This is an optimization exercise on Yosys and OpenROAD, whose aim is small area and a short achievable clock period, not a production implementation.
At most, simulation tests tie the RTL to the original design; equivalence was not proved.
Some runs may be left out. An edit can pass the tests and still lose a function that they never use.
For runs 2, 7 and 8, only the layout was checked, not whether the RTL still works.
Power is estimated from default activity; no workload was simulated.

--- flow/run.sh ---
#!/bin/bash
# synth_recipe.tcl (not shown) runs the flow's synth.tcl, then flattens the netlist and writes it again
# the make line also repeats each setting of config.mk as NAME=value (left out here)
make -C /OpenROAD-flow-scripts/flow DESIGN_CONFIG=/design/flow/config.mk WORK_HOME=/design/flow/orfs CLKGATE_MAP_FILE= SYNTH_SCRIPT=/design/flow/synth_recipe.tcl finish
--- flow/config.mk ---
export PLATFORM = sky130hd
export DESIGN_NAME = cpu
export DESIGN_NICKNAME = cpu
export VERILOG_FILES = /design/flow/design.v
export SDC_FILE = /design/flow/constraint.sdc
export NUM_CORES = 8
export LEC_CHECK = 0
export CAP_MARGIN = 20
export CORE_MARGIN = 2
export CORE_UTILIZATION = 60
export CTS_CLUSTER_DIAMETER = 60
export CTS_CLUSTER_SIZE = 12
export PLACE_DENSITY = 0.75
export SETUP_SLACK_MARGIN = 5
export SLEW_MARGIN = 20
--- flow/constraint.sdc ---
create_clock -name core_clock -period 12.0 [get_ports {clk}]
set_input_delay 2.4000 -clock core_clock [delete_from_list [all_inputs] [get_ports {clk}]]
set_output_delay 2.4000 -clock core_clock [all_outputs]
set_load 0.01 [all_outputs]
--- flow/design.v ---
module cpu(
  input wire clk,
  input wire nreset,
  output wire led,
  output wire [7:0] debug_port1,
  output wire [7:0] debug_port2,
  output wire [7:0] debug_port3,
  output wire [7:0] debug_port4,
  output wire [7:0] debug_port5,
  output wire [7:0] debug_port6,
  output wire [7:0] debug_port7,
  output wire [31:0] imem_addr,
  input wire [31:0] imem_data,
  output wire [31:0] dmem_addr,
  output wire [31:0] dmem_wdata,
  output wire dmem_we,
  output wire dmem_re,
  input wire [31:0] dmem_rdata
  );
  assign led = 1'b1;
  reg rstd;
  always @(posedge clk) rstd <= nreset;
  wire rst = nreset | rstd;
  reg [31:0] pc;
  reg [31:0] ir;                 
  reg [31:0] da, dm;             
  reg [4:0]  drot;               
  reg        noopF;              
  reg        dzero;              
  reg [31:0] ex;                 
  reg [31:0] eaddr;              
  reg        exz;                
  reg        en, evs, esa;       
  reg        ewbt, els, ebr, elink, el;
  reg [3:0]  econd, erd;
  reg        fz, fn, fv;         
  reg [31:0] mdata, maddr;
  reg [3:0]  mrd;
  reg        mwe, mlink, mls, ml, mbr;
  reg [31:0] dout;
  reg [31:0] wd;
  reg [3:0]  wrd;
  reg        wwe, wlink, wbr;
  wire [31:0] rf [0:15];
  wire zE = exz | (ex == 32'd0);
  wire vE = evs & (ex[31] != esa);
  reg cex;
  always @* begin
    case (econd)
      4'b0000: cex = fz;
      4'b0001: cex = ~fz;
      4'b0010: cex = 1'b0;
      4'b0011: cex = 1'b1;
      4'b0100: cex = fn;
      4'b0101: cex = ~fn;
      4'b0110: cex = fv;
      4'b0111: cex = ~fv;
      4'b1000: cex = 1'b0;
      4'b1001: cex = 1'b1;
      4'b1010: cex = (fn == fv);
      4'b1011: cex = (fn != fv);
      4'b1100: cex = ~fz & (fn == fv);
      4'b1101: cex = fz | (fn != fv);
      default: cex = 1'b1;
    endcase
  end
  wire noopE = ebr & cex;
  wire weE   = ewbt & cex;
  assign debug_port4 = ex[7:0] & {8{~exz}};
  assign debug_port5 = ex[15:8] & {8{~exz}};
  wire [31:0] wdb = wlink ? rf[15] : wd;
  wire [14:0] bw;
  genvar g;
  generate
    for (g = 0; g < 15; g = g + 1) begin : bwg
      assign bw[g] = (wwe & (wrd == g)) | ((g == 14) & wlink);
    end
  endgenerate
  wire [3:0] fn_i = imem_data[19:16];
  wire [3:0] fm_i = imem_data[3:0];
  wire fisDP = (imem_data[27:26] == 2'b00);
  wire fisLS = (imem_data[27:26] == 2'b01);
  wire fisBR = (imem_data[27:25] == 3'b101);
  wire fimm  = imem_data[25];
  wire fimmop = fisDP & fimm;                    
  wire fusereg = ~fisBR & ~fimmop;               
  wire fregsh = fusereg & ~(fisLS & ~fimm);      
  wire [1:0] fstyp = imem_data[6:5];
  wire [4:0] famt  = imem_data[11:7];
  wire flsl = fregsh & (fstyp == 2'b00);
  wire flsr = fregsh & (fstyp[1] != fstyp[0]);
  wire [31:0] pmask = {32{fusereg}} & (flsl ? (32'hffffffff >> famt) :
                                       flsr ? (32'hffffffff << famt) : 32'hffffffff);
  wire [4:0] frot  = fimmop ? {imem_data[11:8], 1'b0} :
                     ~fregsh ? 5'd0 :
                     (fstyp == 2'b00) ? (5'd0 - famt) : famt;
  wire [31:0] fconst = fisBR ? {{6{imem_data[23]}}, imem_data[23:0], 2'b00} :
                       fimmop ? {24'd0, imem_data[7:0]} : 32'd0;
  reg [31:0] fa, fmr;
  reg ba, bm;
  integer k;
  always @* begin
    fa  = 32'd0;
    fmr = 32'd0;
    ba  = 1'b0;
    bm  = 1'b0;
    for (k = 0; k < 15; k = k + 1) begin
      fa  = fa  | ({32{(fn_i == k) & ~bw[k]}} & rf[k]);
      fmr = fmr | ({32{(fm_i == k) & ~bw[k]}} & rf[k]);
      ba  = ba | ((fn_i == k) & bw[k]);
      bm  = bm | ((fm_i == k) & bw[k]);
    end
    fa  = fa  | ({32{fn_i == 4'd15}} & pc) | ({32{ba}} & wdb);
    fmr = fmr | ({32{fm_i == 4'd15}} & pc) | ({32{bm}} & wdb);
  end
  wire [31:0] fm = (fmr & pmask) | fconst;
  wire isDP  = (ir[27:26] == 2'b00);
  wire isLSf = (ir[27:26] == 2'b01);
  wire isBRf = (ir[27:25] == 3'b101);
  wire [3:0] dop = ir[24:21];
  wire [3:0] f_rn = (isDP | isLSf) ? ir[19:16] : 4'd0;
  wire [3:0] f_rd = (isDP | isLSf) ? ir[15:12] : 4'd0;
  wire [3:0] f_rm = (isDP | isLSf) ? ir[3:0]   : 4'd0;
  wire [4:0] opD = noopF ? 5'b11111 :
                   isDP  ? {1'b0, dop} :
                   isLSf ? 5'b10000 :
                   isBRf ? 5'b10001 : 5'b11111;
  assign debug_port2 = {f_rd, f_rm};
  assign debug_port3 = {f_rn[2:0], opD};
  wire [31:0] r0 = drot[0] ? {dm[0],     dm[31:1]}   : dm;
  wire [31:0] r1 = drot[1] ? {r0[1:0],   r0[31:2]}   : r0;
  wire [31:0] r2 = drot[2] ? {r1[3:0],   r1[31:4]}   : r1;
  wire [31:0] r3 = drot[3] ? {r2[7:0],   r2[31:8]}   : r2;
  wire [31:0] b  = drot[4] ? {r3[15:0],  r3[31:16]}  : r3;
  wire [31:0] a = da;
  wire sq = noopE | noopF;
  wire dpE = isDP & ~sq;
  wire [3:0] fE = dop;
  wire lsbr = isLSf | isBRf;
  reg [3:0] tt;                  
  always @* begin
    tt = 4'b0000;
    if (isDP & ~dzero) case (fE)
      4'b0000, 4'b1000: tt = 4'b1000;   
      4'b0001, 4'b1001: tt = 4'b0110;   
      4'b1100:          tt = 4'b1110;   
      4'b1101:          tt = 4'b1010;   
      4'b1110:          tt = 4'b0100;   
      4'b1111:          tt = 4'b0101;   
      default:          tt = 4'b0000;
    endcase
  end
  wire oadd = isDP & ((fE == 4'b0100) | (fE == 4'b1011));    
  wire osub = isDP & ((fE == 4'b0010) | (fE == 4'b1010));    
  wire orsb = isDP & (fE == 4'b0011);                        
  wire wbtD = dpE & ((fE[3:2] == 2'b11) | (fE[3] == 1'b0 && fE[2:0] <= 3'd4));
  wire lsD = isLSf & ~sq;
  wire brD = isBRf & ~sq;
  wire sa = a[31];
  wire sb = b[31];
  wire [31:0] na = 32'd0 - a;
  wire [32:0] s1x = {a[31], a} + {b[31], b};
  wire [32:0] s2x = {a[31], a} - {b[31], b};
  wire [31:0] s1 = s1x[31:0];     
  wire [31:0] s2 = s2x[31:0];     
  wire [31:0] s3 = b + na;        
  wire [31:0] s4 = na - b;        
  wire cadd = s1x[32];            
  wire csub = s2x[32];            
  wire same  = (sa == sb);
  wire sub10 = sa & ~sb;
  wire late = (cadd & sub10 & (osub | orsb)) | (orsb & same & (csub ^ sa));
  wire [31:0] lres = (~a & ~b & {32{tt[0]}}) | (~a & b & {32{tt[1]}}) |
                     (a & ~b & {32{tt[2]}}) | (a & b & {32{tt[3]}});
  wire [31:0] rx = ({32{osub}} & s3) | ({32{orsb & same}} & s2) | ({32{orsb & sub10}} & s1);
  wire [31:0] ry = lres | ({32{lsbr}} & b) | ({32{oadd}} & s1) | ({32{osub}} & s2) |
                   ({32{orsb & same}} & s3) | ({32{orsb & ~same}} & s4);
  wire [31:0] res = late ? rx : ry;
  wire nflag = (oadd & cadd) |
               (osub & ~(sub10 & cadd) & csub) |
               (orsb & ((same & csub) | (sub10 & ~cadd)));
  wire vsel = (oadd & same) | ((osub | orsb) & ~same);
  wire arith0 = (fE == 4'b0101) | (fE == 4'b0110) | (fE == 4'b0111);
  assign dmem_we = mls & ~ml;
  assign dmem_re = mls & ml;
  assign dmem_addr = maddr;
  assign dmem_wdata = mdata;
  assign debug_port6 = dout[7:0];
  assign debug_port7 = dout[15:8];
  wire [31:0] pcs = pc + (wbr ? wd : 32'd4);
  wire [31:0] pcn = (wwe && wrd == 4'd15) ? wd : pcs;
  assign imem_addr = pc;
  assign debug_port1 = pc[9:2];
  always @(posedge clk) begin
    pc  <= rst ? 32'd0 : (pcn[31] ? (32'd0 - pcn) : pcn);
    ir  <= rst ? 32'd0 : imem_data;
    da  <= fa;
    dm  <= fm;
    drot <= frot;
    noopF <= ~rst & noopE;
    dzero <= rst;
    ex    <= res;
    eaddr <= ir[24] ? 32'd0 : a;
    exz   <= rst | ~dpE | arith0;
    en    <= ~rst & dpE & nflag;
    evs   <= ~rst & dpE & vsel;
    esa   <= sa;
    ewbt  <= rst | wbtD;
    els   <= ~rst & lsD;
    ebr   <= ~rst & brD;
    elink <= ~rst & isBRf & ir[24];
    econd <= rst ? 4'd0 : ir[31:28];
    erd   <= ir[15:12];
    el    <= ir[20];
    fz <= ~rst & zE;
    fn <= ~rst & en;
    fv <= ~rst & vE;
    mdata <= ex;
    maddr <= eaddr;
    mrd   <= erd;
    mwe   <= ~rst & weE;
    mlink <= ~rst & elink;
    mls   <= ~rst & els;
    ml    <= el;
    mbr   <= ~rst & ebr;
    dout <= mls ? (ml ? dmem_rdata : mdata) : 32'd0;
    wd    <= mbr ? (mdata + (mdata[31] ? 32'hfffffff8 : 32'd8)) : mls ? dout : mdata;
    wrd   <= mrd;
    wwe   <= ~rst & mwe;
    wlink <= ~rst & mlink;
    wbr   <= ~rst & mbr;
  end
  generate
    for (g = 0; g < 16; g = g + 1) begin : regs
      reg [31:0] q;
      assign rf[g] = q;
      if (g == 14) begin : r14
        always @(posedge clk)
          if (rst | wlink | (wwe & (wrd == 4'd14)))
            q <= rst ? 32'd0 : wdb;
      end else begin : rx
        always @(posedge clk)
          if (rst | (wwe & (wrd == g)))
            q <= rst ? 32'd0 : wd;
      end
    end
  endgenerate
endmodule
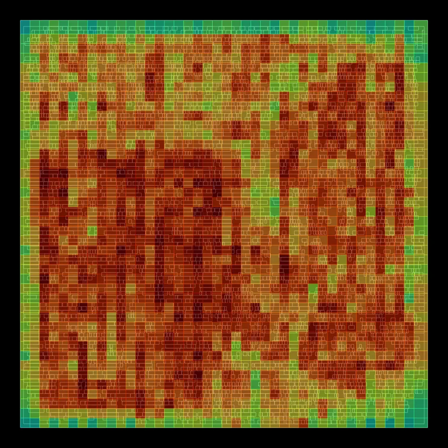
run_1/congestion.png
met1 GRT Util: 0.546
grt met3 use: 0.121
GRT busiest layer: met2

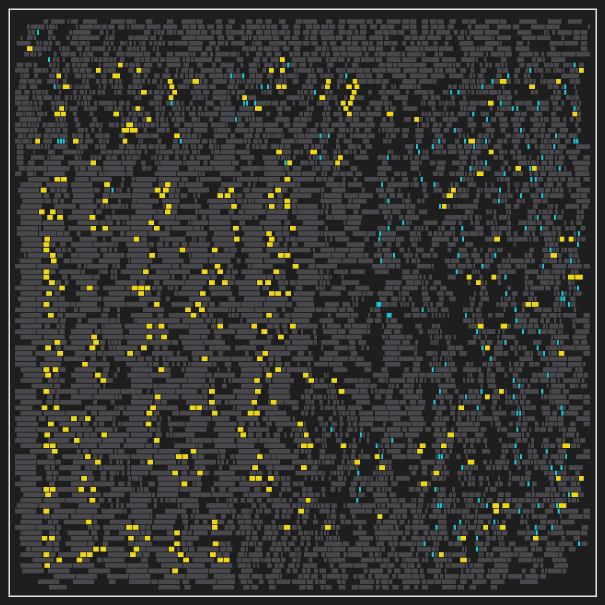
run_1/logic_types.png
Scale: 2 px per um.
Key: yellow = non-inverting ao/oa cells [cells 315, where widely spread]; cyan = inv cells [cells 177]

==> summary.txt, run 1 <==
* Worst IR Drop VDD at around 0.19 mV
* Worst reg2reg startpoint: drot[1]$_DFF_P_
* Final instance area at ~0.056 sq mm
* Row count at between 100 and 150
* Status: complete, no violations
* WP data required at approximately 13000 ps
* Final worst-path cycle share at 0.558
* Most frequent cells in the layout: edfxtp_1, dfxtp_1, nor2_1
* CP endpoint kind: flop
* Utilization after layout at 0.681
* Final worst setup slack at 5310 ps
* Vias in the first global route at about 43000
* Pleak at between 20 and 25 nW
* Clock-cell share at 0.0502
* Hold Path Sink: maddr[28]$_DFF_P_
* Combinational group share of total power at 0.337
* Setup crit start: drot[1]$_DFF_P_
* Setup TNS at 0 ps
* Internal power at between 6 and 7 mW
* Setup violators final at 0
* Synth warn at 1
* IO Pins at 221
* FMAX at 149 MHz
* Mapped cell area at about 0.050 sq mm
* Worst path depth at 19
* Post-synthesis xor/xnor area fraction at 0.0359
* Met1 Wirelength at 68.0 mm
* Psw at about 3.8 mW
* Slew Viols, Final at 0
* Register Area at 0.0226 sq mm
* Post-synthesis mux area share at 0.0531
* RSZ-0062 raised after global routing: false
* Prevailing post-synth register cell: edfxtp_1
* Main combinational cell family by area after synthesis: compound AO/OA/AOI/OAI gates
* GRT overflow at 0
* Setup CP Type: reg -> reg
* Die area at 0.0857 sq mm
* Clock buf count at 130
* Comb power at 3.39 mW
* Final Hold Fails at 0
* Die X at 293 um
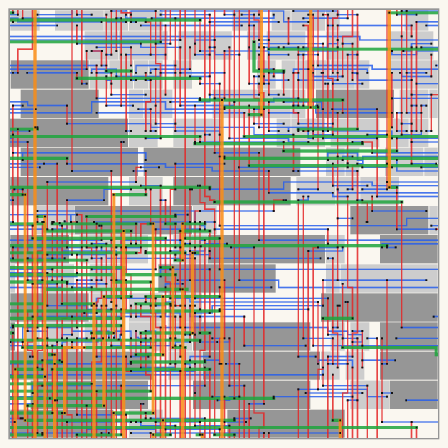
run_1/detail.png
Region (126, 185) to (166, 225) um. Cells in grey, sequential cells in the stronger grey; small squares are vias.
Key: blue = metal 1; orange = metal 4; red = metal 2; green = metal 3
Netlist names of flops here include regs.q (17), da (4), mdata (3). 103 logic cells have their middle in the window. Most frequent: edfxtp_1 (17), dfxtp_1 (10), a221oi_1 (7). Sequential cells in the window: 27.

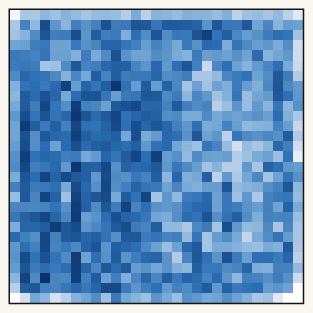
run_1/cell_density.png
Scale: 1 px per um. 29 x 29 tiles, from white (low) to dark blue (high), 0 to 100% covered.
0.50% of the tiles are nearly empty. The mean over all tiles is 64%. 29% of the tiles are over 75% full. The fullest tile reaches 99%.

--- run 2 (diff from run 1) ---
--- a/flow/design.v
+++ b/flow/design.v
@@ -24,7 +24,8 @@
   reg [31:0] pc;
   reg [31:0] ir;                 
   reg [31:0] da, dm;             
-  reg [4:0]  drot;               
+  reg [7:0]  drh;                
+  reg [3:0]  drl;                
   reg        noopF;              
   reg        dzero;              
   reg [31:0] ex;                 
@@ -127,11 +128,16 @@
                    isBRf ? 5'b10001 : 5'b11111;
   assign debug_port2 = {f_rd, f_rm};
   assign debug_port3 = {f_rn[2:0], opD};
-  wire [31:0] r0 = drot[0] ? {dm[0],     dm[31:1]}   : dm;
-  wire [31:0] r1 = drot[1] ? {r0[1:0],   r0[31:2]}   : r0;
-  wire [31:0] r2 = drot[2] ? {r1[3:0],   r1[31:4]}   : r1;
-  wire [31:0] r3 = drot[3] ? {r2[7:0],   r2[31:8]}   : r2;
-  wire [31:0] b  = drot[4] ? {r3[15:0],  r3[31:16]}  : r3;
+  reg [31:0] rt, b;
+  integer j;
+  always @* begin
+    rt = 32'd0;
+    for (j = 0; j < 8; j = j + 1)
+      rt = rt | ({32{drh[j]}} & ((dm >> (4*j)) | (dm << (32 - 4*j))));
+    b = 32'd0;
+    for (j = 0; j < 4; j = j + 1)
+      b = b | ({32{drl[j]}} & ((rt >> j) | (rt << (32 - j))));
+  end
   wire [31:0] a = da;
   wire sq = noopE | noopF;
   wire dpE = isDP & ~sq;
@@ -159,14 +165,16 @@
   wire sa = a[31];
   wire sb = b[31];
   wire [31:0] na = 32'd0 - a;
-  wire [32:0] s1x = {a[31], a} + {b[31], b};
-  wire [32:0] s2x = {a[31], a} - {b[31], b};
-  wire [31:0] s1 = s1x[31:0];     
-  wire [31:0] s2 = s2x[31:0];     
-  wire [31:0] s3 = b + na;        
-  wire [31:0] s4 = na - b;        
-  wire cadd = s1x[32];            
-  wire csub = s2x[32];            
+  wire [31:0] nb = ~b;
+  wire [31:0] u0, u1, v0, v1;
+  addc2 AU(.x(a), .y(nb), .s0(u0), .s1(u1));
+  addc2 AV(.x(na), .y(nb), .s0(v0), .s1(v1));
+  wire [31:0] s1 = ~v0;           
+  wire [31:0] s2 = u1;            
+  wire [31:0] s3 = ~u0;           
+  wire [31:0] s4 = v1;            
+  wire cadd = (sa & sb) | ((sa ^ sb) & s1[31]);     
+  wire csub = (sa & ~sb) | (~(sa ^ sb) & s2[31]);   
   wire same  = (sa == sb);
   wire sub10 = sa & ~sb;
   wire late = (cadd & sub10 & (osub | orsb)) | (orsb & same & (csub ^ sa));
@@ -196,7 +204,8 @@
     ir  <= rst ? 32'd0 : imem_data;
     da  <= fa;
     dm  <= fm;
-    drot <= frot;
+    drh <= 8'd1 << frot[4:2];
+    drl <= 4'd1 << frot[1:0];
     noopF <= ~rst & noopE;
     dzero <= rst;
     ex    <= res;
@@ -246,3 +255,22 @@
     end
   endgenerate
 endmodule
+module addc2(input [31:0] x, input [31:0] y, output [31:0] s0, output [31:0] s1);
+  wire [31:0] g0 = x & y;
+  wire [31:0] p0 = x ^ y;
+  reg [31:0] G, P, Gn, Pn;
+  integer i, d;
+  always @* begin
+    G = g0; P = p0;
+    for (d = 1; d < 32; d = d * 2) begin
+      Gn = G; Pn = P;
+      for (i = d; i < 32; i = i + 1) begin
+        Gn[i] = G[i] | (P[i] & G[i-d]);
+        Pn[i] = P[i] & P[i-d];
+      end
+      G = Gn; P = Pn;
+    end
+  end
+  assign s0 = p0 ^ {G[30:0], 1'b0};
+  assign s1 = p0 ^ {G[30:0] | P[30:0], 1'b1};
+endmodule
==> flow/flow/run.sh (new file) <==
#!/bin/bash
# Own layout flow: the standard ORFS flow (standard synthesis unchanged), with
# timing repair asked to aim for more setup slack than the 12 ns clock needs.
set -euo pipefail
bash standard.sh SETUP_SLACK_MARGIN=8 finish > flow_standard.log 2>&1
==> flow/standard.sh (new file) <==
#!/bin/bash
# synth_recipe.tcl (not shown) runs the flow's synth.tcl, then flattens the netlist and writes it again
# the make line also repeats each setting of config.mk as NAME=value (left out here)
make -C /OpenROAD-flow-scripts/flow DESIGN_CONFIG=/design/flow/config.mk WORK_HOME=/design/flow/orfs CLKGATE_MAP_FILE= SYNTH_SCRIPT=/design/flow/synth_recipe.tcl "${@:-finish}"
--- a/flow/config.mk
+++ b/flow/config.mk
@@ -11,5 +11,4 @@
 export CTS_CLUSTER_DIAMETER = 60
 export CTS_CLUSTER_SIZE = 12
 export PLACE_DENSITY = 0.75
-export SETUP_SLACK_MARGIN = 5
 export SLEW_MARGIN = 20
removed: flow/run.sh
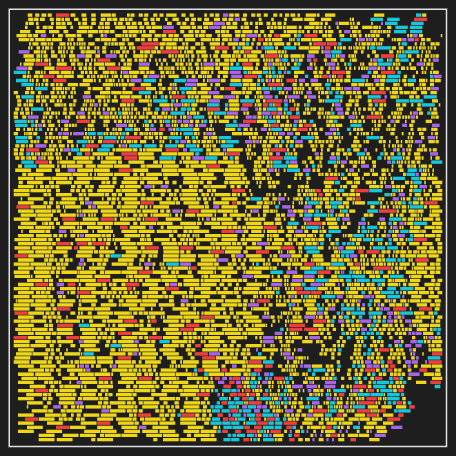
run_2/sizes.png
Scale: 1.5 px per um.
Key: red = _6 and larger [cells 215]; cyan = _3 and _4 cells [cells 445]; yellow = _0 and _1 cells [cells 4126]; purple = _2 cells [cells 334]
final instance area: 0.0598 sq mm
Non-CTS buffers: 509
Area Growth Syn to Fin: 21.6%

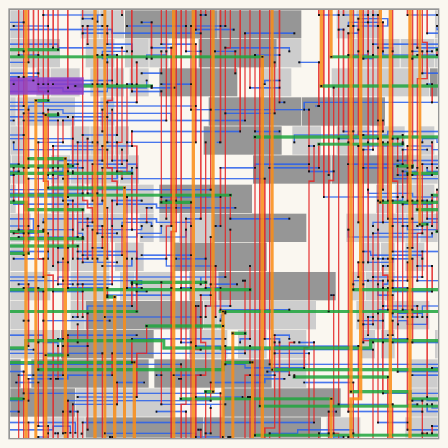
run_2/detail.png
Region (125, 183) to (165, 223) um. Cells in grey, sequential cells in the stronger grey; small squares are vias.
Key: orange = metal 4; blue = metal 1; purple = metal 5; green = metal 3; red = metal 2
101 logic cells have their middle in the window. Sequential cells in the window: 21. Netlist names of flops here include regs.q (8), pc (5), ex (2). Most frequent: nor2_1 (12), edfxtp_1 (8).

==> run 2 against run 1 <==
  * Critical path type unchanged
  * Maximum frequency rose by 29%
  * Count of clock-buffer cells in the layout down 6
  * Die area is 1.5% lower
  * Synthesized cell count decreased by 1.0%
==> summary.txt, run 2 <==
* FMAX at about 190 MHz
* Slew Viols, Final at 0
* Hold Path Sink: el$_DFF_P_
* Final worst-path cycle share at 0.431
* Utilization after layout at 0.732
* Setup crit start: drh[3]$_SDFF_PP0_
* Share of layout cells above drive strength 1 at 0.194
* Main combinational cell family by area after synthesis: compound AO/OA/AOI/OAI gates
* Worst reg2reg startpoint: drh[3]$_SDFF_PP0_
* GRT busiest layer: met2
* Post-DRT Antenna Nets at 0
* Psw at between 4 and 5 mW
* Row count at between 100 and 150
* Die X at just under 300 um
* Die area at 0.0844 sq mm
* Comb power at around 4.5 mW
* Grt met3 use at 0.184
* Post-synthesis mux area share at 0.0231
* Worst path depth at 21
* Final worst setup slack at ~7000 ps
* Register Area at 0.0230 sq mm
* Met1 Wirelength at between 70 and 80 mm
* Footprint of the multi-input gates at about 0.027 sq mm
* Status: complete, no violations
* WP data required at 12590 ps
* Setup CP Type: reg -> reg
* Setup TNS at 0 ps
* IO Pins at between 200 and 250
* Synth area leader: edfxtp_1
* Placed Cells at between 5000 and 6000
* Setup violators final at 0
* Internal power at 6.91 mW
* Avg Cell Area, Syn at 10.1 sq um
* Synth warn at 2
* Post-synthesis xor/xnor area fraction at 0.0304
* Final Hold Fails at 0
* Largest register FFs at 512
* CP endpoint kind: flop
* Worst IR Drop VDD at between 0.15 and 0.2 mV
* Mapped cell area at 0.0492 sq mm
* Combinational group share of total power at 0.389
* GRT overflow at 0
* Clock buf count at ~120
* Non-clock inverters at ~120
* Met1 GRT Util at 0.588
* Clock-cell share at 0.0476
* Prevailing post-synth register cell: edfxtp_1
--- run 3 (diff from run 2) ---
--- a/flow/design.v
+++ b/flow/design.v
@@ -28,7 +28,8 @@
   reg [3:0]  drl;                
   reg        noopF;              
   reg        dzero;              
-  reg [31:0] ex;                 
+  reg [31:0] erx, ery;           
+  reg        elate;
   reg [31:0] eaddr;              
   reg        exz;                
   reg        en, evs, esa;       
@@ -43,6 +44,7 @@
   reg [3:0]  wrd;
   reg        wwe, wlink, wbr;
   wire [31:0] rf [0:15];
+  wire [31:0] ex = elate ? erx : ery;
   wire zE = exz | (ex == 32'd0);
   wire vE = evs & (ex[31] != esa);
   reg cex;
@@ -164,11 +166,10 @@
   wire brD = isBRf & ~sq;
   wire sa = a[31];
   wire sb = b[31];
-  wire [31:0] na = 32'd0 - a;
-  wire [31:0] nb = ~b;
-  wire [31:0] u0, u1, v0, v1;
-  addc2 AU(.x(a), .y(nb), .s0(u0), .s1(u1));
-  addc2 AV(.x(na), .y(nb), .s0(v0), .s1(v1));
+  wire [31:0] u0, u1, v0, v1, na;
+  neg32 NA(.x(a), .s(na));                         
+  addc2 AU(.x(a), .y(~b), .s0(u0), .s1(u1));
+  addc2 AV(.x(na), .y(~b), .s0(v0), .s1(v1));
   wire [31:0] s1 = ~v0;           
   wire [31:0] s2 = u1;            
   wire [31:0] s3 = ~u0;           
@@ -183,7 +184,6 @@
   wire [31:0] rx = ({32{osub}} & s3) | ({32{orsb & same}} & s2) | ({32{orsb & sub10}} & s1);
   wire [31:0] ry = lres | ({32{lsbr}} & b) | ({32{oadd}} & s1) | ({32{osub}} & s2) |
                    ({32{orsb & same}} & s3) | ({32{orsb & ~same}} & s4);
-  wire [31:0] res = late ? rx : ry;
   wire nflag = (oadd & cadd) |
                (osub & ~(sub10 & cadd) & csub) |
                (orsb & ((same & csub) | (sub10 & ~cadd)));
@@ -208,36 +208,38 @@
     drl <= 4'd1 << frot[1:0];
     noopF <= ~rst & noopE;
     dzero <= rst;
-    ex    <= res;
+    erx   <= rx;
+    ery   <= ry;
+    elate <= late;
     eaddr <= ir[24] ? 32'd0 : a;
     exz   <= rst | ~dpE | arith0;
-    en    <= ~rst & dpE & nflag;
-    evs   <= ~rst & dpE & vsel;
+    en    <= ~rstd & dpE & nflag;
+    evs   <= ~rstd & dpE & vsel;
     esa   <= sa;
-    ewbt  <= rst | wbtD;
-    els   <= ~rst & lsD;
-    ebr   <= ~rst & brD;
-    elink <= ~rst & isBRf & ir[24];
-    econd <= rst ? 4'd0 : ir[31:28];
+    ewbt  <= rstd | wbtD;
+    els   <= ~rstd & lsD;
+    ebr   <= ~rstd & brD;
+    elink <= ~rstd & isBRf & ir[24];
+    econd <= rstd ? 4'd0 : ir[31:28];
     erd   <= ir[15:12];
     el    <= ir[20];
-    fz <= ~rst & zE;
-    fn <= ~rst & en;
-    fv <= ~rst & vE;
+    fz <= ~rstd & zE;
+    fn <= ~rstd & en;
+    fv <= ~rstd & vE;
     mdata <= ex;
     maddr <= eaddr;
     mrd   <= erd;
-    mwe   <= ~rst & weE;
-    mlink <= ~rst & elink;
+    mwe   <= ~rstd & weE;
+    mlink <= ~rstd & elink;
     mls   <= ~rst & els;
     ml    <= el;
-    mbr   <= ~rst & ebr;
+    mbr   <= ~rstd & ebr;
     dout <= mls ? (ml ? dmem_rdata : mdata) : 32'd0;
     wd    <= mbr ? (mdata + (mdata[31] ? 32'hfffffff8 : 32'd8)) : mls ? dout : mdata;
     wrd   <= mrd;
-    wwe   <= ~rst & mwe;
-    wlink <= ~rst & mlink;
-    wbr   <= ~rst & mbr;
+    wwe   <= ~rstd & mwe;
+    wlink <= ~rstd & mlink;
+    wbr   <= ~rstd & mbr;
   end
   generate
     for (g = 0; g < 16; g = g + 1) begin : regs
@@ -245,12 +247,12 @@
       assign rf[g] = q;
       if (g == 14) begin : r14
         always @(posedge clk)
-          if (rst | wlink | (wwe & (wrd == 4'd14)))
-            q <= rst ? 32'd0 : wdb;
+          if (rstd | wlink | (wwe & (wrd == 4'd14)))
+            q <= rstd ? 32'd0 : wdb;
       end else begin : rx
         always @(posedge clk)
-          if (rst | (wwe & (wrd == g)))
-            q <= rst ? 32'd0 : wd;
+          if (rstd | (wwe & (wrd == g)))
+            q <= rstd ? 32'd0 : wd;
       end
     end
   endgenerate
@@ -274,3 +276,6 @@
   assign s0 = p0 ^ {G[30:0], 1'b0};
   assign s1 = p0 ^ {G[30:0] | P[30:0], 1'b1};
 endmodule
+module neg32(input [31:0] x, output [31:0] s);
+  assign s = 32'd0 - x;
+endmodule
==> flow/flow/run.sh (replaced) <==
#!/bin/bash
# Own layout flow: the standard ORFS flow, with the standard synthesis unchanged
# (SYNTH_HIERARCHICAL comes from config.mk). Two differences in how the layout is made:
#  - timing repair aims for 8 ns of setup slack instead of 0, so it keeps sizing up
#    the critical paths well past what the 12 ns clock needs;
#  - ports are buffered with buf_4 cells (still one buffer per port), which the
#    resizer can size, instead of the delay cells buffer_ports picks by default.
set -euo pipefail
bash standard.sh SETUP_SLACK_MARGIN=8 "BUFFER_PORTS_ARGS=-buffer_cell sky130_fd_sc_hd__buf_4" finish > flow_standard.log 2>&1
--- a/flow/config.mk
+++ b/flow/config.mk
@@ -12,3 +12,4 @@
 export CTS_CLUSTER_SIZE = 12
 export PLACE_DENSITY = 0.75
 export SLEW_MARGIN = 20
+export SYNTH_HIERARCHICAL = 1
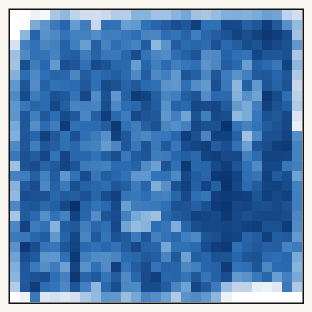
run_3/cell_density.png
Scale: 1 px per um. 29 x 29 tiles, from white (low) to dark blue (high), 0 to 100% covered.
The fullest tile reaches 99%. The mean over all tiles is 72%. 1.4% of the tiles are nearly empty. 53% of the tiles are over 75% full.

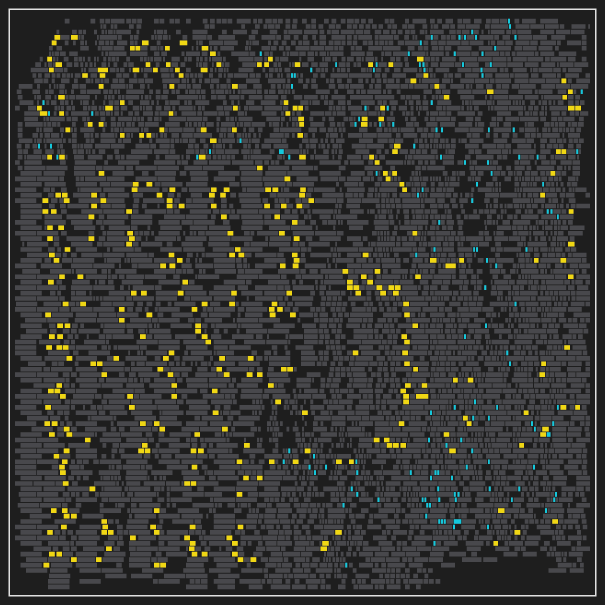
run_3/logic_types.png
Scale: 2 px per um.
Key: cyan = inv cells [cells 141]; yellow = non-inverting ao/oa cells [cells 355, where widely spread]
multi-input combinational area share: 0.455
commonest non-fill, non-tap cell in the layout: buf_4
Finished Layout Cells: 6473

==> run 3 against run 2 <==
  * Wire length rose by 0.49%
  * Total power rose by 21%
  * Die area rose by 1.4%
  * Sequential power rose by 9.5%
  * Register-to-register slack improved by 700 ps
  * Largest cell class unchanged
==> summary.txt, run 3 <==
* Synth area leader: edfxtp_1
* Post-synthesis mux area share at 0.0370
* Mapped Cells at 5002
* Root buffer cell: clkbuf_16
* CP endpoint kind: flop
* Post-synthesis sequential area ratio at 0.468
* Seq power at roughly 4.7 mW
* Hold Path Sink: maddr[14]$_DFF_P_
* WL final at 218 mm
* # diodes at 11
* Die X at 292 um
* Utilization after layout at 0.765
* Area Growth Syn to Fin at 26.0%
* Final worst setup slack at 7530 ps
* Metal3 WL at between 30 and 40 mm
* Vias in the first global route at 44500
* GRT busiest layer: met2
* Fillers at about 5200
* Met1 Wirelength at between 70 and 80 mm
* GRT overflow at 0
* Slew Viols, Final at 0
* P_clk at 2.88 mW
* Worst IR Drop VDD at approximately 0.14 mV
* Internal power at 8.26 mW
* FMAX at roughly 220 MHz
* Nets@finish at roughly 5500
* Placed Cells at between 5000 and 6000
* Status: complete, no violations
* Clock latency (worst-skew pair) at ~730 ps
* Register Area at roughly 0.023 sq mm
* Comb power at around 6.5 mW
* Largest Register: regs.q
* Critical Path Fanout Max at 8
* Prevailing post-synth register cell: edfxtp_1
* Async SR Flop Fraction at 0
* Largest register FFs at 512
* Main combinational cell family by area after synthesis: compound AO/OA/AOI/OAI gates
* Crit path capture: en$_DFF_P_
* Row count at between 100 and 150
* Combinational group share of total power at 0.462
* Reg-to-reg slack, setup at between 7000 and 8000 ps
* Met1 GRT Util at 0.578
* Non-clock buffering overhead at 0.0954
* Dpl ws at about 6400 ps
* Avg Cell Area, Syn at 9.98 sq um
* Final Hold Fails at 0
* Final worst-path cycle share at 0.373
* Footprint of the multi-input gates at roughly 0.029 sq mm
* Post-synthesis compound-gate area fraction at 0.243
* Initial antenna violation count at 20
* Worst r2r dst: en$_DFF_P_
* Worst R2R Path Depth at 19
* # hold bufs at CTS at 0
* Final instance area at between 0.06 and 0.07 sq mm
* Slew @ Worst Pin at between 1000 and 1500 ps
* Worst path depth at 19
* DR vias/cell at ~7.6
* Mapped cell area at roughly 0.05 sq mm
* Post-CTS resize count at 488
* Synth warn at 8
* Clock-cell share at 0.0464
* Setup TNS at 0 ps
* Most common cell in the netlist: edfxtp_1
* Top power group: combinational cells
* CP arrival at between 5000 and 6000 ps
* Die area at between 0.08 and 0.09 sq mm
* WP data required at about 13000 ps
* Grt met3 use at 0.146
* Setup violators final at 0
* Top Metal Used: met5
* Height of the chip at 292 um
* Synth top area share at 0.308
* Psw at 5.84 mW
* Met2 usage at 0.688
* Clock power frac at 0.204
* Clock buf count at between 100 and 150
* Worst-path clk slew at around 60 ps
* Pwr Density at 224 mW/mm^2
* Post-DRT Antenna Nets at 0
* Worst reg2reg startpoint: da[0]$_DFF_P_
* RSZ-0062 raised after global routing: true
* Share of layout cells above drive strength 1 at 0.262
* First-pass GRT wire length at around 300 mm
* Number of synthesized flops with an enable pin at around 500
* Starting Density at 0.607
* Worst setup SP type: flop
* Setup CP Type: reg -> reg
* Clk sinks at between 900 and 1000
* Pleak at 23.4 nW
* Critical Path, Cell by Cell: buf_6 > or4_4 > nor3_2 > nand2_1 > xor2_1 > ha_1 > nand2_4 > o21a_4 > nor4_4 > nor3_2 > a21oi_2 > buf_6 > a21oi_4 > xnor2_2 > nor2_2 > o21ai_1 > a21oi_1 > o32a_1 > nor3_2
* Tmin final at 4470 ps
* Multi-In Gates at between 3000 and 4000
* Adder-Cell Fraction of Synth Area at 0.0349
* Most frequent cells in the layout: buf_4, edfxtp_1, dfxtp_1
* GRT Total Usage at 0.472
* GPL Wtd Cong at about 1.1
* Post-CTS Setup Repair Bufs at 160
* Non-CTS buffers at 647
* Tot Pwr at 14.1 mW
* IO Pins at 221
* Synth Area in Simple Gates at 0.139
* Synth top cells by count: edfxtp_1, dfxtp_1, nand2_1
* Non-clock inverters at about 140
* Pin count of the biggest net entering global routing at 55
* Post-synthesis xor/xnor area fraction at 0.0330
* CTS buffer count at 94
* CTS tree: done
* CP max-delay cell: ha_1
* Setup crit start: da[0]$_DFF_P_
* CTS H-tree depth at 3
--- run 4 (diff from run 3) ---
--- a/flow/design.v
+++ b/flow/design.v
@@ -29,8 +29,7 @@
   reg        noopF;              
   reg        dzero;              
   reg [31:0] erx, ery;           
-  reg        elate;
-  reg [31:0] eaddr;              
+  reg        elate;              
   reg        exz;                
   reg        en, evs, esa;       
   reg        ewbt, els, ebr, elink, el;
@@ -114,6 +113,7 @@
       bm  = bm | ((fm_i == k) & bw[k]);
     end
     fa  = fa  | ({32{fn_i == 4'd15}} & pc) | ({32{ba}} & wdb);
+    fa  = fisBR ? {{28{imem_data[23]}}, 4'b1000} : fa;
     fmr = fmr | ({32{fm_i == 4'd15}} & pc) | ({32{bm}} & wdb);
   end
   wire [31:0] fm = (fmr & pmask) | fconst;
@@ -181,8 +181,9 @@
   wire late = (cadd & sub10 & (osub | orsb)) | (orsb & same & (csub ^ sa));
   wire [31:0] lres = (~a & ~b & {32{tt[0]}}) | (~a & b & {32{tt[1]}}) |
                      (a & ~b & {32{tt[2]}}) | (a & b & {32{tt[3]}});
-  wire [31:0] rx = ({32{osub}} & s3) | ({32{orsb & same}} & s2) | ({32{orsb & sub10}} & s1);
-  wire [31:0] ry = lres | ({32{lsbr}} & b) | ({32{oadd}} & s1) | ({32{osub}} & s2) |
+  wire [31:0] rx = ({32{osub}} & s3) | ({32{orsb & same}} & s2) | ({32{orsb & sub10}} & s1) |
+                   ({32{isLSf & ~ir[24]}} & a);
+  wire [31:0] ry = lres | ({32{isLSf}} & b) | ({32{oadd | isBRf}} & s1) | ({32{osub}} & s2) |
                    ({32{orsb & same}} & s3) | ({32{orsb & ~same}} & s4);
   wire nflag = (oadd & cadd) |
                (osub & ~(sub10 & cadd) & csub) |
@@ -211,7 +212,6 @@
     erx   <= rx;
     ery   <= ry;
     elate <= late;
-    eaddr <= ir[24] ? 32'd0 : a;
     exz   <= rst | ~dpE | arith0;
     en    <= ~rstd & dpE & nflag;
     evs   <= ~rstd & dpE & vsel;
@@ -227,7 +227,7 @@
     fn <= ~rstd & en;
     fv <= ~rstd & vE;
     mdata <= ex;
-    maddr <= eaddr;
+    maddr <= erx;
     mrd   <= erd;
     mwe   <= ~rstd & weE;
     mlink <= ~rstd & elink;
@@ -235,7 +235,7 @@
     ml    <= el;
     mbr   <= ~rstd & ebr;
     dout <= mls ? (ml ? dmem_rdata : mdata) : 32'd0;
-    wd    <= mbr ? (mdata + (mdata[31] ? 32'hfffffff8 : 32'd8)) : mls ? dout : mdata;
+    wd    <= mls ? dout : mdata;
     wrd   <= mrd;
     wwe   <= ~rstd & mwe;
     wlink <= ~rstd & mlink;
--- a/flow/config.mk
+++ b/flow/config.mk
@@ -8,8 +8,8 @@
 export CAP_MARGIN = 20
 export CORE_MARGIN = 2
 export CORE_UTILIZATION = 60
-export CTS_CLUSTER_DIAMETER = 60
-export CTS_CLUSTER_SIZE = 12
+export CTS_CLUSTER_DIAMETER = 100
+export CTS_CLUSTER_SIZE = 30
 export PLACE_DENSITY = 0.75
 export SLEW_MARGIN = 20
 export SYNTH_HIERARCHICAL = 1
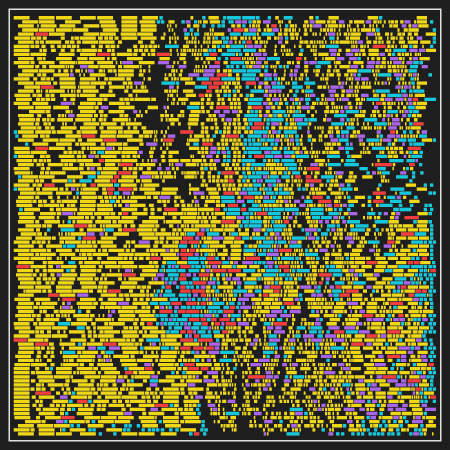
run_4/sizes.png
Scale: 1.5 px per um.
Key: purple = _2 cells [cells 440]; red = _6 and larger [cells 180]; cyan = _3 and _4 cells [cells 801]; yellow = _0 and _1 cells [cells 3642]

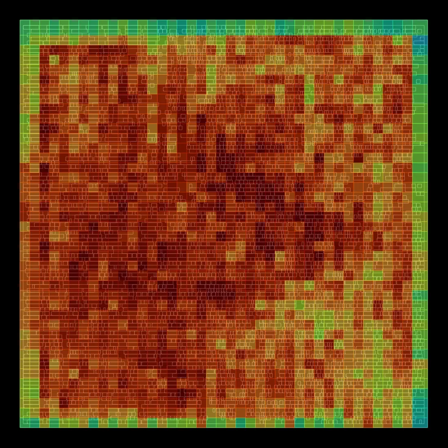
run_4/congestion.png
grt met3 use: 0.208
WL/cell: 36.7 um

==> run 4 against run 3 <==
  * Worst setup slack lost 100 ps
  * Still clean
  * Maximum frequency shrank 2.3%
  * Clock power shrank 42%
  * Highest routed layer unchanged
==> summary.txt, run 4 <==
* Worst setup SP type: flop
* Most frequent cells in the layout: edfxtp_1, buf_4, dfxtp_1
* GRT overflow at 0
* GRT busiest layer: met2
* Synth warn at 8
* Avg Cell Area, Syn at between 10 and 15 sq um
* Commonest non-fill, non-tap cell in the layout: edfxtp_1
* Most common cell in the netlist: edfxtp_1
* GPL Wtd Cong at around 1.0
* Critical Path Fanout Max at 17
* Initial antenna violation count at 23
* Worst r2r dst: ery[31]$_DFF_P_
* Final worst setup slack at around 7400 ps
* Non-clock inverters at between 100 and 150
* Met2 usage at 0.724
* Post-CTS resize count at roughly 510
* Synth top cells by count: edfxtp_1, dfxtp_1, clkbuf_1
* Placed Cells at 5710
* Post-DRT Antenna Nets at 0
* First-pass GRT wire length at approximately 300 mm
* Share of layout cells above drive strength 1 at 0.281
* Post-synthesis mux area share at 0.0407
* Worst IR Drop VDD at around 0.27 mV
* Pleak at between 20 and 25 nW
* Status: complete, no violations
* Mapped Cells at between 4000 and 5000
* Multi-input combinational area share at 0.461
* Critical Path, Cell by Cell: buf_6 > a22oi_1 > nand4_1 > buf_4 > buf_4 > a221oi_4 > buf_12 > ha_4 > nand2_1 > o21a_1 > nor4_1 > nor3_1 > a21oi_2 > buf_4 > a21oi_4 > xnor2_2 > mux2i_1 > a221o_1 > a221oi_2 > o221ai_1
* Final instance area at between 0.05 and 0.06 sq mm
* CP endpoint kind: flop
* Utilization after layout at 0.751
* Footprint of the multi-input gates at 0.0274 sq mm
* Multi-In Gates at roughly 3300
* Slew Viols, Final at 0
* Setup TNS at 0 ps
* Number of synthesized flops with an enable pin at 512
* Worst reg2reg startpoint: drh[3]$_SDFF_PP0_
* Tmin final at between 4000 and 5000 ps
* Clock buf count at 56
* Prevailing post-synth register cell: edfxtp_1
* Synth Area in Simple Gates at 0.137
* Nets@finish at 5213
* IO Pins at between 200 and 250
* Post-synthesis sequential area ratio at 0.474
* # diodes at 19
* Hold Path Sink: wrd[2]$_DFF_P_
* Tot Pwr at about 13 mW
* Setup crit start: drh[3]$_SDFF_PP0_
--- run 5 (diff from run 4) ---
--- a/flow/design.v
+++ b/flow/design.v
@@ -40,8 +40,7 @@
   reg        mwe, mlink, mls, ml, mbr;
   reg [31:0] dout;
   reg [31:0] wd;
-  reg [3:0]  wrd;
-  reg        wwe, wlink, wbr;
+  reg        wpcw, wbr;          
   wire [31:0] rf [0:15];
   wire [31:0] ex = elate ? erx : ery;
   wire zE = exz | (ex == 32'd0);
@@ -70,14 +69,6 @@
   wire weE   = ewbt & cex;
   assign debug_port4 = ex[7:0] & {8{~exz}};
   assign debug_port5 = ex[15:8] & {8{~exz}};
-  wire [31:0] wdb = wlink ? rf[15] : wd;
-  wire [14:0] bw;
-  genvar g;
-  generate
-    for (g = 0; g < 15; g = g + 1) begin : bwg
-      assign bw[g] = (wwe & (wrd == g)) | ((g == 14) & wlink);
-    end
-  endgenerate
   wire [3:0] fn_i = imem_data[19:16];
   wire [3:0] fm_i = imem_data[3:0];
   wire fisDP = (imem_data[27:26] == 2'b00);
@@ -99,22 +90,17 @@
   wire [31:0] fconst = fisBR ? {{6{imem_data[23]}}, imem_data[23:0], 2'b00} :
                        fimmop ? {24'd0, imem_data[7:0]} : 32'd0;
   reg [31:0] fa, fmr;
-  reg ba, bm;
   integer k;
   always @* begin
     fa  = 32'd0;
     fmr = 32'd0;
-    ba  = 1'b0;
-    bm  = 1'b0;
     for (k = 0; k < 15; k = k + 1) begin
-      fa  = fa  | ({32{(fn_i == k) & ~bw[k]}} & rf[k]);
-      fmr = fmr | ({32{(fm_i == k) & ~bw[k]}} & rf[k]);
-      ba  = ba | ((fn_i == k) & bw[k]);
-      bm  = bm | ((fm_i == k) & bw[k]);
+      fa  = fa  | ({32{fn_i == k}} & rf[k]);
+      fmr = fmr | ({32{fm_i == k}} & rf[k]);
     end
-    fa  = fa  | ({32{fn_i == 4'd15}} & pc) | ({32{ba}} & wdb);
+    fa  = fa  | ({32{fn_i == 4'd15}} & pc);
     fa  = fisBR ? {{28{imem_data[23]}}, 4'b1000} : fa;
-    fmr = fmr | ({32{fm_i == 4'd15}} & pc) | ({32{bm}} & wdb);
+    fmr = fmr | ({32{fm_i == 4'd15}} & pc);
   end
   wire [31:0] fm = (fmr & pmask) | fconst;
   wire isDP  = (ir[27:26] == 2'b00);
@@ -194,10 +180,11 @@
   assign dmem_re = mls & ml;
   assign dmem_addr = maddr;
   assign dmem_wdata = mdata;
+  wire [31:0] mwd = mls ? dout : mdata;
   assign debug_port6 = dout[7:0];
   assign debug_port7 = dout[15:8];
   wire [31:0] pcs = pc + (wbr ? wd : 32'd4);
-  wire [31:0] pcn = (wwe && wrd == 4'd15) ? wd : pcs;
+  wire [31:0] pcn = wpcw ? wd : pcs;
   assign imem_addr = pc;
   assign debug_port1 = pc[9:2];
   always @(posedge clk) begin
@@ -235,24 +222,23 @@
     ml    <= el;
     mbr   <= ~rstd & ebr;
     dout <= mls ? (ml ? dmem_rdata : mdata) : 32'd0;
-    wd    <= mls ? dout : mdata;
-    wrd   <= mrd;
-    wwe   <= ~rstd & mwe;
-    wlink <= ~rstd & mlink;
+    wd    <= mwd;
+    wpcw  <= ~rstd & mwe & (mrd == 4'd15);
     wbr   <= ~rstd & mbr;
   end
+  genvar g;
   generate
     for (g = 0; g < 16; g = g + 1) begin : regs
       reg [31:0] q;
       assign rf[g] = q;
       if (g == 14) begin : r14
         always @(posedge clk)
-          if (rstd | wlink | (wwe & (wrd == 4'd14)))
-            q <= rstd ? 32'd0 : wdb;
+          if (rstd | mlink | (mwe & (mrd == 4'd14)))
+            q <= rstd ? 32'd0 : (mlink ? rf[15] : mwd);
       end else begin : rx
         always @(posedge clk)
-          if (rstd | (wwe & (wrd == g)))
-            q <= rstd ? 32'd0 : wd;
+          if (rstd | (mwe & (mrd == g)))
+            q <= rstd ? 32'd0 : mwd;
       end
     end
   endgenerate
@@ -261,14 +247,17 @@
   wire [31:0] g0 = x & y;
   wire [31:0] p0 = x ^ y;
   reg [31:0] G, P, Gn, Pn;
-  integer i, d;
+  integer i, l, j;
   always @* begin
     G = g0; P = p0;
-    for (d = 1; d < 32; d = d * 2) begin
+    for (l = 0; l < 5; l = l + 1) begin
       Gn = G; Pn = P;
-      for (i = d; i < 32; i = i + 1) begin
-        Gn[i] = G[i] | (P[i] & G[i-d]);
-        Pn[i] = P[i] & P[i-d];
+      for (i = 0; i < 32; i = i + 1) begin
+        if ((i >> l) & 1) begin
+          j = ((i >> l) << l) - 1;
+          Gn[i] = G[i] | (P[i] & G[j]);
+          Pn[i] = P[i] & P[j];
+        end
       end
       G = Gn; P = Pn;
     end
==> flow/flow/run.sh (replaced) <==
#!/bin/bash
# Own layout flow: the standard ORFS flow (standard.sh), with the standard synthesis
# unchanged (SYNTH_HIERARCHICAL comes from config.mk). What differs is how hard the
# layout steps work on timing:
#  - up to and including CTS, timing repair aims for 8 ns of setup slack instead of 0,
#    so it keeps sizing up the critical paths well past what the 12 ns clock needs;
#  - global routing's repair then runs with the default margin (0): it fixes hold and
#    any real violation, but adds no more area chasing the extra slack;
#  - ports are buffered with buf_1 cells (still one buffer per port), which the resizer
#    can size up where it matters, instead of the delay cells buffer_ports picks.
# Each make run's full output goes to its own log file here; ORFS's per-step logs are
# under orfs/logs/.
set -euo pipefail
PORTS="BUFFER_PORTS_ARGS=-buffer_cell sky130_fd_sc_hd__buf_1"
bash standard.sh SETUP_SLACK_MARGIN=8 "$PORTS" cts > flow_to_cts.log 2>&1
bash standard.sh SETUP_SLACK_MARGIN=0 "$PORTS" finish > flow_to_finish.log 2>&1
--- a/flow/config.mk
+++ b/flow/config.mk
@@ -8,8 +8,8 @@
 export CAP_MARGIN = 20
 export CORE_MARGIN = 2
 export CORE_UTILIZATION = 60
-export CTS_CLUSTER_DIAMETER = 100
-export CTS_CLUSTER_SIZE = 30
+export CTS_CLUSTER_DIAMETER = 80
+export CTS_CLUSTER_SIZE = 20
 export PLACE_DENSITY = 0.75
 export SLEW_MARGIN = 20
 export SYNTH_HIERARCHICAL = 1
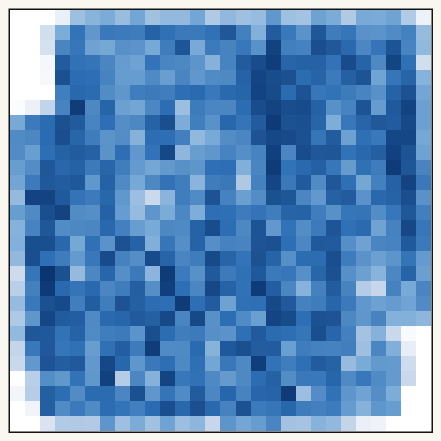
run_5/cell_density.png
Scale: 1.5 px per um. 28 x 28 tiles, from white (low) to dark blue (high), 0 to 100% covered.
The mean over all tiles is 64%. 3.8% of the tiles are nearly empty. 33% of the tiles are over 75% full. The fullest tile reaches 98%.

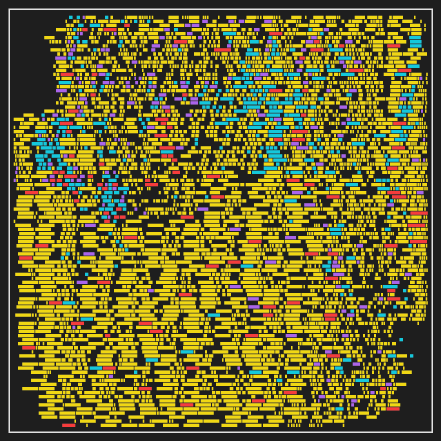
run_5/sizes.png
Scale: 1.5 px per um.
Key: yellow = _0 and _1 cells [cells 4044]; red = _6 and larger [cells 108]; purple = _2 cells [cells 181]; cyan = _3 and _4 cells [cells 348]
Non-CTS buffers: 456
final instance area: 0.0521 sq mm
final worst setup slack: 7410 ps

==> run 5 against run 4 <==
  * First-iteration DRC count down 19%
  * Count of clock-buffer cells in the layout rose by 28
  * Still clean on timing, DRC and antenna
  * Critical endpoint is now ery[17]$_DFF_P_
  * Clock power rose by 14%
  * Highest routed layer unchanged
  * Worst setup slack worse by 10 ps
  * Utilization shrank 6.5 points
  * Total power shrank 19%
  * Non-clock buffer count fell by 188
  * Cell count shrank 6.7%
  * Flip-flop and latch count fell by 5
==> summary.txt, run 5 <==
* Status: complete, no violations
* GRT Total Usage at 0.466
* # hold bufs at CTS at 0
* Share of layout cells above drive strength 1 at 0.136
* Commonest non-fill, non-tap cell in the layout: edfxtp_1
* GPL Wtd Cong at a little over 1
* Worst R2R Path Depth at 19
* Post-synthesis xor/xnor area fraction at 0.0255
* Die X at between 200 and 300 um
* Clock latency (worst-skew pair) at approximately 700 ps
* FMAX at 218 MHz
* Most common cell in the netlist: edfxtp_1
* Multi-In Gates at between 3000 and 4000
* IO Pins at roughly 220
* Combinational group share of total power at 0.387
* Utilization after layout at 0.686
* Main combinational cell family by area after synthesis: compound AO/OA/AOI/OAI gates
* Async SR Flop Fraction at 0
* Worst reg2reg startpoint: drh[7]$_SDFF_PN0_
* WP data required at approximately 13000 ps
* Register Area at about 0.023 sq mm
* Clock buf count at 84
* CTS buffer count at 53
* Area Growth Syn to Fin at 13.3%
* Met1 Wirelength at ~64 mm
* DR vias/cell at between 7 and 8
* Seq power at around 4.5 mW
* Post-DRT Antenna Nets at 0
* CP max-delay cell: fa_1
* Initial antenna violation count at 20
* RSZ-0062 raised after global routing: false
* WL final at 189 mm
* Worst-path clk slew at roughly 90 ps
* CP arrival at 5120 ps
* Met2 usage at 0.654
* Root buffer cell: clkbuf_16
* Clk sinks at 874
* GRT busiest layer: met2
* Hold Path Sink: ml$_DFF_P_
* Post-synthesis mux area share at 0.0328
* GRT overflow at 0
* Number of synthesized flops with an enable pin at between 500 and 600
* Slew @ Worst Pin at 1280 ps
* Worst setup SP type: flop
* Reg-to-reg slack, setup at approximately 7400 ps
* # diodes at 10
* Most frequent cells in the layout: edfxtp_1, a22oi_1, dfxtp_1
* Largest Register: regs.q
* Tot Pwr at about 10 mW
* Internal power at a little over 6 mW
* Post-CTS Setup Repair Bufs at 131
* Pleak at between 15 and 20 nW
* Post-synthesis sequential area ratio at 0.492
* Die area at about 0.079 sq mm
* Mapped Cells at about 4500
* Met1 GRT Util at 0.578
* Fillers at between 5000 and 6000
* Worst path depth at 19
* Slew Viols, Final at 0
* Clock power frac at 0.185
* CP endpoint kind: flop
* Row count at 101
* Worst IR Drop VDD at roughly 0.15 mV
* Finished Layout Cells at 5721
* Metal3 WL at ~34 mm
* Crit path capture: ery[17]$_DFF_P_
* First-pass GRT wire length at 269 mm
* Starting Density at 0.606
* Setup CP Type: reg -> reg
* Grt met3 use at 0.219
* Footprint of the multi-input gates at around 0.023 sq mm
* Critical Path, Cell by Cell: buf_8 > a22oi_1 > nand4_1 > a22o_1 > a221oi_4 > ha_1 > o211ai_1 > buf_4 > o211ai_1 > nand3_1 > nand2_4 > inv_2 > fa_1 > o41ai_1 > xor2_1 > inv_1 > mux2i_1 > a22oi_1 > o211ai_1
* Pwr Density at roughly 200 mW/mm^2
* Comb power at between 4 and 5 mW
* WL/cell at 33.0 um
* Height of the chip at around 280 um
* Largest register FFs at between 500 and 600
* Worst r2r dst: ery[17]$_DFF_P_
* Multi-input combinational area share at 0.441
* Final worst-path cycle share at 0.382
* Setup violators final at 0
* CTS tree: done
* Prevailing post-synth register cell: edfxtp_1
* Dpl ws at around 6300 ps
* Synth Area in Simple Gates at 0.131
* Post-synthesis compound-gate area fraction at 0.240
* Non-clock buffering overhead at 0.0568
* Placed Cells at ~5500
* Nets@finish at about 4800
* Critical Path Fanout Max at 32
* Setup TNS at 0 ps
* Post-CTS resize count at 340
--- run 6 (diff from run 5) ---
--- a/flow/design.v
+++ b/flow/design.v
@@ -266,5 +266,19 @@
   assign s1 = p0 ^ {G[30:0] | P[30:0], 1'b1};
 endmodule
 module neg32(input [31:0] x, output [31:0] s);
-  assign s = 32'd0 - x;
+  reg [31:0] o, on;
+  integer i, l, j;
+  always @* begin
+    o = x;
+    for (l = 0; l < 5; l = l + 1) begin
+      on = o;
+      for (i = 0; i < 32; i = i + 1)
+        if ((i >> l) & 1) begin
+          j = ((i >> l) << l) - 1;
+          on[i] = o[i] | o[j];
+        end
+      o = on;
+    end
+  end
+  assign s = x ^ {o[30:0], 1'b0};
 endmodule
--- a/flow/flow/run.sh
+++ b/flow/flow/run.sh
@@ -2,7 +2,7 @@
 # Own layout flow: the standard ORFS flow (standard.sh), with the standard synthesis
 # unchanged (SYNTH_HIERARCHICAL comes from config.mk). What differs is how hard the
 # layout steps work on timing:
-#  - up to and including CTS, timing repair aims for 8 ns of setup slack instead of 0,
+#  - up to and including CTS, timing repair aims for 7.75 ns of setup slack instead of 0,
 #    so it keeps sizing up the critical paths well past what the 12 ns clock needs;
 #  - global routing's repair then runs with the default margin (0): it fixes hold and
 #    any real violation, but adds no more area chasing the extra slack;
@@ -12,5 +12,5 @@
 # under orfs/logs/.
 set -euo pipefail
 PORTS="BUFFER_PORTS_ARGS=-buffer_cell sky130_fd_sc_hd__buf_1"
-bash standard.sh SETUP_SLACK_MARGIN=8 "$PORTS" cts > flow_to_cts.log 2>&1
+bash standard.sh SETUP_SLACK_MARGIN=7.75 "$PORTS" cts > flow_to_cts.log 2>&1
 bash standard.sh SETUP_SLACK_MARGIN=0 "$PORTS" finish > flow_to_finish.log 2>&1
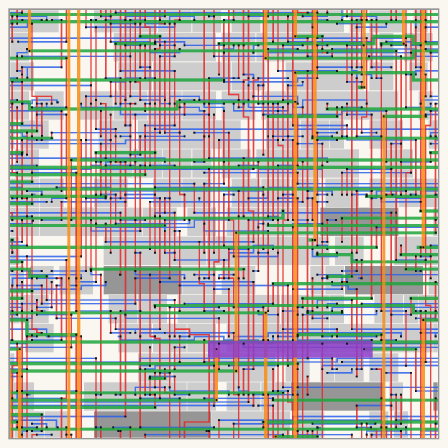
run_6/detail.png
Region (121, 177) to (161, 217) um. Cells in grey, sequential cells in the stronger grey; small squares are vias.
Key: blue = metal 1; green = metal 3; red = metal 2; purple = metal 5; orange = metal 4
Most frequent: buf_4 (23), a22o_1 (21), a22oi_1 (14). Sequential cells in the window: 5. 120 logic cells have their middle in the window.

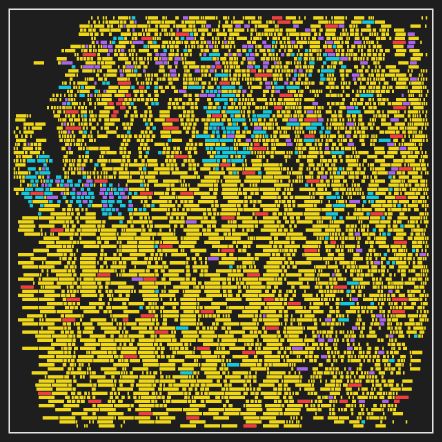
run_6/sizes.png
Scale: 1.5 px per um.
Key: cyan = _3 and _4 cells [cells 258]; red = _6 and larger [cells 82]; yellow = _0 and _1 cells [cells 4115]; purple = _2 cells [cells 175]
final worst setup slack: 7370 ps
Non-CTS buffers: 404
final instance area: 0.0511 sq mm
Area Growth Syn to Fin: 10.7%

==> run 6 against run 5 <==
  * Global-route usage down 1.7 points
  * Still clean on timing, DRC and antenna
  * Combinational power down 5.7%
  * Clock power up 3%
  * Critical endpoint is now dm[11]$_DFF_P_
  * Largest power group unchanged
  * Maximum frequency down 0.98%
  * Critical path depth down 10
==> summary.txt, run 6 <==
* Worst-path clk slew at around 90 ps
* Mapped Cells at 4509
* Mapped cell area at between 0.04 and 0.05 sq mm
* GRT Total Usage at 0.449
* Commonest non-fill, non-tap cell in the layout: edfxtp_1
* CP arrival at ~5100 ps
* RSZ-0062 raised after global routing: false
* Critical Path, Cell by Cell: buf_2 > nand2b_4 > nor3_2 > buf_4 > a22o_1 > a221oi_1 > nand4_1 > o2111ai_1 > o21ai_0
* Worst reg2reg startpoint: drh[5]$_SDFF_PN0_
* Fillers at roughly 6000
* Slew Viols, Final at 0
* GRT busiest layer: met2
* IO Pins at 221
* Tot Pwr at about 10 mW
* Met1 Wirelength at about 62 mm
* Clock buf count at a little over 80
* Synth area leader: edfxtp_1
* Reg-to-reg slack, setup at 7450 ps
* Prevailing post-synth register cell: edfxtp_1
* CTS H-tree depth at 2
* P_clk at between 1.5 and 2 mW
* Footprint of the multi-input gates at 0.0226 sq mm
* CTS buffer count at 53
* Clk sinks at 874
* Synth top cells by count: edfxtp_1, a22oi_1, dfxtp_1
* Post-CTS Setup Repair Bufs at roughly 80
* Critical Path Fanout Max at 32
* Die area at 0.0792 sq mm
* Clock power frac at 0.194
* Status: complete, no violations
* Worst path depth at 9
* Post-synthesis compound-gate area fraction at 0.240
* Nets@finish at between 4000 and 5000
* Number of synthesized flops with an enable pin at 512
* DR vias/cell at between 7 and 8
* Metal3 WL at 33.4 mm
* First-pass GRT wire length at 260 mm
* Clock-cell share at 0.0325
* Hold Path Sink: el$_DFF_P_
* Met1 GRT Util at 0.560
* Setup TNS at 0 ps
* Most frequent cells in the layout: edfxtp_1, a22oi_1, dfxtp_1
* Multi-In Gates at about 3100
* Worst IR Drop VDD at roughly 0.16 mV
* Dpl ws at 6240 ps
* Root buffer cell: clkbuf_16
* Comb power at approximately 3.8 mW
* Largest register FFs at a little over 500
==> run 7: a larger rewrite; changed files in full <==
removed: flow/flow/run.sh
removed: flow/standard.sh
==> flow/design.v <==
module cpu(
  input wire clk,
  input wire nreset,
  output wire led,
  output wire [7:0] debug_port1,
  output wire [7:0] debug_port2,
  output wire [7:0] debug_port3,
  output wire [7:0] debug_port4,
  output wire [7:0] debug_port5,
  output wire [7:0] debug_port6,
  output wire [7:0] debug_port7,
  output wire [31:0] imem_addr,
  input wire [31:0] imem_data,
  output wire [31:0] dmem_addr,
  output wire [31:0] dmem_wdata,
  output wire dmem_we,
  output wire dmem_re,
  input wire [31:0] dmem_rdata
  );
  assign led = 1'b1;
  reg rstd;
  always @(posedge clk) rstd <= nreset;
  wire rst = nreset | rstd;
  reg [31:0] pc;
  reg [31:0] ir, pcv;
  reg        noopF;
  reg [31:0] ea, eb;
  reg [3:0]  ett;                
  reg        eadd, esub, ersb;   
  reg        ewbt, els, ebr, elink, ep, el;
  reg [3:0]  econd, erd;
  reg        fz, fn, fv;         
  reg [31:0] mdata, maddr;
  reg [3:0]  mrd;
  reg        mwe, mlink, mls, ml, mbr;
  reg [31:0] dout;
  reg [31:0] wd;
  reg [3:0]  wrd;
  reg        wwe, wlink, wbr;
  wire [31:0] rf [0:15];
  reg cex;
  always @* begin
    case (econd)
      4'b0000: cex = fz;
      4'b0001: cex = ~fz;
      4'b0010: cex = 1'b0;
      4'b0011: cex = 1'b1;
      4'b0100: cex = fn;
      4'b0101: cex = ~fn;
      4'b0110: cex = fv;
      4'b0111: cex = ~fv;
      4'b1000: cex = 1'b0;
      4'b1001: cex = 1'b1;
      4'b1010: cex = (fn == fv);
      4'b1011: cex = (fn != fv);
      4'b1100: cex = ~fz & (fn == fv);
      4'b1101: cex = fz | (fn != fv);
      default: cex = 1'b1;
    endcase
  end
  wire noopE = ebr & cex;
  wire weE   = ewbt & cex;
  wire isDP  = (ir[27:26] == 2'b00);
  wire isLSf = (ir[27:26] == 2'b01);
  wire isBRf = (ir[27:25] == 3'b101);
  wire immI  = ir[25];
  wire [3:0] dop = ir[24:21];
  wire [3:0] f_rn = (isDP | isLSf) ? ir[19:16] : 4'd0;
  wire [3:0] f_rd = (isDP | isLSf) ? ir[15:12] : 4'd0;
  wire [3:0] f_rm = (isDP | isLSf) ? ir[3:0]   : 4'd0;
  wire [4:0] opD = noopF ? 5'b11111 :
                   isDP  ? {1'b0, dop} :
                   isLSf ? 5'b10000 :
                   isBRf ? 5'b10001 : 5'b11111;
  assign debug_port2 = {f_rd, f_rm};
  assign debug_port3 = {f_rn[2:0], opD};
  wire [3:0] rnI = ir[19:16];
  wire [3:0] rmI = ir[3:0];
  reg [31:0] rnV, rmV;
  integer k;
  always @* begin
    rnV = 32'd0;
    rmV = 32'd0;
    for (k = 0; k < 15; k = k + 1) begin
      rnV = rnV | ({32{rnI == k}} & rf[k]);
      rmV = rmV | ({32{rmI == k}} & rf[k]);
    end
    rnV = rnV | ({32{rnI == 4'd15}} & pcv);
    rmV = rmV | ({32{rmI == 4'd15}} & pcv);
  end
  wire [4:0] samt = (isLSf & ~immI) ? 5'd0 : ir[11:7];
  wire [1:0] styp = ir[6:5];
  wire [4:0] rot  = (styp == 2'b00) ? (5'd0 - samt) : samt;
  wire [31:0] r0 = rot[0] ? {rmV[0],    rmV[31:1]}  : rmV;
  wire [31:0] r1 = rot[1] ? {r0[1:0],   r0[31:2]}   : r0;
  wire [31:0] r2 = rot[2] ? {r1[3:0],   r1[31:4]}   : r1;
  wire [31:0] r3 = rot[3] ? {r2[7:0],   r2[31:8]}   : r2;
  wire [31:0] r4 = rot[4] ? {r3[15:0],  r3[31:16]}  : r3;
  wire [31:0] smask = (styp == 2'b00) ? (32'hffffffff << samt) :
                      (styp == 2'b11) ? 32'hffffffff : (32'hffffffff >> samt);
  wire [31:0] shv = r4 & smask;
  wire [63:0] immd = {24'd0, ir[7:0], 24'd0, ir[7:0]} >> {ir[11:8], 1'b0};
  wire [31:0] immv = immd[31:0];
  wire [29:0] boff = {{6{ir[23]}}, ir[23:0]};
  wire [29:0] boff8 = boff + (ir[23] ? 30'h3ffffffe : 30'd2);
  wire [31:0] brv = {boff8, 2'b00};
  wire [31:0] bD = isBRf ? brv : (isDP & immI) ? immv : shv;
  wire [4:0] opE = noopE ? 5'b11111 : opD;
  wire dpE = ~opE[4];
  wire [3:0] fE = opE[3:0];
  reg [3:0] tt;
  always @* begin
    tt = 4'b0000;
    if (dpE) case (fE)
      4'b0000, 4'b1000: tt = 4'b1000;   
      4'b0001, 4'b1001: tt = 4'b0110;   
      4'b1100:          tt = 4'b1110;   
      4'b1101:          tt = 4'b1010;   
      4'b1110:          tt = 4'b0100;   
      4'b1111:          tt = 4'b0101;   
      default:          tt = 4'b0000;
    endcase
  end
  wire wbtD = dpE & (fE[3:2] == 2'b11 || fE == 4'b0000 || fE == 4'b0001 ||
                     fE == 4'b0010 || fE == 4'b0011 || fE == 4'b0100);
  wire sa = ea[31];
  wire sb = eb[31];
  wire [32:0] s1x = {ea[31], ea} + {eb[31], eb};
  wire [32:0] s2x = {ea[31], ea} - {eb[31], eb};
  wire [31:0] s1 = s1x[31:0];
  wire [31:0] s2 = s2x[31:0];
  wire [31:0] s3 = eb - ea;
  wire [31:0] nx = ~ea, ny = ~eb;
  wire [31:0] cs = nx ^ ny ^ 32'd2;
  wire [31:0] cc = ((nx & ny) | ((nx | ny) & 32'd2)) << 1;
  wire [31:0] s4 = cs + cc;       
  wire cadd = s1x[32];            
  wire csub = s2x[32];            
  wire sub10 = sa & ~sb;
  wire sub01 = ~sa & sb;
  wire sel1 = eadd | (ersb & sub10 & cadd);
  wire sel2 = (esub & ~(sub10 & cadd)) | (ersb & (sa == sb) & (csub ^ sa));
  wire sel3 = (esub & sub10 & cadd) | (ersb & (sa == sb) & ~(csub ^ sa));
  wire sel4 = ersb & (sub01 | (sub10 & ~cadd));
  wire [31:0] lres = (~ea & ~eb & {32{ett[0]}}) | (~ea & eb & {32{ett[1]}}) |
                     (ea & ~eb & {32{ett[2]}}) | (ea & eb & {32{ett[3]}});
  wire [31:0] res = lres | ({32{sel1}} & s1) | ({32{sel2}} & s2) |
                    ({32{sel3}} & s3) | ({32{sel4}} & s4);
  wire nflag = (eadd & cadd) |
               (esub & ~(sub10 & cadd) & csub) |
               (ersb & (((sa == sb) & csub) | (sub10 & ~cadd)));
  wire vflag = (eadd & (sa == sb) & (res[31] != sa)) |
               ((esub | ersb) & (sa != sb) & (res[31] != sa));
  wire zflag = (res == 32'd0);
  assign debug_port4 = res[7:0];
  assign debug_port5 = res[15:8];
  assign dmem_we = mls & ~ml;
  assign dmem_re = mls & ml;
  assign dmem_addr = maddr;
  assign dmem_wdata = mdata;
  assign debug_port6 = dout[7:0];
  assign debug_port7 = dout[15:8];
  wire [31:0] pcn = wbr ? (pc + wd) : (wwe && wrd == 4'd15) ? wd : (pc + 32'd4);
  assign imem_addr = pc;
  assign debug_port1 = pc[9:2];
  always @(posedge clk) begin
    pc  <= rst ? 32'd0 : (pcn[31] ? (32'd0 - pcn) : pcn);
    ir  <= rst ? 32'd0 : imem_data;
    pcv <= pc;
    noopF <= ~rst & noopE;
    ea <= rnV;
    eb <= bD;
    eadd <= ~rst & dpE & (fE == 4'b0100 || fE == 4'b1011);
    esub <= ~rst & dpE & (fE == 4'b0010 || fE == 4'b1010);
    ersb <= ~rst & dpE & (fE == 4'b0011);
    ett  <= rst ? 4'b0000 : tt;
    ewbt <= rst | wbtD;
    els  <= ~rst & (opE == 5'b10000);
    ebr  <= ~rst & (opE == 5'b10001);
    elink <= ~rst & isBRf & ir[24];
    econd <= rst ? 4'd0 : ir[31:28];
    erd <= ir[15:12];
    ep  <= ir[24];
    el  <= ir[20];
    fz <= ~rst & zflag;
    fn <= ~rst & nflag;
    fv <= ~rst & vflag;
    mdata <= (els | ebr) ? eb : res;
    maddr <= ep ? 32'd0 : ea;
    mrd  <= erd;
    mwe  <= ~rst & weE;
    mlink <= ~rst & elink;
    mls  <= ~rst & els;
    ml   <= el;
    mbr  <= ~rst & ebr;
    dout <= mls ? (ml ? dmem_rdata : mdata) : 32'd0;
    wd   <= mls ? dout : mdata;
    wrd  <= mrd;
    wwe  <= ~rst & mwe;
    wlink <= ~rst & mlink;
    wbr  <= ~rst & mbr;
  end
  genvar g;
  generate
    for (g = 0; g < 16; g = g + 1) begin : regs
      reg [31:0] q;
      assign rf[g] = q;
      if (g == 14) begin : r14
        always @(posedge clk)
          if (rst | wlink | (wwe & (wrd == 4'd14)))
            q <= rst ? 32'd0 : (wlink ? rf[15] : wd);
      end else begin : rx
        always @(posedge clk)
          if (rst | (wwe & (wrd == g)))
            q <= rst ? 32'd0 : wd;
      end
    end
  endgenerate
endmodule
==> flow/run.sh <==
#!/bin/bash
# synth_recipe.tcl (not shown) runs the flow's synth.tcl, then flattens the netlist and writes it again
# the make line also repeats each setting of config.mk as NAME=value (left out here)
make -C /OpenROAD-flow-scripts/flow DESIGN_CONFIG=/design/flow/config.mk WORK_HOME=/design/flow/orfs CLKGATE_MAP_FILE= SYNTH_SCRIPT=/design/flow/synth_recipe.tcl finish
==> flow/config.mk <==
export PLATFORM = sky130hd
export DESIGN_NAME = cpu
export DESIGN_NICKNAME = cpu
export VERILOG_FILES = /design/flow/design.v
export SDC_FILE = /design/flow/constraint.sdc
export NUM_CORES = 8
export LEC_CHECK = 0
export CAP_MARGIN = 20
export CORE_MARGIN = 2
export CORE_UTILIZATION = 30
export CTS_CLUSTER_DIAMETER = 60
export CTS_CLUSTER_SIZE = 12
export PLACE_DENSITY = 0.45
export SLEW_MARGIN = 20
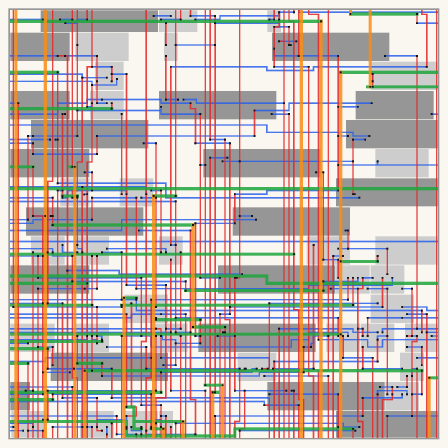
run_7/detail.png
Region (183, 264) to (223, 304) um. Cells in grey, sequential cells in the stronger grey; small squares are vias.
Key: orange = metal 4; blue = metal 1; green = metal 3; red = metal 2
50 logic cells have their middle in the window. Netlist names of flops here include regs.q (18), ea (1). Most frequent: edfxtp_1 (18), a221oi_1 (8), a22o_1 (7). Sequential cells in the window: 19.

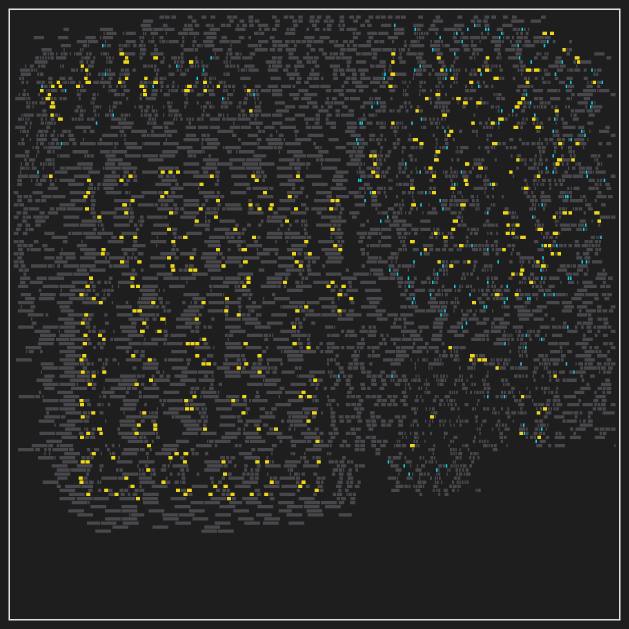
run_7/logic_types.png
Scale: 1.5 px per um.
Key: yellow = non-inverting ao/oa cells [cells 355, where widely spread]; cyan = inv cells [cells 162]

==> run 7 against run 6 <==
  * Design area up 10%
  * Utilization shrank 32 points
  * Synthesized area grew 5.0%
  * Flip-flop and latch count shrank 32
  * Sequential share of layout area down 5.2 points
  * Wire length up 31%
  * Critical path depth up 7
  * Via count rose by 0.83%
  * Worst hold slack lost 10 ps
  * Global-route usage down 17 points
  * Largest cell class is now multi-input gates
  * Largest power group unchanged
==> summary.txt, run 7 <==
* Post-DRT Antenna Nets at 0
* DR vias/cell at between 6 and 7
* Starting Density at 0.302
* Seq power at between 3 and 4 mW
* Register Area at between 0.02 and 0.025 sq mm
* Mapped Cells at about 4700
* Synth top area share at 0.317
* # diodes at 15
* P_clk at 2.84 mW
* Most common cell in the netlist: edfxtp_1
* Worst IR Drop VDD at roughly 0.12 mV
* First-pass GRT wire length at ~330 mm
* CTS H-tree depth at 3
* Metal3 WL at approximately 23 mm
* Synth top cells by count: edfxtp_1, nor2_1, dfxtp_1
* Async SR Flop Fraction at 0
* Hold Path Sink: wrd[1]$_DFF_P_
* Number of synthesized flops with an enable pin at around 510
* Worst clock skew at roughly 78 ps
* Main combinational cell family by area after synthesis: compound AO/OA/AOI/OAI gates
* Psw at roughly 4 mW
* IO Pins at between 200 and 250
* Non-clock buffering overhead at 0.0547
* Tmin final at approximately 8400 ps
* WP data required at 9600 ps
* Seq_cells at between 800 and 900
* Synth Area in Simple Gates at 0.119
* Slew @ Worst Pin at 1320 ps
* Vias in the first global route at 40700
* Met1 GRT Util at 0.377
* WL/cell at 33.8 um
* Top Metal Used: met5
* Clock power frac at 0.273
* Met1 Wirelength at slightly below 100 mm
* Top power group: registers
* WL final at 239 mm
* Non-CTS buffers at 337
* Avg Cell Area, Syn at around 10 sq um
* Setup violators final at 0
* Row count at ~150
* GPL Wtd Cong at approximately 0.94
* Root buffer cell: clkbuf_16
* Non-clock inverters at between 150 and 200
* Critical Path, Cell by Cell: inv_1 > ha_1 > inv_1 > fa_1 > nor2b_1 > o311ai_2 > a211oi_2 > a2111oi_4 > o21ai_2 > and3_1 > o21ai_1 > nand2_1 > buf_4 > a221o_1 > a211o_1 > clkdlybuf4s50_1
* Synth warn at 1
* Comb power at between 3 and 4 mW
* Pwr Density at approximately 180 mW/mm^2
* Area Growth Syn to Fin at 16.1%
* # hold bufs at CTS at 0
* Dpl ws at about 4300 ps
* Final worst-path cycle share at 0.703
* Nets@finish at between 5000 and 6000
* Worst-path clk slew at approximately 60 ps
* Post-synthesis xor/xnor area fraction at 0.0273
* Fillers at between 15000 and 20000
* Grt met3 use at 0.0677
* Worst R2R Path Depth at 12
* Worst setup SP type: flop
* Status: complete, no violations
* Initial antenna violation count at 31
* Final worst setup slack at approximately 3600 ps
* Post-synthesis compound-gate area fraction at 0.232
* CP arrival at approximately 6000 ps
* GRT overflow at 0
* Crit path capture: debug_port4[3]
* Height of the chip at 406 um
* FMAX at 119 MHz
* Share of layout cells above drive strength 1 at 0.0956
* Internal power at roughly 6.3 mW
* GRT Total Usage at 0.283
* Most frequent cells in the layout: edfxtp_1, nor2_1, dfxtp_1
* Post-CTS Setup Repair Bufs at 0
* Post-CTS resize count at 0
* Final Hold Fails at 0
* Reg-to-reg slack, setup at ~5200 ps
* Largest register FFs at slightly above 500
* Clock-cell share at 0.0517
* Setup TNS at 0 ps
* Commonest non-fill, non-tap cell in the layout: edfxtp_1
* Final instance area at 0.0562 sq mm
* Prevailing post-synth register cell: edfxtp_1
* Finished Layout Cells at between 7000 and 8000
* Critical Path Fanout Max at 14
* Utilization after layout at 0.350
* Pin count of the biggest net entering global routing at 65
* Adder-Cell Fraction of Synth Area at 0.0596
* Die area at about 0.16 sq mm
* Synth area leader: edfxtp_1
* Largest Register: regs.q
* Clock buf count at around 130
* Placed Cells at 6913
* Worst reg2reg startpoint: ir[2]$_SDFF_PN0_
* Worst path depth at 16
* RSZ-0062 raised after global routing: false
* CP max-delay cell: a2111oi_4
* Slew Viols, Final at 0
* Met2 usage at 0.422
* Post-synthesis sequential area ratio at 0.454
* CP endpoint kind: output port
* Post-synthesis mux area share at 0.0672
* Combinational group share of total power at 0.359
## Run 8: large edit since run 7, in outline
flow/design.v: 219 -> 1079 lines; modules unchanged: 0
  ALU: new, 172 lines
  conditionTest: new, 45 lines
  addrInputMux: new, 11 lines
  aluOutputMux: new, 19 lines
  noopMux: new, 11 lines
  WriteDataMux: new, 11 lines
  shifter: new, 91 lines
  sortInstruction: new, 78 lines
  registerFile: new, 54 lines
  programCounter: new, 28 lines
  instructionFetchRegister: new, 27 lines
  registerFetchRegister: new, 54 lines
  executeRegister: new, 69 lines
  DataMemoryRegister: new, 37 lines
  dataMemory: new, 23 lines
  cpu: edited, 219 -> 349 lines
==> module conditionTest as of run 8 <==
module conditionTest (cond, CPSRIn, conditionalExecute, reset, clk);
	input wire [3:0] cond, CPSRIn;
	input wire reset, clk;
	output reg conditionalExecute;
	reg Z,C,N,V;
	always @* begin
		Z = CPSRIn[0];
		C = CPSRIn[1];
		N = CPSRIn[2];
		V = CPSRIn[3];
		case (cond)	
			4'b0000: if (Z == 1)						 
							conditionalExecute = 1; else conditionalExecute = 0;
			4'b0001: if (Z == 0)						 
							conditionalExecute = 1; else conditionalExecute = 0;
			4'b0010: if (C == 1)						 
							conditionalExecute = 1; else conditionalExecute = 0;
			4'b0011: if (C == 0)						 
							conditionalExecute = 1; else conditionalExecute = 0;
			4'b0100: if (N == 1)						 
							conditionalExecute = 1; else conditionalExecute = 0;
			4'b0101:	if (N == 0)						 
							conditionalExecute = 1; else conditionalExecute = 0;
			4'b0110: if (V == 1)						 
							conditionalExecute = 1; else conditionalExecute = 0;
			4'b0111: if (V == 0)						 
							conditionalExecute = 1; else conditionalExecute = 0;
			4'b1000: if ((C == 1) && (Z == 0))	 
							conditionalExecute = 1; else conditionalExecute = 0;
			4'b1001: if ((C == 0) | (Z == 1))	 
							conditionalExecute = 1; else conditionalExecute = 0;
			4'b1010: if (N == V)						 
							conditionalExecute = 1; else conditionalExecute = 0;
			4'b1011: if (N != V)						 
							conditionalExecute = 1; else conditionalExecute = 0;
			4'b1100: if ((Z == 0) && (N == V))	 
							conditionalExecute = 1; else conditionalExecute = 0;
			4'b1101: if ((Z == 1) | (N != V))	 
							conditionalExecute = 1; else conditionalExecute = 0;
			4'b1110: 									 
							conditionalExecute = 1;
			default: 	conditionalExecute = 1;
		endcase
	end
endmodule
==> module programCounter as of run 8 <==
module programCounter(Branch, currData, branchImmediate, clk, writeEnable, writeData, reset);
  input wire Branch, clk, writeEnable, reset;
  input wire [31:0] writeData, branchImmediate;
  output reg [31:0] currData;
  reg [31:0] nextData, temp;
  always @* begin
	 if (Branch == 1'b1) begin
		if (branchImmediate[31] == 1'b1) 
			nextData = currData - (~branchImmediate + 1'b1) - 4'b1000;
		else
			nextData = currData + branchImmediate + 4'b1000;
	 end
    else if (writeEnable)
		nextData = writeData;
	 else
      nextData = currData + 3'b100;
  end
  always @(posedge clk) begin
	if (reset)
		currData <= 0;
	else begin
		if (nextData[31] == 1'b0)
			currData <= nextData;
		else 
			currData <= (~nextData + 1'b1);
		end
	end
endmodule
==> module shifter as of run 8 <==
module shifter(opcode, data12In, branchOffset, rmData, shiftedData, immediateOperand);
	input wire immediateOperand;
	input wire [4:0]  opcode;
	input wire [11:0] data12In;
	input wire [23:0] branchOffset;
	input wire [31:0] rmData;
	output reg [31:0] shiftedData;
	reg [7:0] rm_shift;
	reg [1:0] shiftType;
	reg [31:0] immediateData;
	always @* begin
			rm_shift = 0;
			shiftType = 0;
			immediateData = {24'b000000000000000000000000, data12In[7:0]};
			if (opcode == 5'b10001) begin  
				if (branchOffset[23] == 1'b1)
					shiftedData = {6'b111111, branchOffset, 2'b00};
				else 
					shiftedData = {6'b000000, branchOffset, 2'b00};
			end
			else if ((opcode == 5'b10000 && immediateOperand == 1) || (opcode != 5'b10000 &&  immediateOperand == 0)) begin 
				rm_shift = data12In[11:7];
				shiftType = data12In[6:5];
				case (shiftType)
						2'b00: 	shiftedData = rmData << rm_shift;  
						2'b01:	shiftedData = rmData >> rm_shift;  
						2'b10: 	shiftedData = rmData >>> rm_shift;  
						2'b11: 	case(rm_shift)
										5'b00000:	shiftedData = rmData;
										5'b00001:	shiftedData = {rmData[0], rmData[31:1]};
										5'b00010:	shiftedData = {rmData[1:0], rmData[31:2]};
										5'b00011:	shiftedData = {rmData[2:0], rmData[31:3]};
										5'b00100:	shiftedData = {rmData[3:0], rmData[31:4]};
										5'b00101:	shiftedData = {rmData[4:0], rmData[31:5]};
										5'b00110:	shiftedData = {rmData[5:0], rmData[31:6]};
										5'b00111:	shiftedData = {rmData[6:0], rmData[31:7]};
										5'b01000:	shiftedData = {rmData[7:0], rmData[31:8]};
										5'b01001:	shiftedData = {rmData[8:0], rmData[31:9]};
										5'b01010:	shiftedData = {rmData[9:0], rmData[31:10]};
										5'b01011:	shiftedData = {rmData[10:0], rmData[31:11]};
										5'b01100:	shiftedData = {rmData[11:0], rmData[31:12]};
										5'b01101:	shiftedData = {rmData[12:0], rmData[31:13]};
										5'b01110:	shiftedData = {rmData[13:0], rmData[31:14]};
										5'b01111:	shiftedData = {rmData[14:0], rmData[31:15]};
										5'b10000:	shiftedData = {rmData[15:0], rmData[31:16]};
										5'b10001:	shiftedData = {rmData[16:0], rmData[31:17]};
										5'b10010:	shiftedData = {rmData[17:0], rmData[31:18]};
										5'b10011:	shiftedData = {rmData[18:0], rmData[31:19]};
										5'b10100:	shiftedData = {rmData[19:0], rmData[31:20]};
										5'b10101:	shiftedData = {rmData[20:0], rmData[31:21]};
										5'b10110:	shiftedData = {rmData[21:0], rmData[31:22]};
										5'b10111:	shiftedData = {rmData[22:0], rmData[31:23]};
										5'b11000:	shiftedData = {rmData[23:0], rmData[31:24]};
										5'b11001:	shiftedData = {rmData[24:0], rmData[31:25]};
										5'b11010:	shiftedData = {rmData[25:0], rmData[31:26]};
										5'b11011:	shiftedData = {rmData[26:0], rmData[31:27]};
										5'b11100:	shiftedData = {rmData[27:0], rmData[31:28]};
										5'b11101:	shiftedData = {rmData[28:0], rmData[31:29]};
										5'b11110:	shiftedData = {rmData[29:0], rmData[31:30]};
										5'b11111:	shiftedData = {rmData[30:0], rmData[31]};
										default:		shiftedData = 32'b0;
									endcase
					endcase
			end
			else if (immediateOperand == 1) begin  
				rm_shift = {data12In[11:8], 1'b0};
				case(rm_shift)
					5'b00000:	shiftedData = immediateData;
					5'b00010:	shiftedData = {immediateData[1:0], immediateData[31:2]};
					5'b00100:	shiftedData = {immediateData[3:0], immediateData[31:4]};
					5'b00110:	shiftedData = {immediateData[5:0], immediateData[31:6]};
					5'b01000:	shiftedData = {immediateData[7:0], immediateData[31:8]};
					5'b01010:	shiftedData = {immediateData[9:0], immediateData[31:10]};
					5'b01100:	shiftedData = {immediateData[11:0], immediateData[31:12]};
					5'b01110:	shiftedData = {immediateData[13:0], immediateData[31:14]};
					5'b10000:	shiftedData = {immediateData[15:0], immediateData[31:16]};
					5'b10010:	shiftedData = {immediateData[17:0], immediateData[31:18]};
					5'b10100:	shiftedData = {immediateData[19:0], immediateData[31:20]};
					5'b10110:	shiftedData = {immediateData[21:0], immediateData[31:22]};
					5'b11000:	shiftedData = {immediateData[23:0], immediateData[31:24]};
					5'b11010:	shiftedData = {immediateData[25:0], immediateData[31:26]};
					5'b11100:	shiftedData = {immediateData[27:0], immediateData[31:28]};
					5'b11110:	shiftedData = {immediateData[29:0], immediateData[31:30]};
					default:		shiftedData = 32'b0;
				endcase
			end
			else begin
				shiftedData = rmData;
			end
	end	
endmodule
==> module registerFetchRegister as of run 8 <==
module registerFetchRegister(Data1IN, Data2IN, linkBitIN, prePostAddOffsetIN, upDownOffsetIN,
												byteOrWordIN, writeBackIN, loadStoreIN, rdIN, rmIN, opcodeIN,
												condIN, CPSRwriteIN, immediateOperandIN,
												Data1OUT, Data2OUT, linkBitOUT, prePostAddOffsetOUT, upDownOffsetOUT,
												byteOrWordOUT, writeBackOUT, loadStoreOUT, rdOUT, rmOUT, opcodeOUT,
												condOUT, CPSRwriteOUT, immediateOperandOUT, 
												reset, clk);
	input wire [31:0] Data1IN;
	input wire [31:0] Data2IN;
	input wire linkBitIN, prePostAddOffsetIN, upDownOffsetIN, byteOrWordIN, writeBackIN, loadStoreIN, CPSRwriteIN, immediateOperandIN, reset, clk;
	input wire [3:0] rdIN, rmIN;
	input wire [4:0] opcodeIN;
	input wire [3:0] condIN;
   output reg [31:0] Data1OUT;
	output reg [31:0] Data2OUT;
	output reg linkBitOUT, prePostAddOffsetOUT, upDownOffsetOUT, byteOrWordOUT, writeBackOUT, loadStoreOUT, CPSRwriteOUT, immediateOperandOUT;
	output reg [3:0] rdOUT, rmOUT;
	output reg [4:0] opcodeOUT;
	output reg [3:0] condOUT;
	 always @(posedge clk) begin
		 if (reset) begin
			Data1OUT <= 0;
			Data2OUT <= 0;
			linkBitOUT <= 0;
			prePostAddOffsetOUT <= 0;
			upDownOffsetOUT <= 0;
			byteOrWordOUT <= 0;
			writeBackOUT <= 0;
			loadStoreOUT <= 0;
			rdOUT <= 0;
			rmOUT <= 0;
			opcodeOUT <= 0;
			condOUT <= 0;
			CPSRwriteOUT <= 0;
			immediateOperandOUT <= 0;
		 end
		 else begin
			Data1OUT <= Data1IN;
			Data2OUT <= Data2IN;
			linkBitOUT <= linkBitIN;
			prePostAddOffsetOUT <= prePostAddOffsetIN;
			upDownOffsetOUT <= upDownOffsetIN;
			byteOrWordOUT <= byteOrWordIN;
			writeBackOUT <= writeBackIN;
			loadStoreOUT <= loadStoreIN;
			rdOUT <= rdIN;
			rmOUT <= rmIN;
			opcodeOUT <= opcodeIN;
			condOUT <= condIN;
			CPSRwriteOUT <= CPSRwriteIN;
			immediateOperandOUT <= immediateOperandIN;							
		end			
	 end
endmodule
==> module dataMemory as of run 8 <==
module dataMemory(addr, dataIn, dataOut, memoryEnable, readNotWrite, reset, clk,
                  memRead, memWrite, memReadData);
	input wire [31:0] addr, dataIn;
	input wire readNotWrite, memoryEnable, reset, clk;  
	input wire [31:0] memReadData;  
	output reg [31:0] dataOut;
	output wire memRead, memWrite;
	reg [31:0] internalDataHold;
	assign memWrite = (readNotWrite == 0) && (memoryEnable == 1);
	assign memRead = (readNotWrite == 1) && (memoryEnable == 1);
	always @* begin
		if ((readNotWrite == 0) && (memoryEnable == 1))
			internalDataHold = dataIn;
		else
			internalDataHold = memReadData;
	end
	always @(posedge clk) begin
		if (memoryEnable == 1)
			dataOut <= internalDataHold;
		else
			dataOut <= 0;
	end
endmodule
==> module aluOutputMux as of run 8 <==
module aluOutputMux(opcode, ALUresult, branchImmediate, conditionalExecute, aluMuxout, aluWritebackTest, writebackEnable, noop);
input wire [4:0] opcode;
input wire [31:0] ALUresult, branchImmediate;
input wire conditionalExecute, aluWritebackTest;
output reg [31:0] aluMuxout;
output reg writebackEnable;
output reg noop;
always @* begin
	writebackEnable = (aluWritebackTest && conditionalExecute);
	if (opcode == 5'b10001)
		aluMuxout = branchImmediate;
	else 
		aluMuxout = ALUresult;
	if ((opcode == 5'b10001) && conditionalExecute)
		noop = 1;
	else 
		noop =0;
	end
endmodule
==> module WriteDataMux as of run 8 <==
module WriteDataMux(dMemIn, ALUIn, isDataAccess, regWriteDataOut);
	input wire [31:0] dMemIn, ALUIn;
	input wire isDataAccess;
	output reg [31:0] regWriteDataOut;
	always @* begin
		if (isDataAccess)
			regWriteDataOut = dMemIn;
		else
			regWriteDataOut = ALUIn;
	end
endmodule
==> module noopMux as of run 8 <==
module noopMux(opcodeIN, opcodeOUT, noop);
input wire [4:0] opcodeIN;
input wire noop;
output reg [4:0] opcodeOUT;
always @* begin
if (noop)
	opcodeOUT = 5'b11111;
	else
	opcodeOUT = opcodeIN;
	end
endmodule
==> module addrInputMux as of run 8 <==
module addrInputMux(preCheck, ALUInput, d0Input, dataOut);
	input wire preCheck;
	input wire [31:0] ALUInput, d0Input;
	output reg [31:0] dataOut;
	always @* begin
		if (preCheck)  
			dataOut = ALUInput;
		else  
			dataOut = d0Input;
	end
endmodule
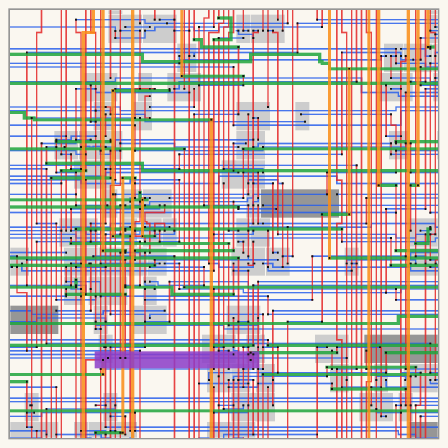
run_8/detail.png
Region (219, 314) to (259, 354) um. Cells in grey, sequential cells in the stronger grey; small squares are vias.
Key: green = metal 3; purple = metal 5; red = metal 2; orange = metal 4; blue = metal 1
71 logic cells have their middle in the window. Netlist names of flops here include regFetch.Data1OUT (3). Most frequent: a21oi_1 (10), nor2_1 (8), xnor2_1 (6). Sequential cells in the window: 3.

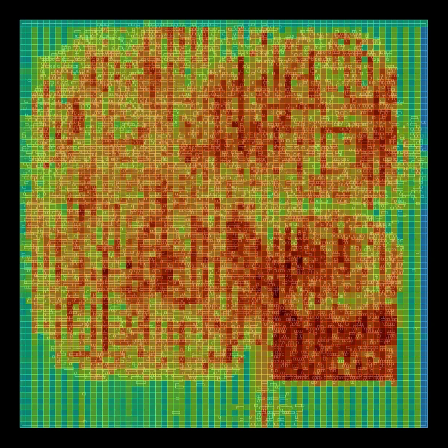
run_8/congestion.png
met2 usage: 0.487
GRT Total Usage: 0.318
WL/cell: 35.9 um
grt met3 use: 0.0707

==> run 8 against run 7 <==
  * Still clean on timing, DRC and antenna
  * Design area increased by 36%
  * First-iteration DRC count increased by 69%
  * Count of clock-buffer cells in the layout increased by 16
  * Non-clock buffer count increased by 109
  * Worst setup slack got worse by 3300 ps
  * Sequential share of layout area decreased by 8.6 points
  * Total power decreased by 7.8%
  * Synthesized area increased by 39%
  * Clock skew decreased by 2.1 ps
  * Critical path type unchanged
==> summary.txt, run 8 <==
* Post-CTS resize count at 0
* CTS tree: done
* Met1 Wirelength at approximately 160 mm
* Clock buf count at 148
* Setup TNS at 0 ps
* IO Pins at ~220
* Clock latency (worst-skew pair) at approximately 800 ps
* Synth top cells by count: and2_1, clkbuf_1, nor2_1
* Non-clock buffering overhead at 0.0520
* Comb power at around 2.6 mW
* Post-synthesis sequential area ratio at 0.348
* CP endpoint kind: output port
* Setup crit start: regFetch.Data1OUT[4]$_SDFF_PP0_
* Placed Cells at 10300
* Multi-In Gates at roughly 5700
* WP data required at ~9600 ps
* Starting Density at 0.302
* Post-CTS Setup Repair Bufs at 0
* Status: complete, no violations
* Adder-Cell Fraction of Synth Area at 0.0479
* Avg Cell Area, Syn at 8.78 sq um
* Synth area leader: edfxtp_1
* # hold bufs at CTS at 0
* Largest register FFs at between 500 and 600
* GPL Wtd Cong at between 0.9 and 1
* Fillers at 23000
* Area Growth Syn to Fin at 13.9%
* Main combinational cell family by area after synthesis: compound AO/OA/AOI/OAI gates
* Most common cell in the netlist: and2_1
* Multi-input combinational area share at 0.530
* Worst clock skew at 75.5 ps
* Setup violators final at 0
* DR vias/cell at 6.37
* Worst-path clk slew at 60 ps
* Pwr Density at around 130 mW/mm^2
* CP max-delay cell: clkdlybuf4s50_1
* Finished Layout Cells at 10500
* Non-CTS buffers at around 450
* Worst reg2reg startpoint: regFetch.Data1OUT[4]$_SDFF_PP0_
* Height of the chip at ~480 um
* Prevailing post-synth register cell: edfxtp_1
* Final instance area at around 0.077 sq mm
* Post-synthesis xor/xnor area fraction at 0.0340
* Crit path capture: debug_port5[7]
* Register Area at between 0.02 and 0.025 sq mm
* GRT overflow at 0
* Reg-to-reg slack, setup at around 2900 ps
* FMAX at roughly 85 MHz
* # diodes at 10
* Final worst-path cycle share at 0.977
* Die X at around 480 um
* First-pass GRT wire length at between 500 and 600 mm
* Synth warn at 16
* Initial antenna violation count at 44
* GRT busiest layer: met2
* Critical Path, Cell by Cell: nor4_2 > nand4_1 > or4_1 > or3_1 > nand2b_1 > nor3_1 > nor2_1 > xnor2_1 > ha_1 > a21oi_1 > nand2_1 > a32oi_1 > a31o_2 > nand2_2 > mux2i_1 > o221ai_1 > a21oi_1 > nor2b_1 > nor2b_1 > nand2_1 > o21ai_0 > xnor2_1 > clkdlybuf4s50_1
* Most frequent cells in the layout: and2_1, nand2_1, nor2_1
* Combinational group share of total power at 0.276
* Dpl cell area at 0.0728 sq mm
* Met1 GRT Util at 0.435
* Nets@finish at between 7000 and 8000
* Slew @ Worst Pin at around 1300 ps
* Commonest non-fill, non-tap cell in the layout: and2_1
* Dpl ws at around 1200 ps
* Top Metal Used: met5
* Clock-cell share at 0.0479
* Final Hold Fails at 0
* Psw at around 3.5 mW
* Worst IR Drop VDD at ~0.11 mV
* Clock power frac at 0.362
* Metal3 WL at about 38 mm
* CP arrival at slightly above 9000 ps
* P_clk at roughly 3.5 mW
* Synth top area share at 0.229
* Share of layout cells above drive strength 1 at 0.113
* Worst R2R Path Depth at 25
* Post-synthesis compound-gate area fraction at 0.227
* Root buffer cell: clkbuf_16
* Synth Area in Simple Gates at 0.183
* Row count at 173
* Non-clock inverters at 311
* Mapped Cells at roughly 7700
* Slew Viols, Final at 0
* Post-synthesis mux area share at 0.0997
* Pleak at 27.5 nW
* RSZ-0062 raised after global routing: false
* Number of synthesized flops with an enable pin at between 500 and 600
* Setup CP Type: reg -> out
* Seq_cells at slightly above 900
* Async SR Flop Fraction at 0

==> screenshots <==
Selected gate families.
picture 1
Scale: 2 px per um.
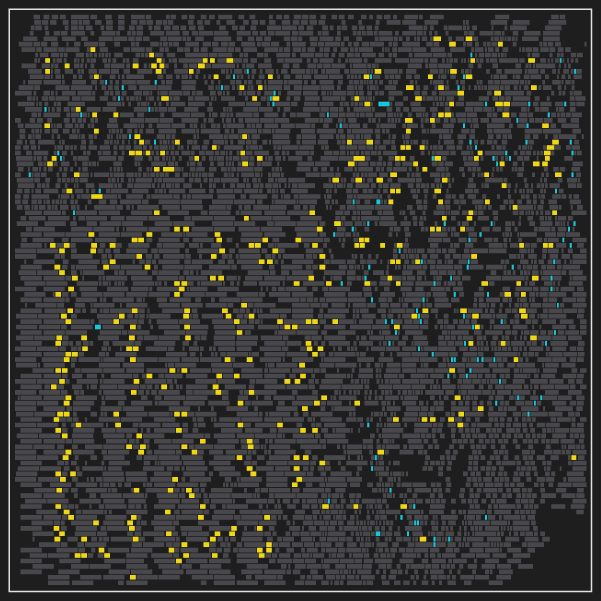
picture 2
Scale: 1.5 px per um.
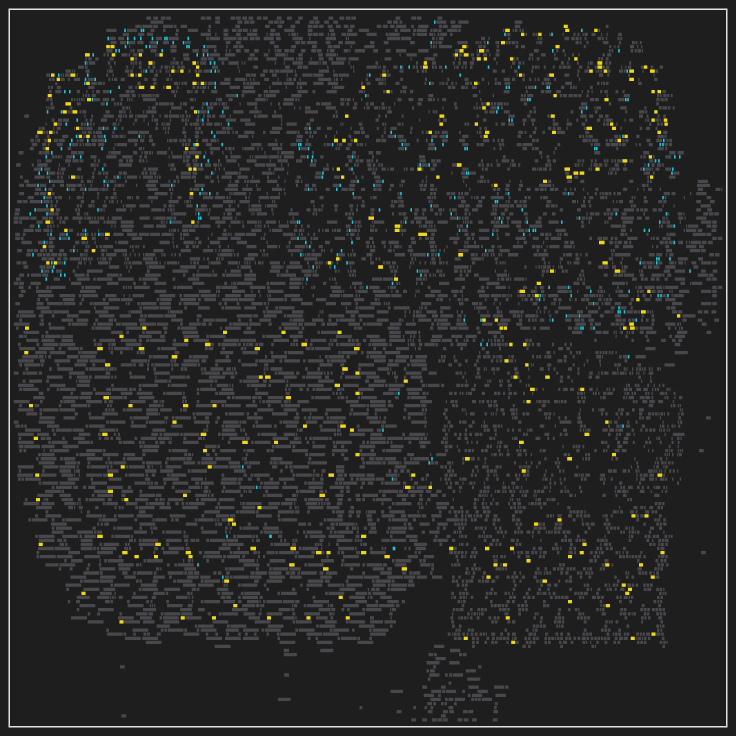
picture 3
Scale: 2 px per um.
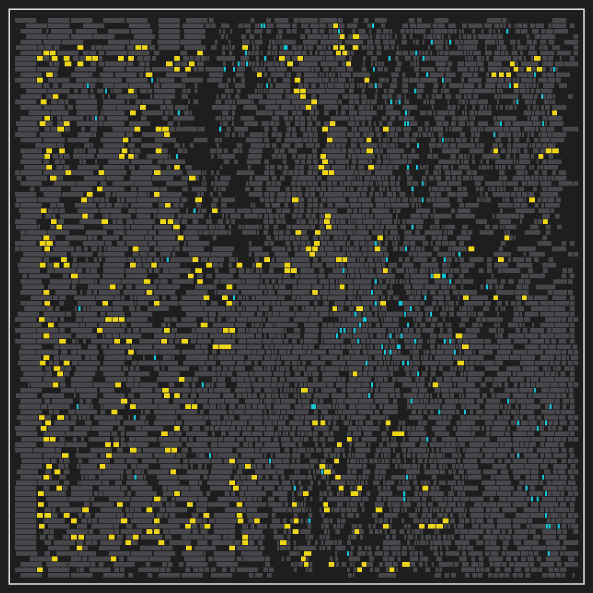
picture 4
Scale: 2 px per um.
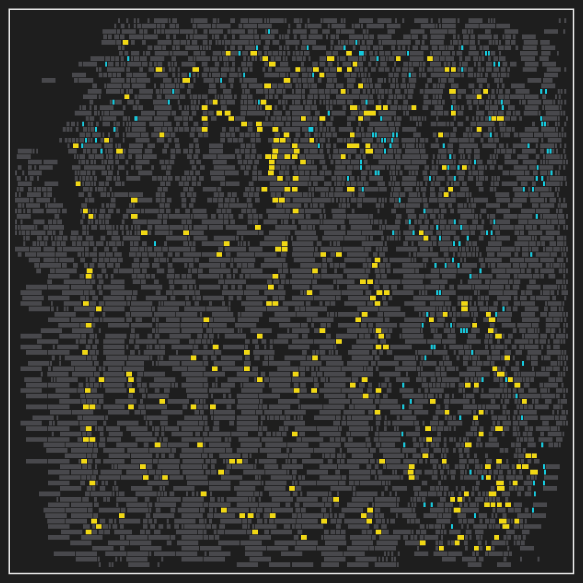
picture 5
Scale: 2 px per um.
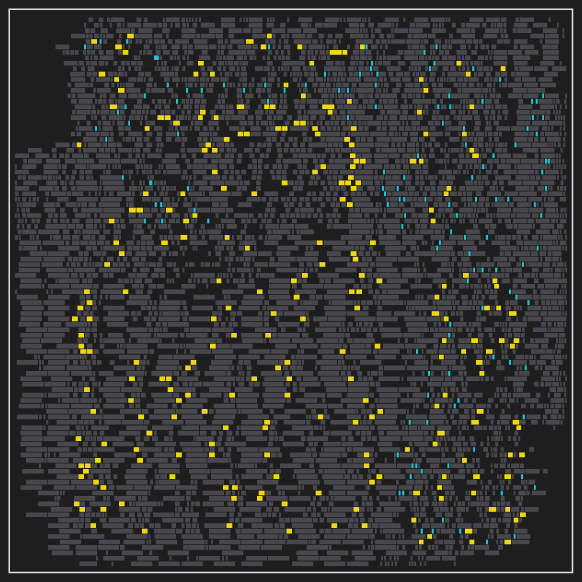
- largest die: picture 2
- most cells: picture 2
Picture 2 is run 8.
Picture 4 is run 6.
Picture 5 is run 5.
Picture 3 is run 4.
Picture 1 is run 2.

Key to picture 4:
Key: yellow = non-inverting ao/oa cells [cells 258, where widely spread]; cyan = inv cells [cells 143, where widely spread]

-- port drivers added, routing unchanged --
The flow's constraints put no driver on any port. The routed layouts listed below were extracted and timed again, unchanged, in two steps.
Step 1 (the two cells are an assumption about what drives the block):
set clk [get_ports {clk}]
set_driving_cell -lib_cell sky130_fd_sc_hd__clkbuf_16 $clk
set_driving_cell -lib_cell sky130_fd_sc_hd__buf_2 [delete_from_list [all_inputs] $clk]
Step 2, shift: input delay + t, output delay - t, t = (earliest + latest rising clock arrival at the registers) / 2. This alone moves slack from input paths to output paths.
Slacks: ideal / step 1 / step 2; pairs: ideal / step 1.
run | t (ns) | setup WS [ns] | slew at the worst register clock pin (ns)
run 1 | 0.740 | 5.309 / 5.309 / 5.309 | 0.07 / 0.07
run 2 | 0.772 | 6.827 / 6.827 / 6.827 | 0.07 / 0.07
run 3 | 0.762 | 7.529 / 7.476 / 7.080 | 0.07 / 0.07
run 4 | 0.709 | 7.425 / 7.425 / 6.896 | 0.12 / 0.12
run 5 | 0.741 | 7.415 / 7.415 / 7.072 | 0.10 / 0.10
run 6 | 0.748 | 7.369 / 7.410 / 6.662 | 0.09 / 0.09
run 7 | 0.806 | 3.565 / 3.481 / 4.287 | 0.07 / 0.07
run 8 | 0.860 | 0.277 / 0.180 / 1.040 | 0.07 / 0.07
After both steps every run listed still meets setup and hold. The setup slack of run 6, which loses most, moves by +0.041 ns with the drivers and by -0.707 ns with both steps.
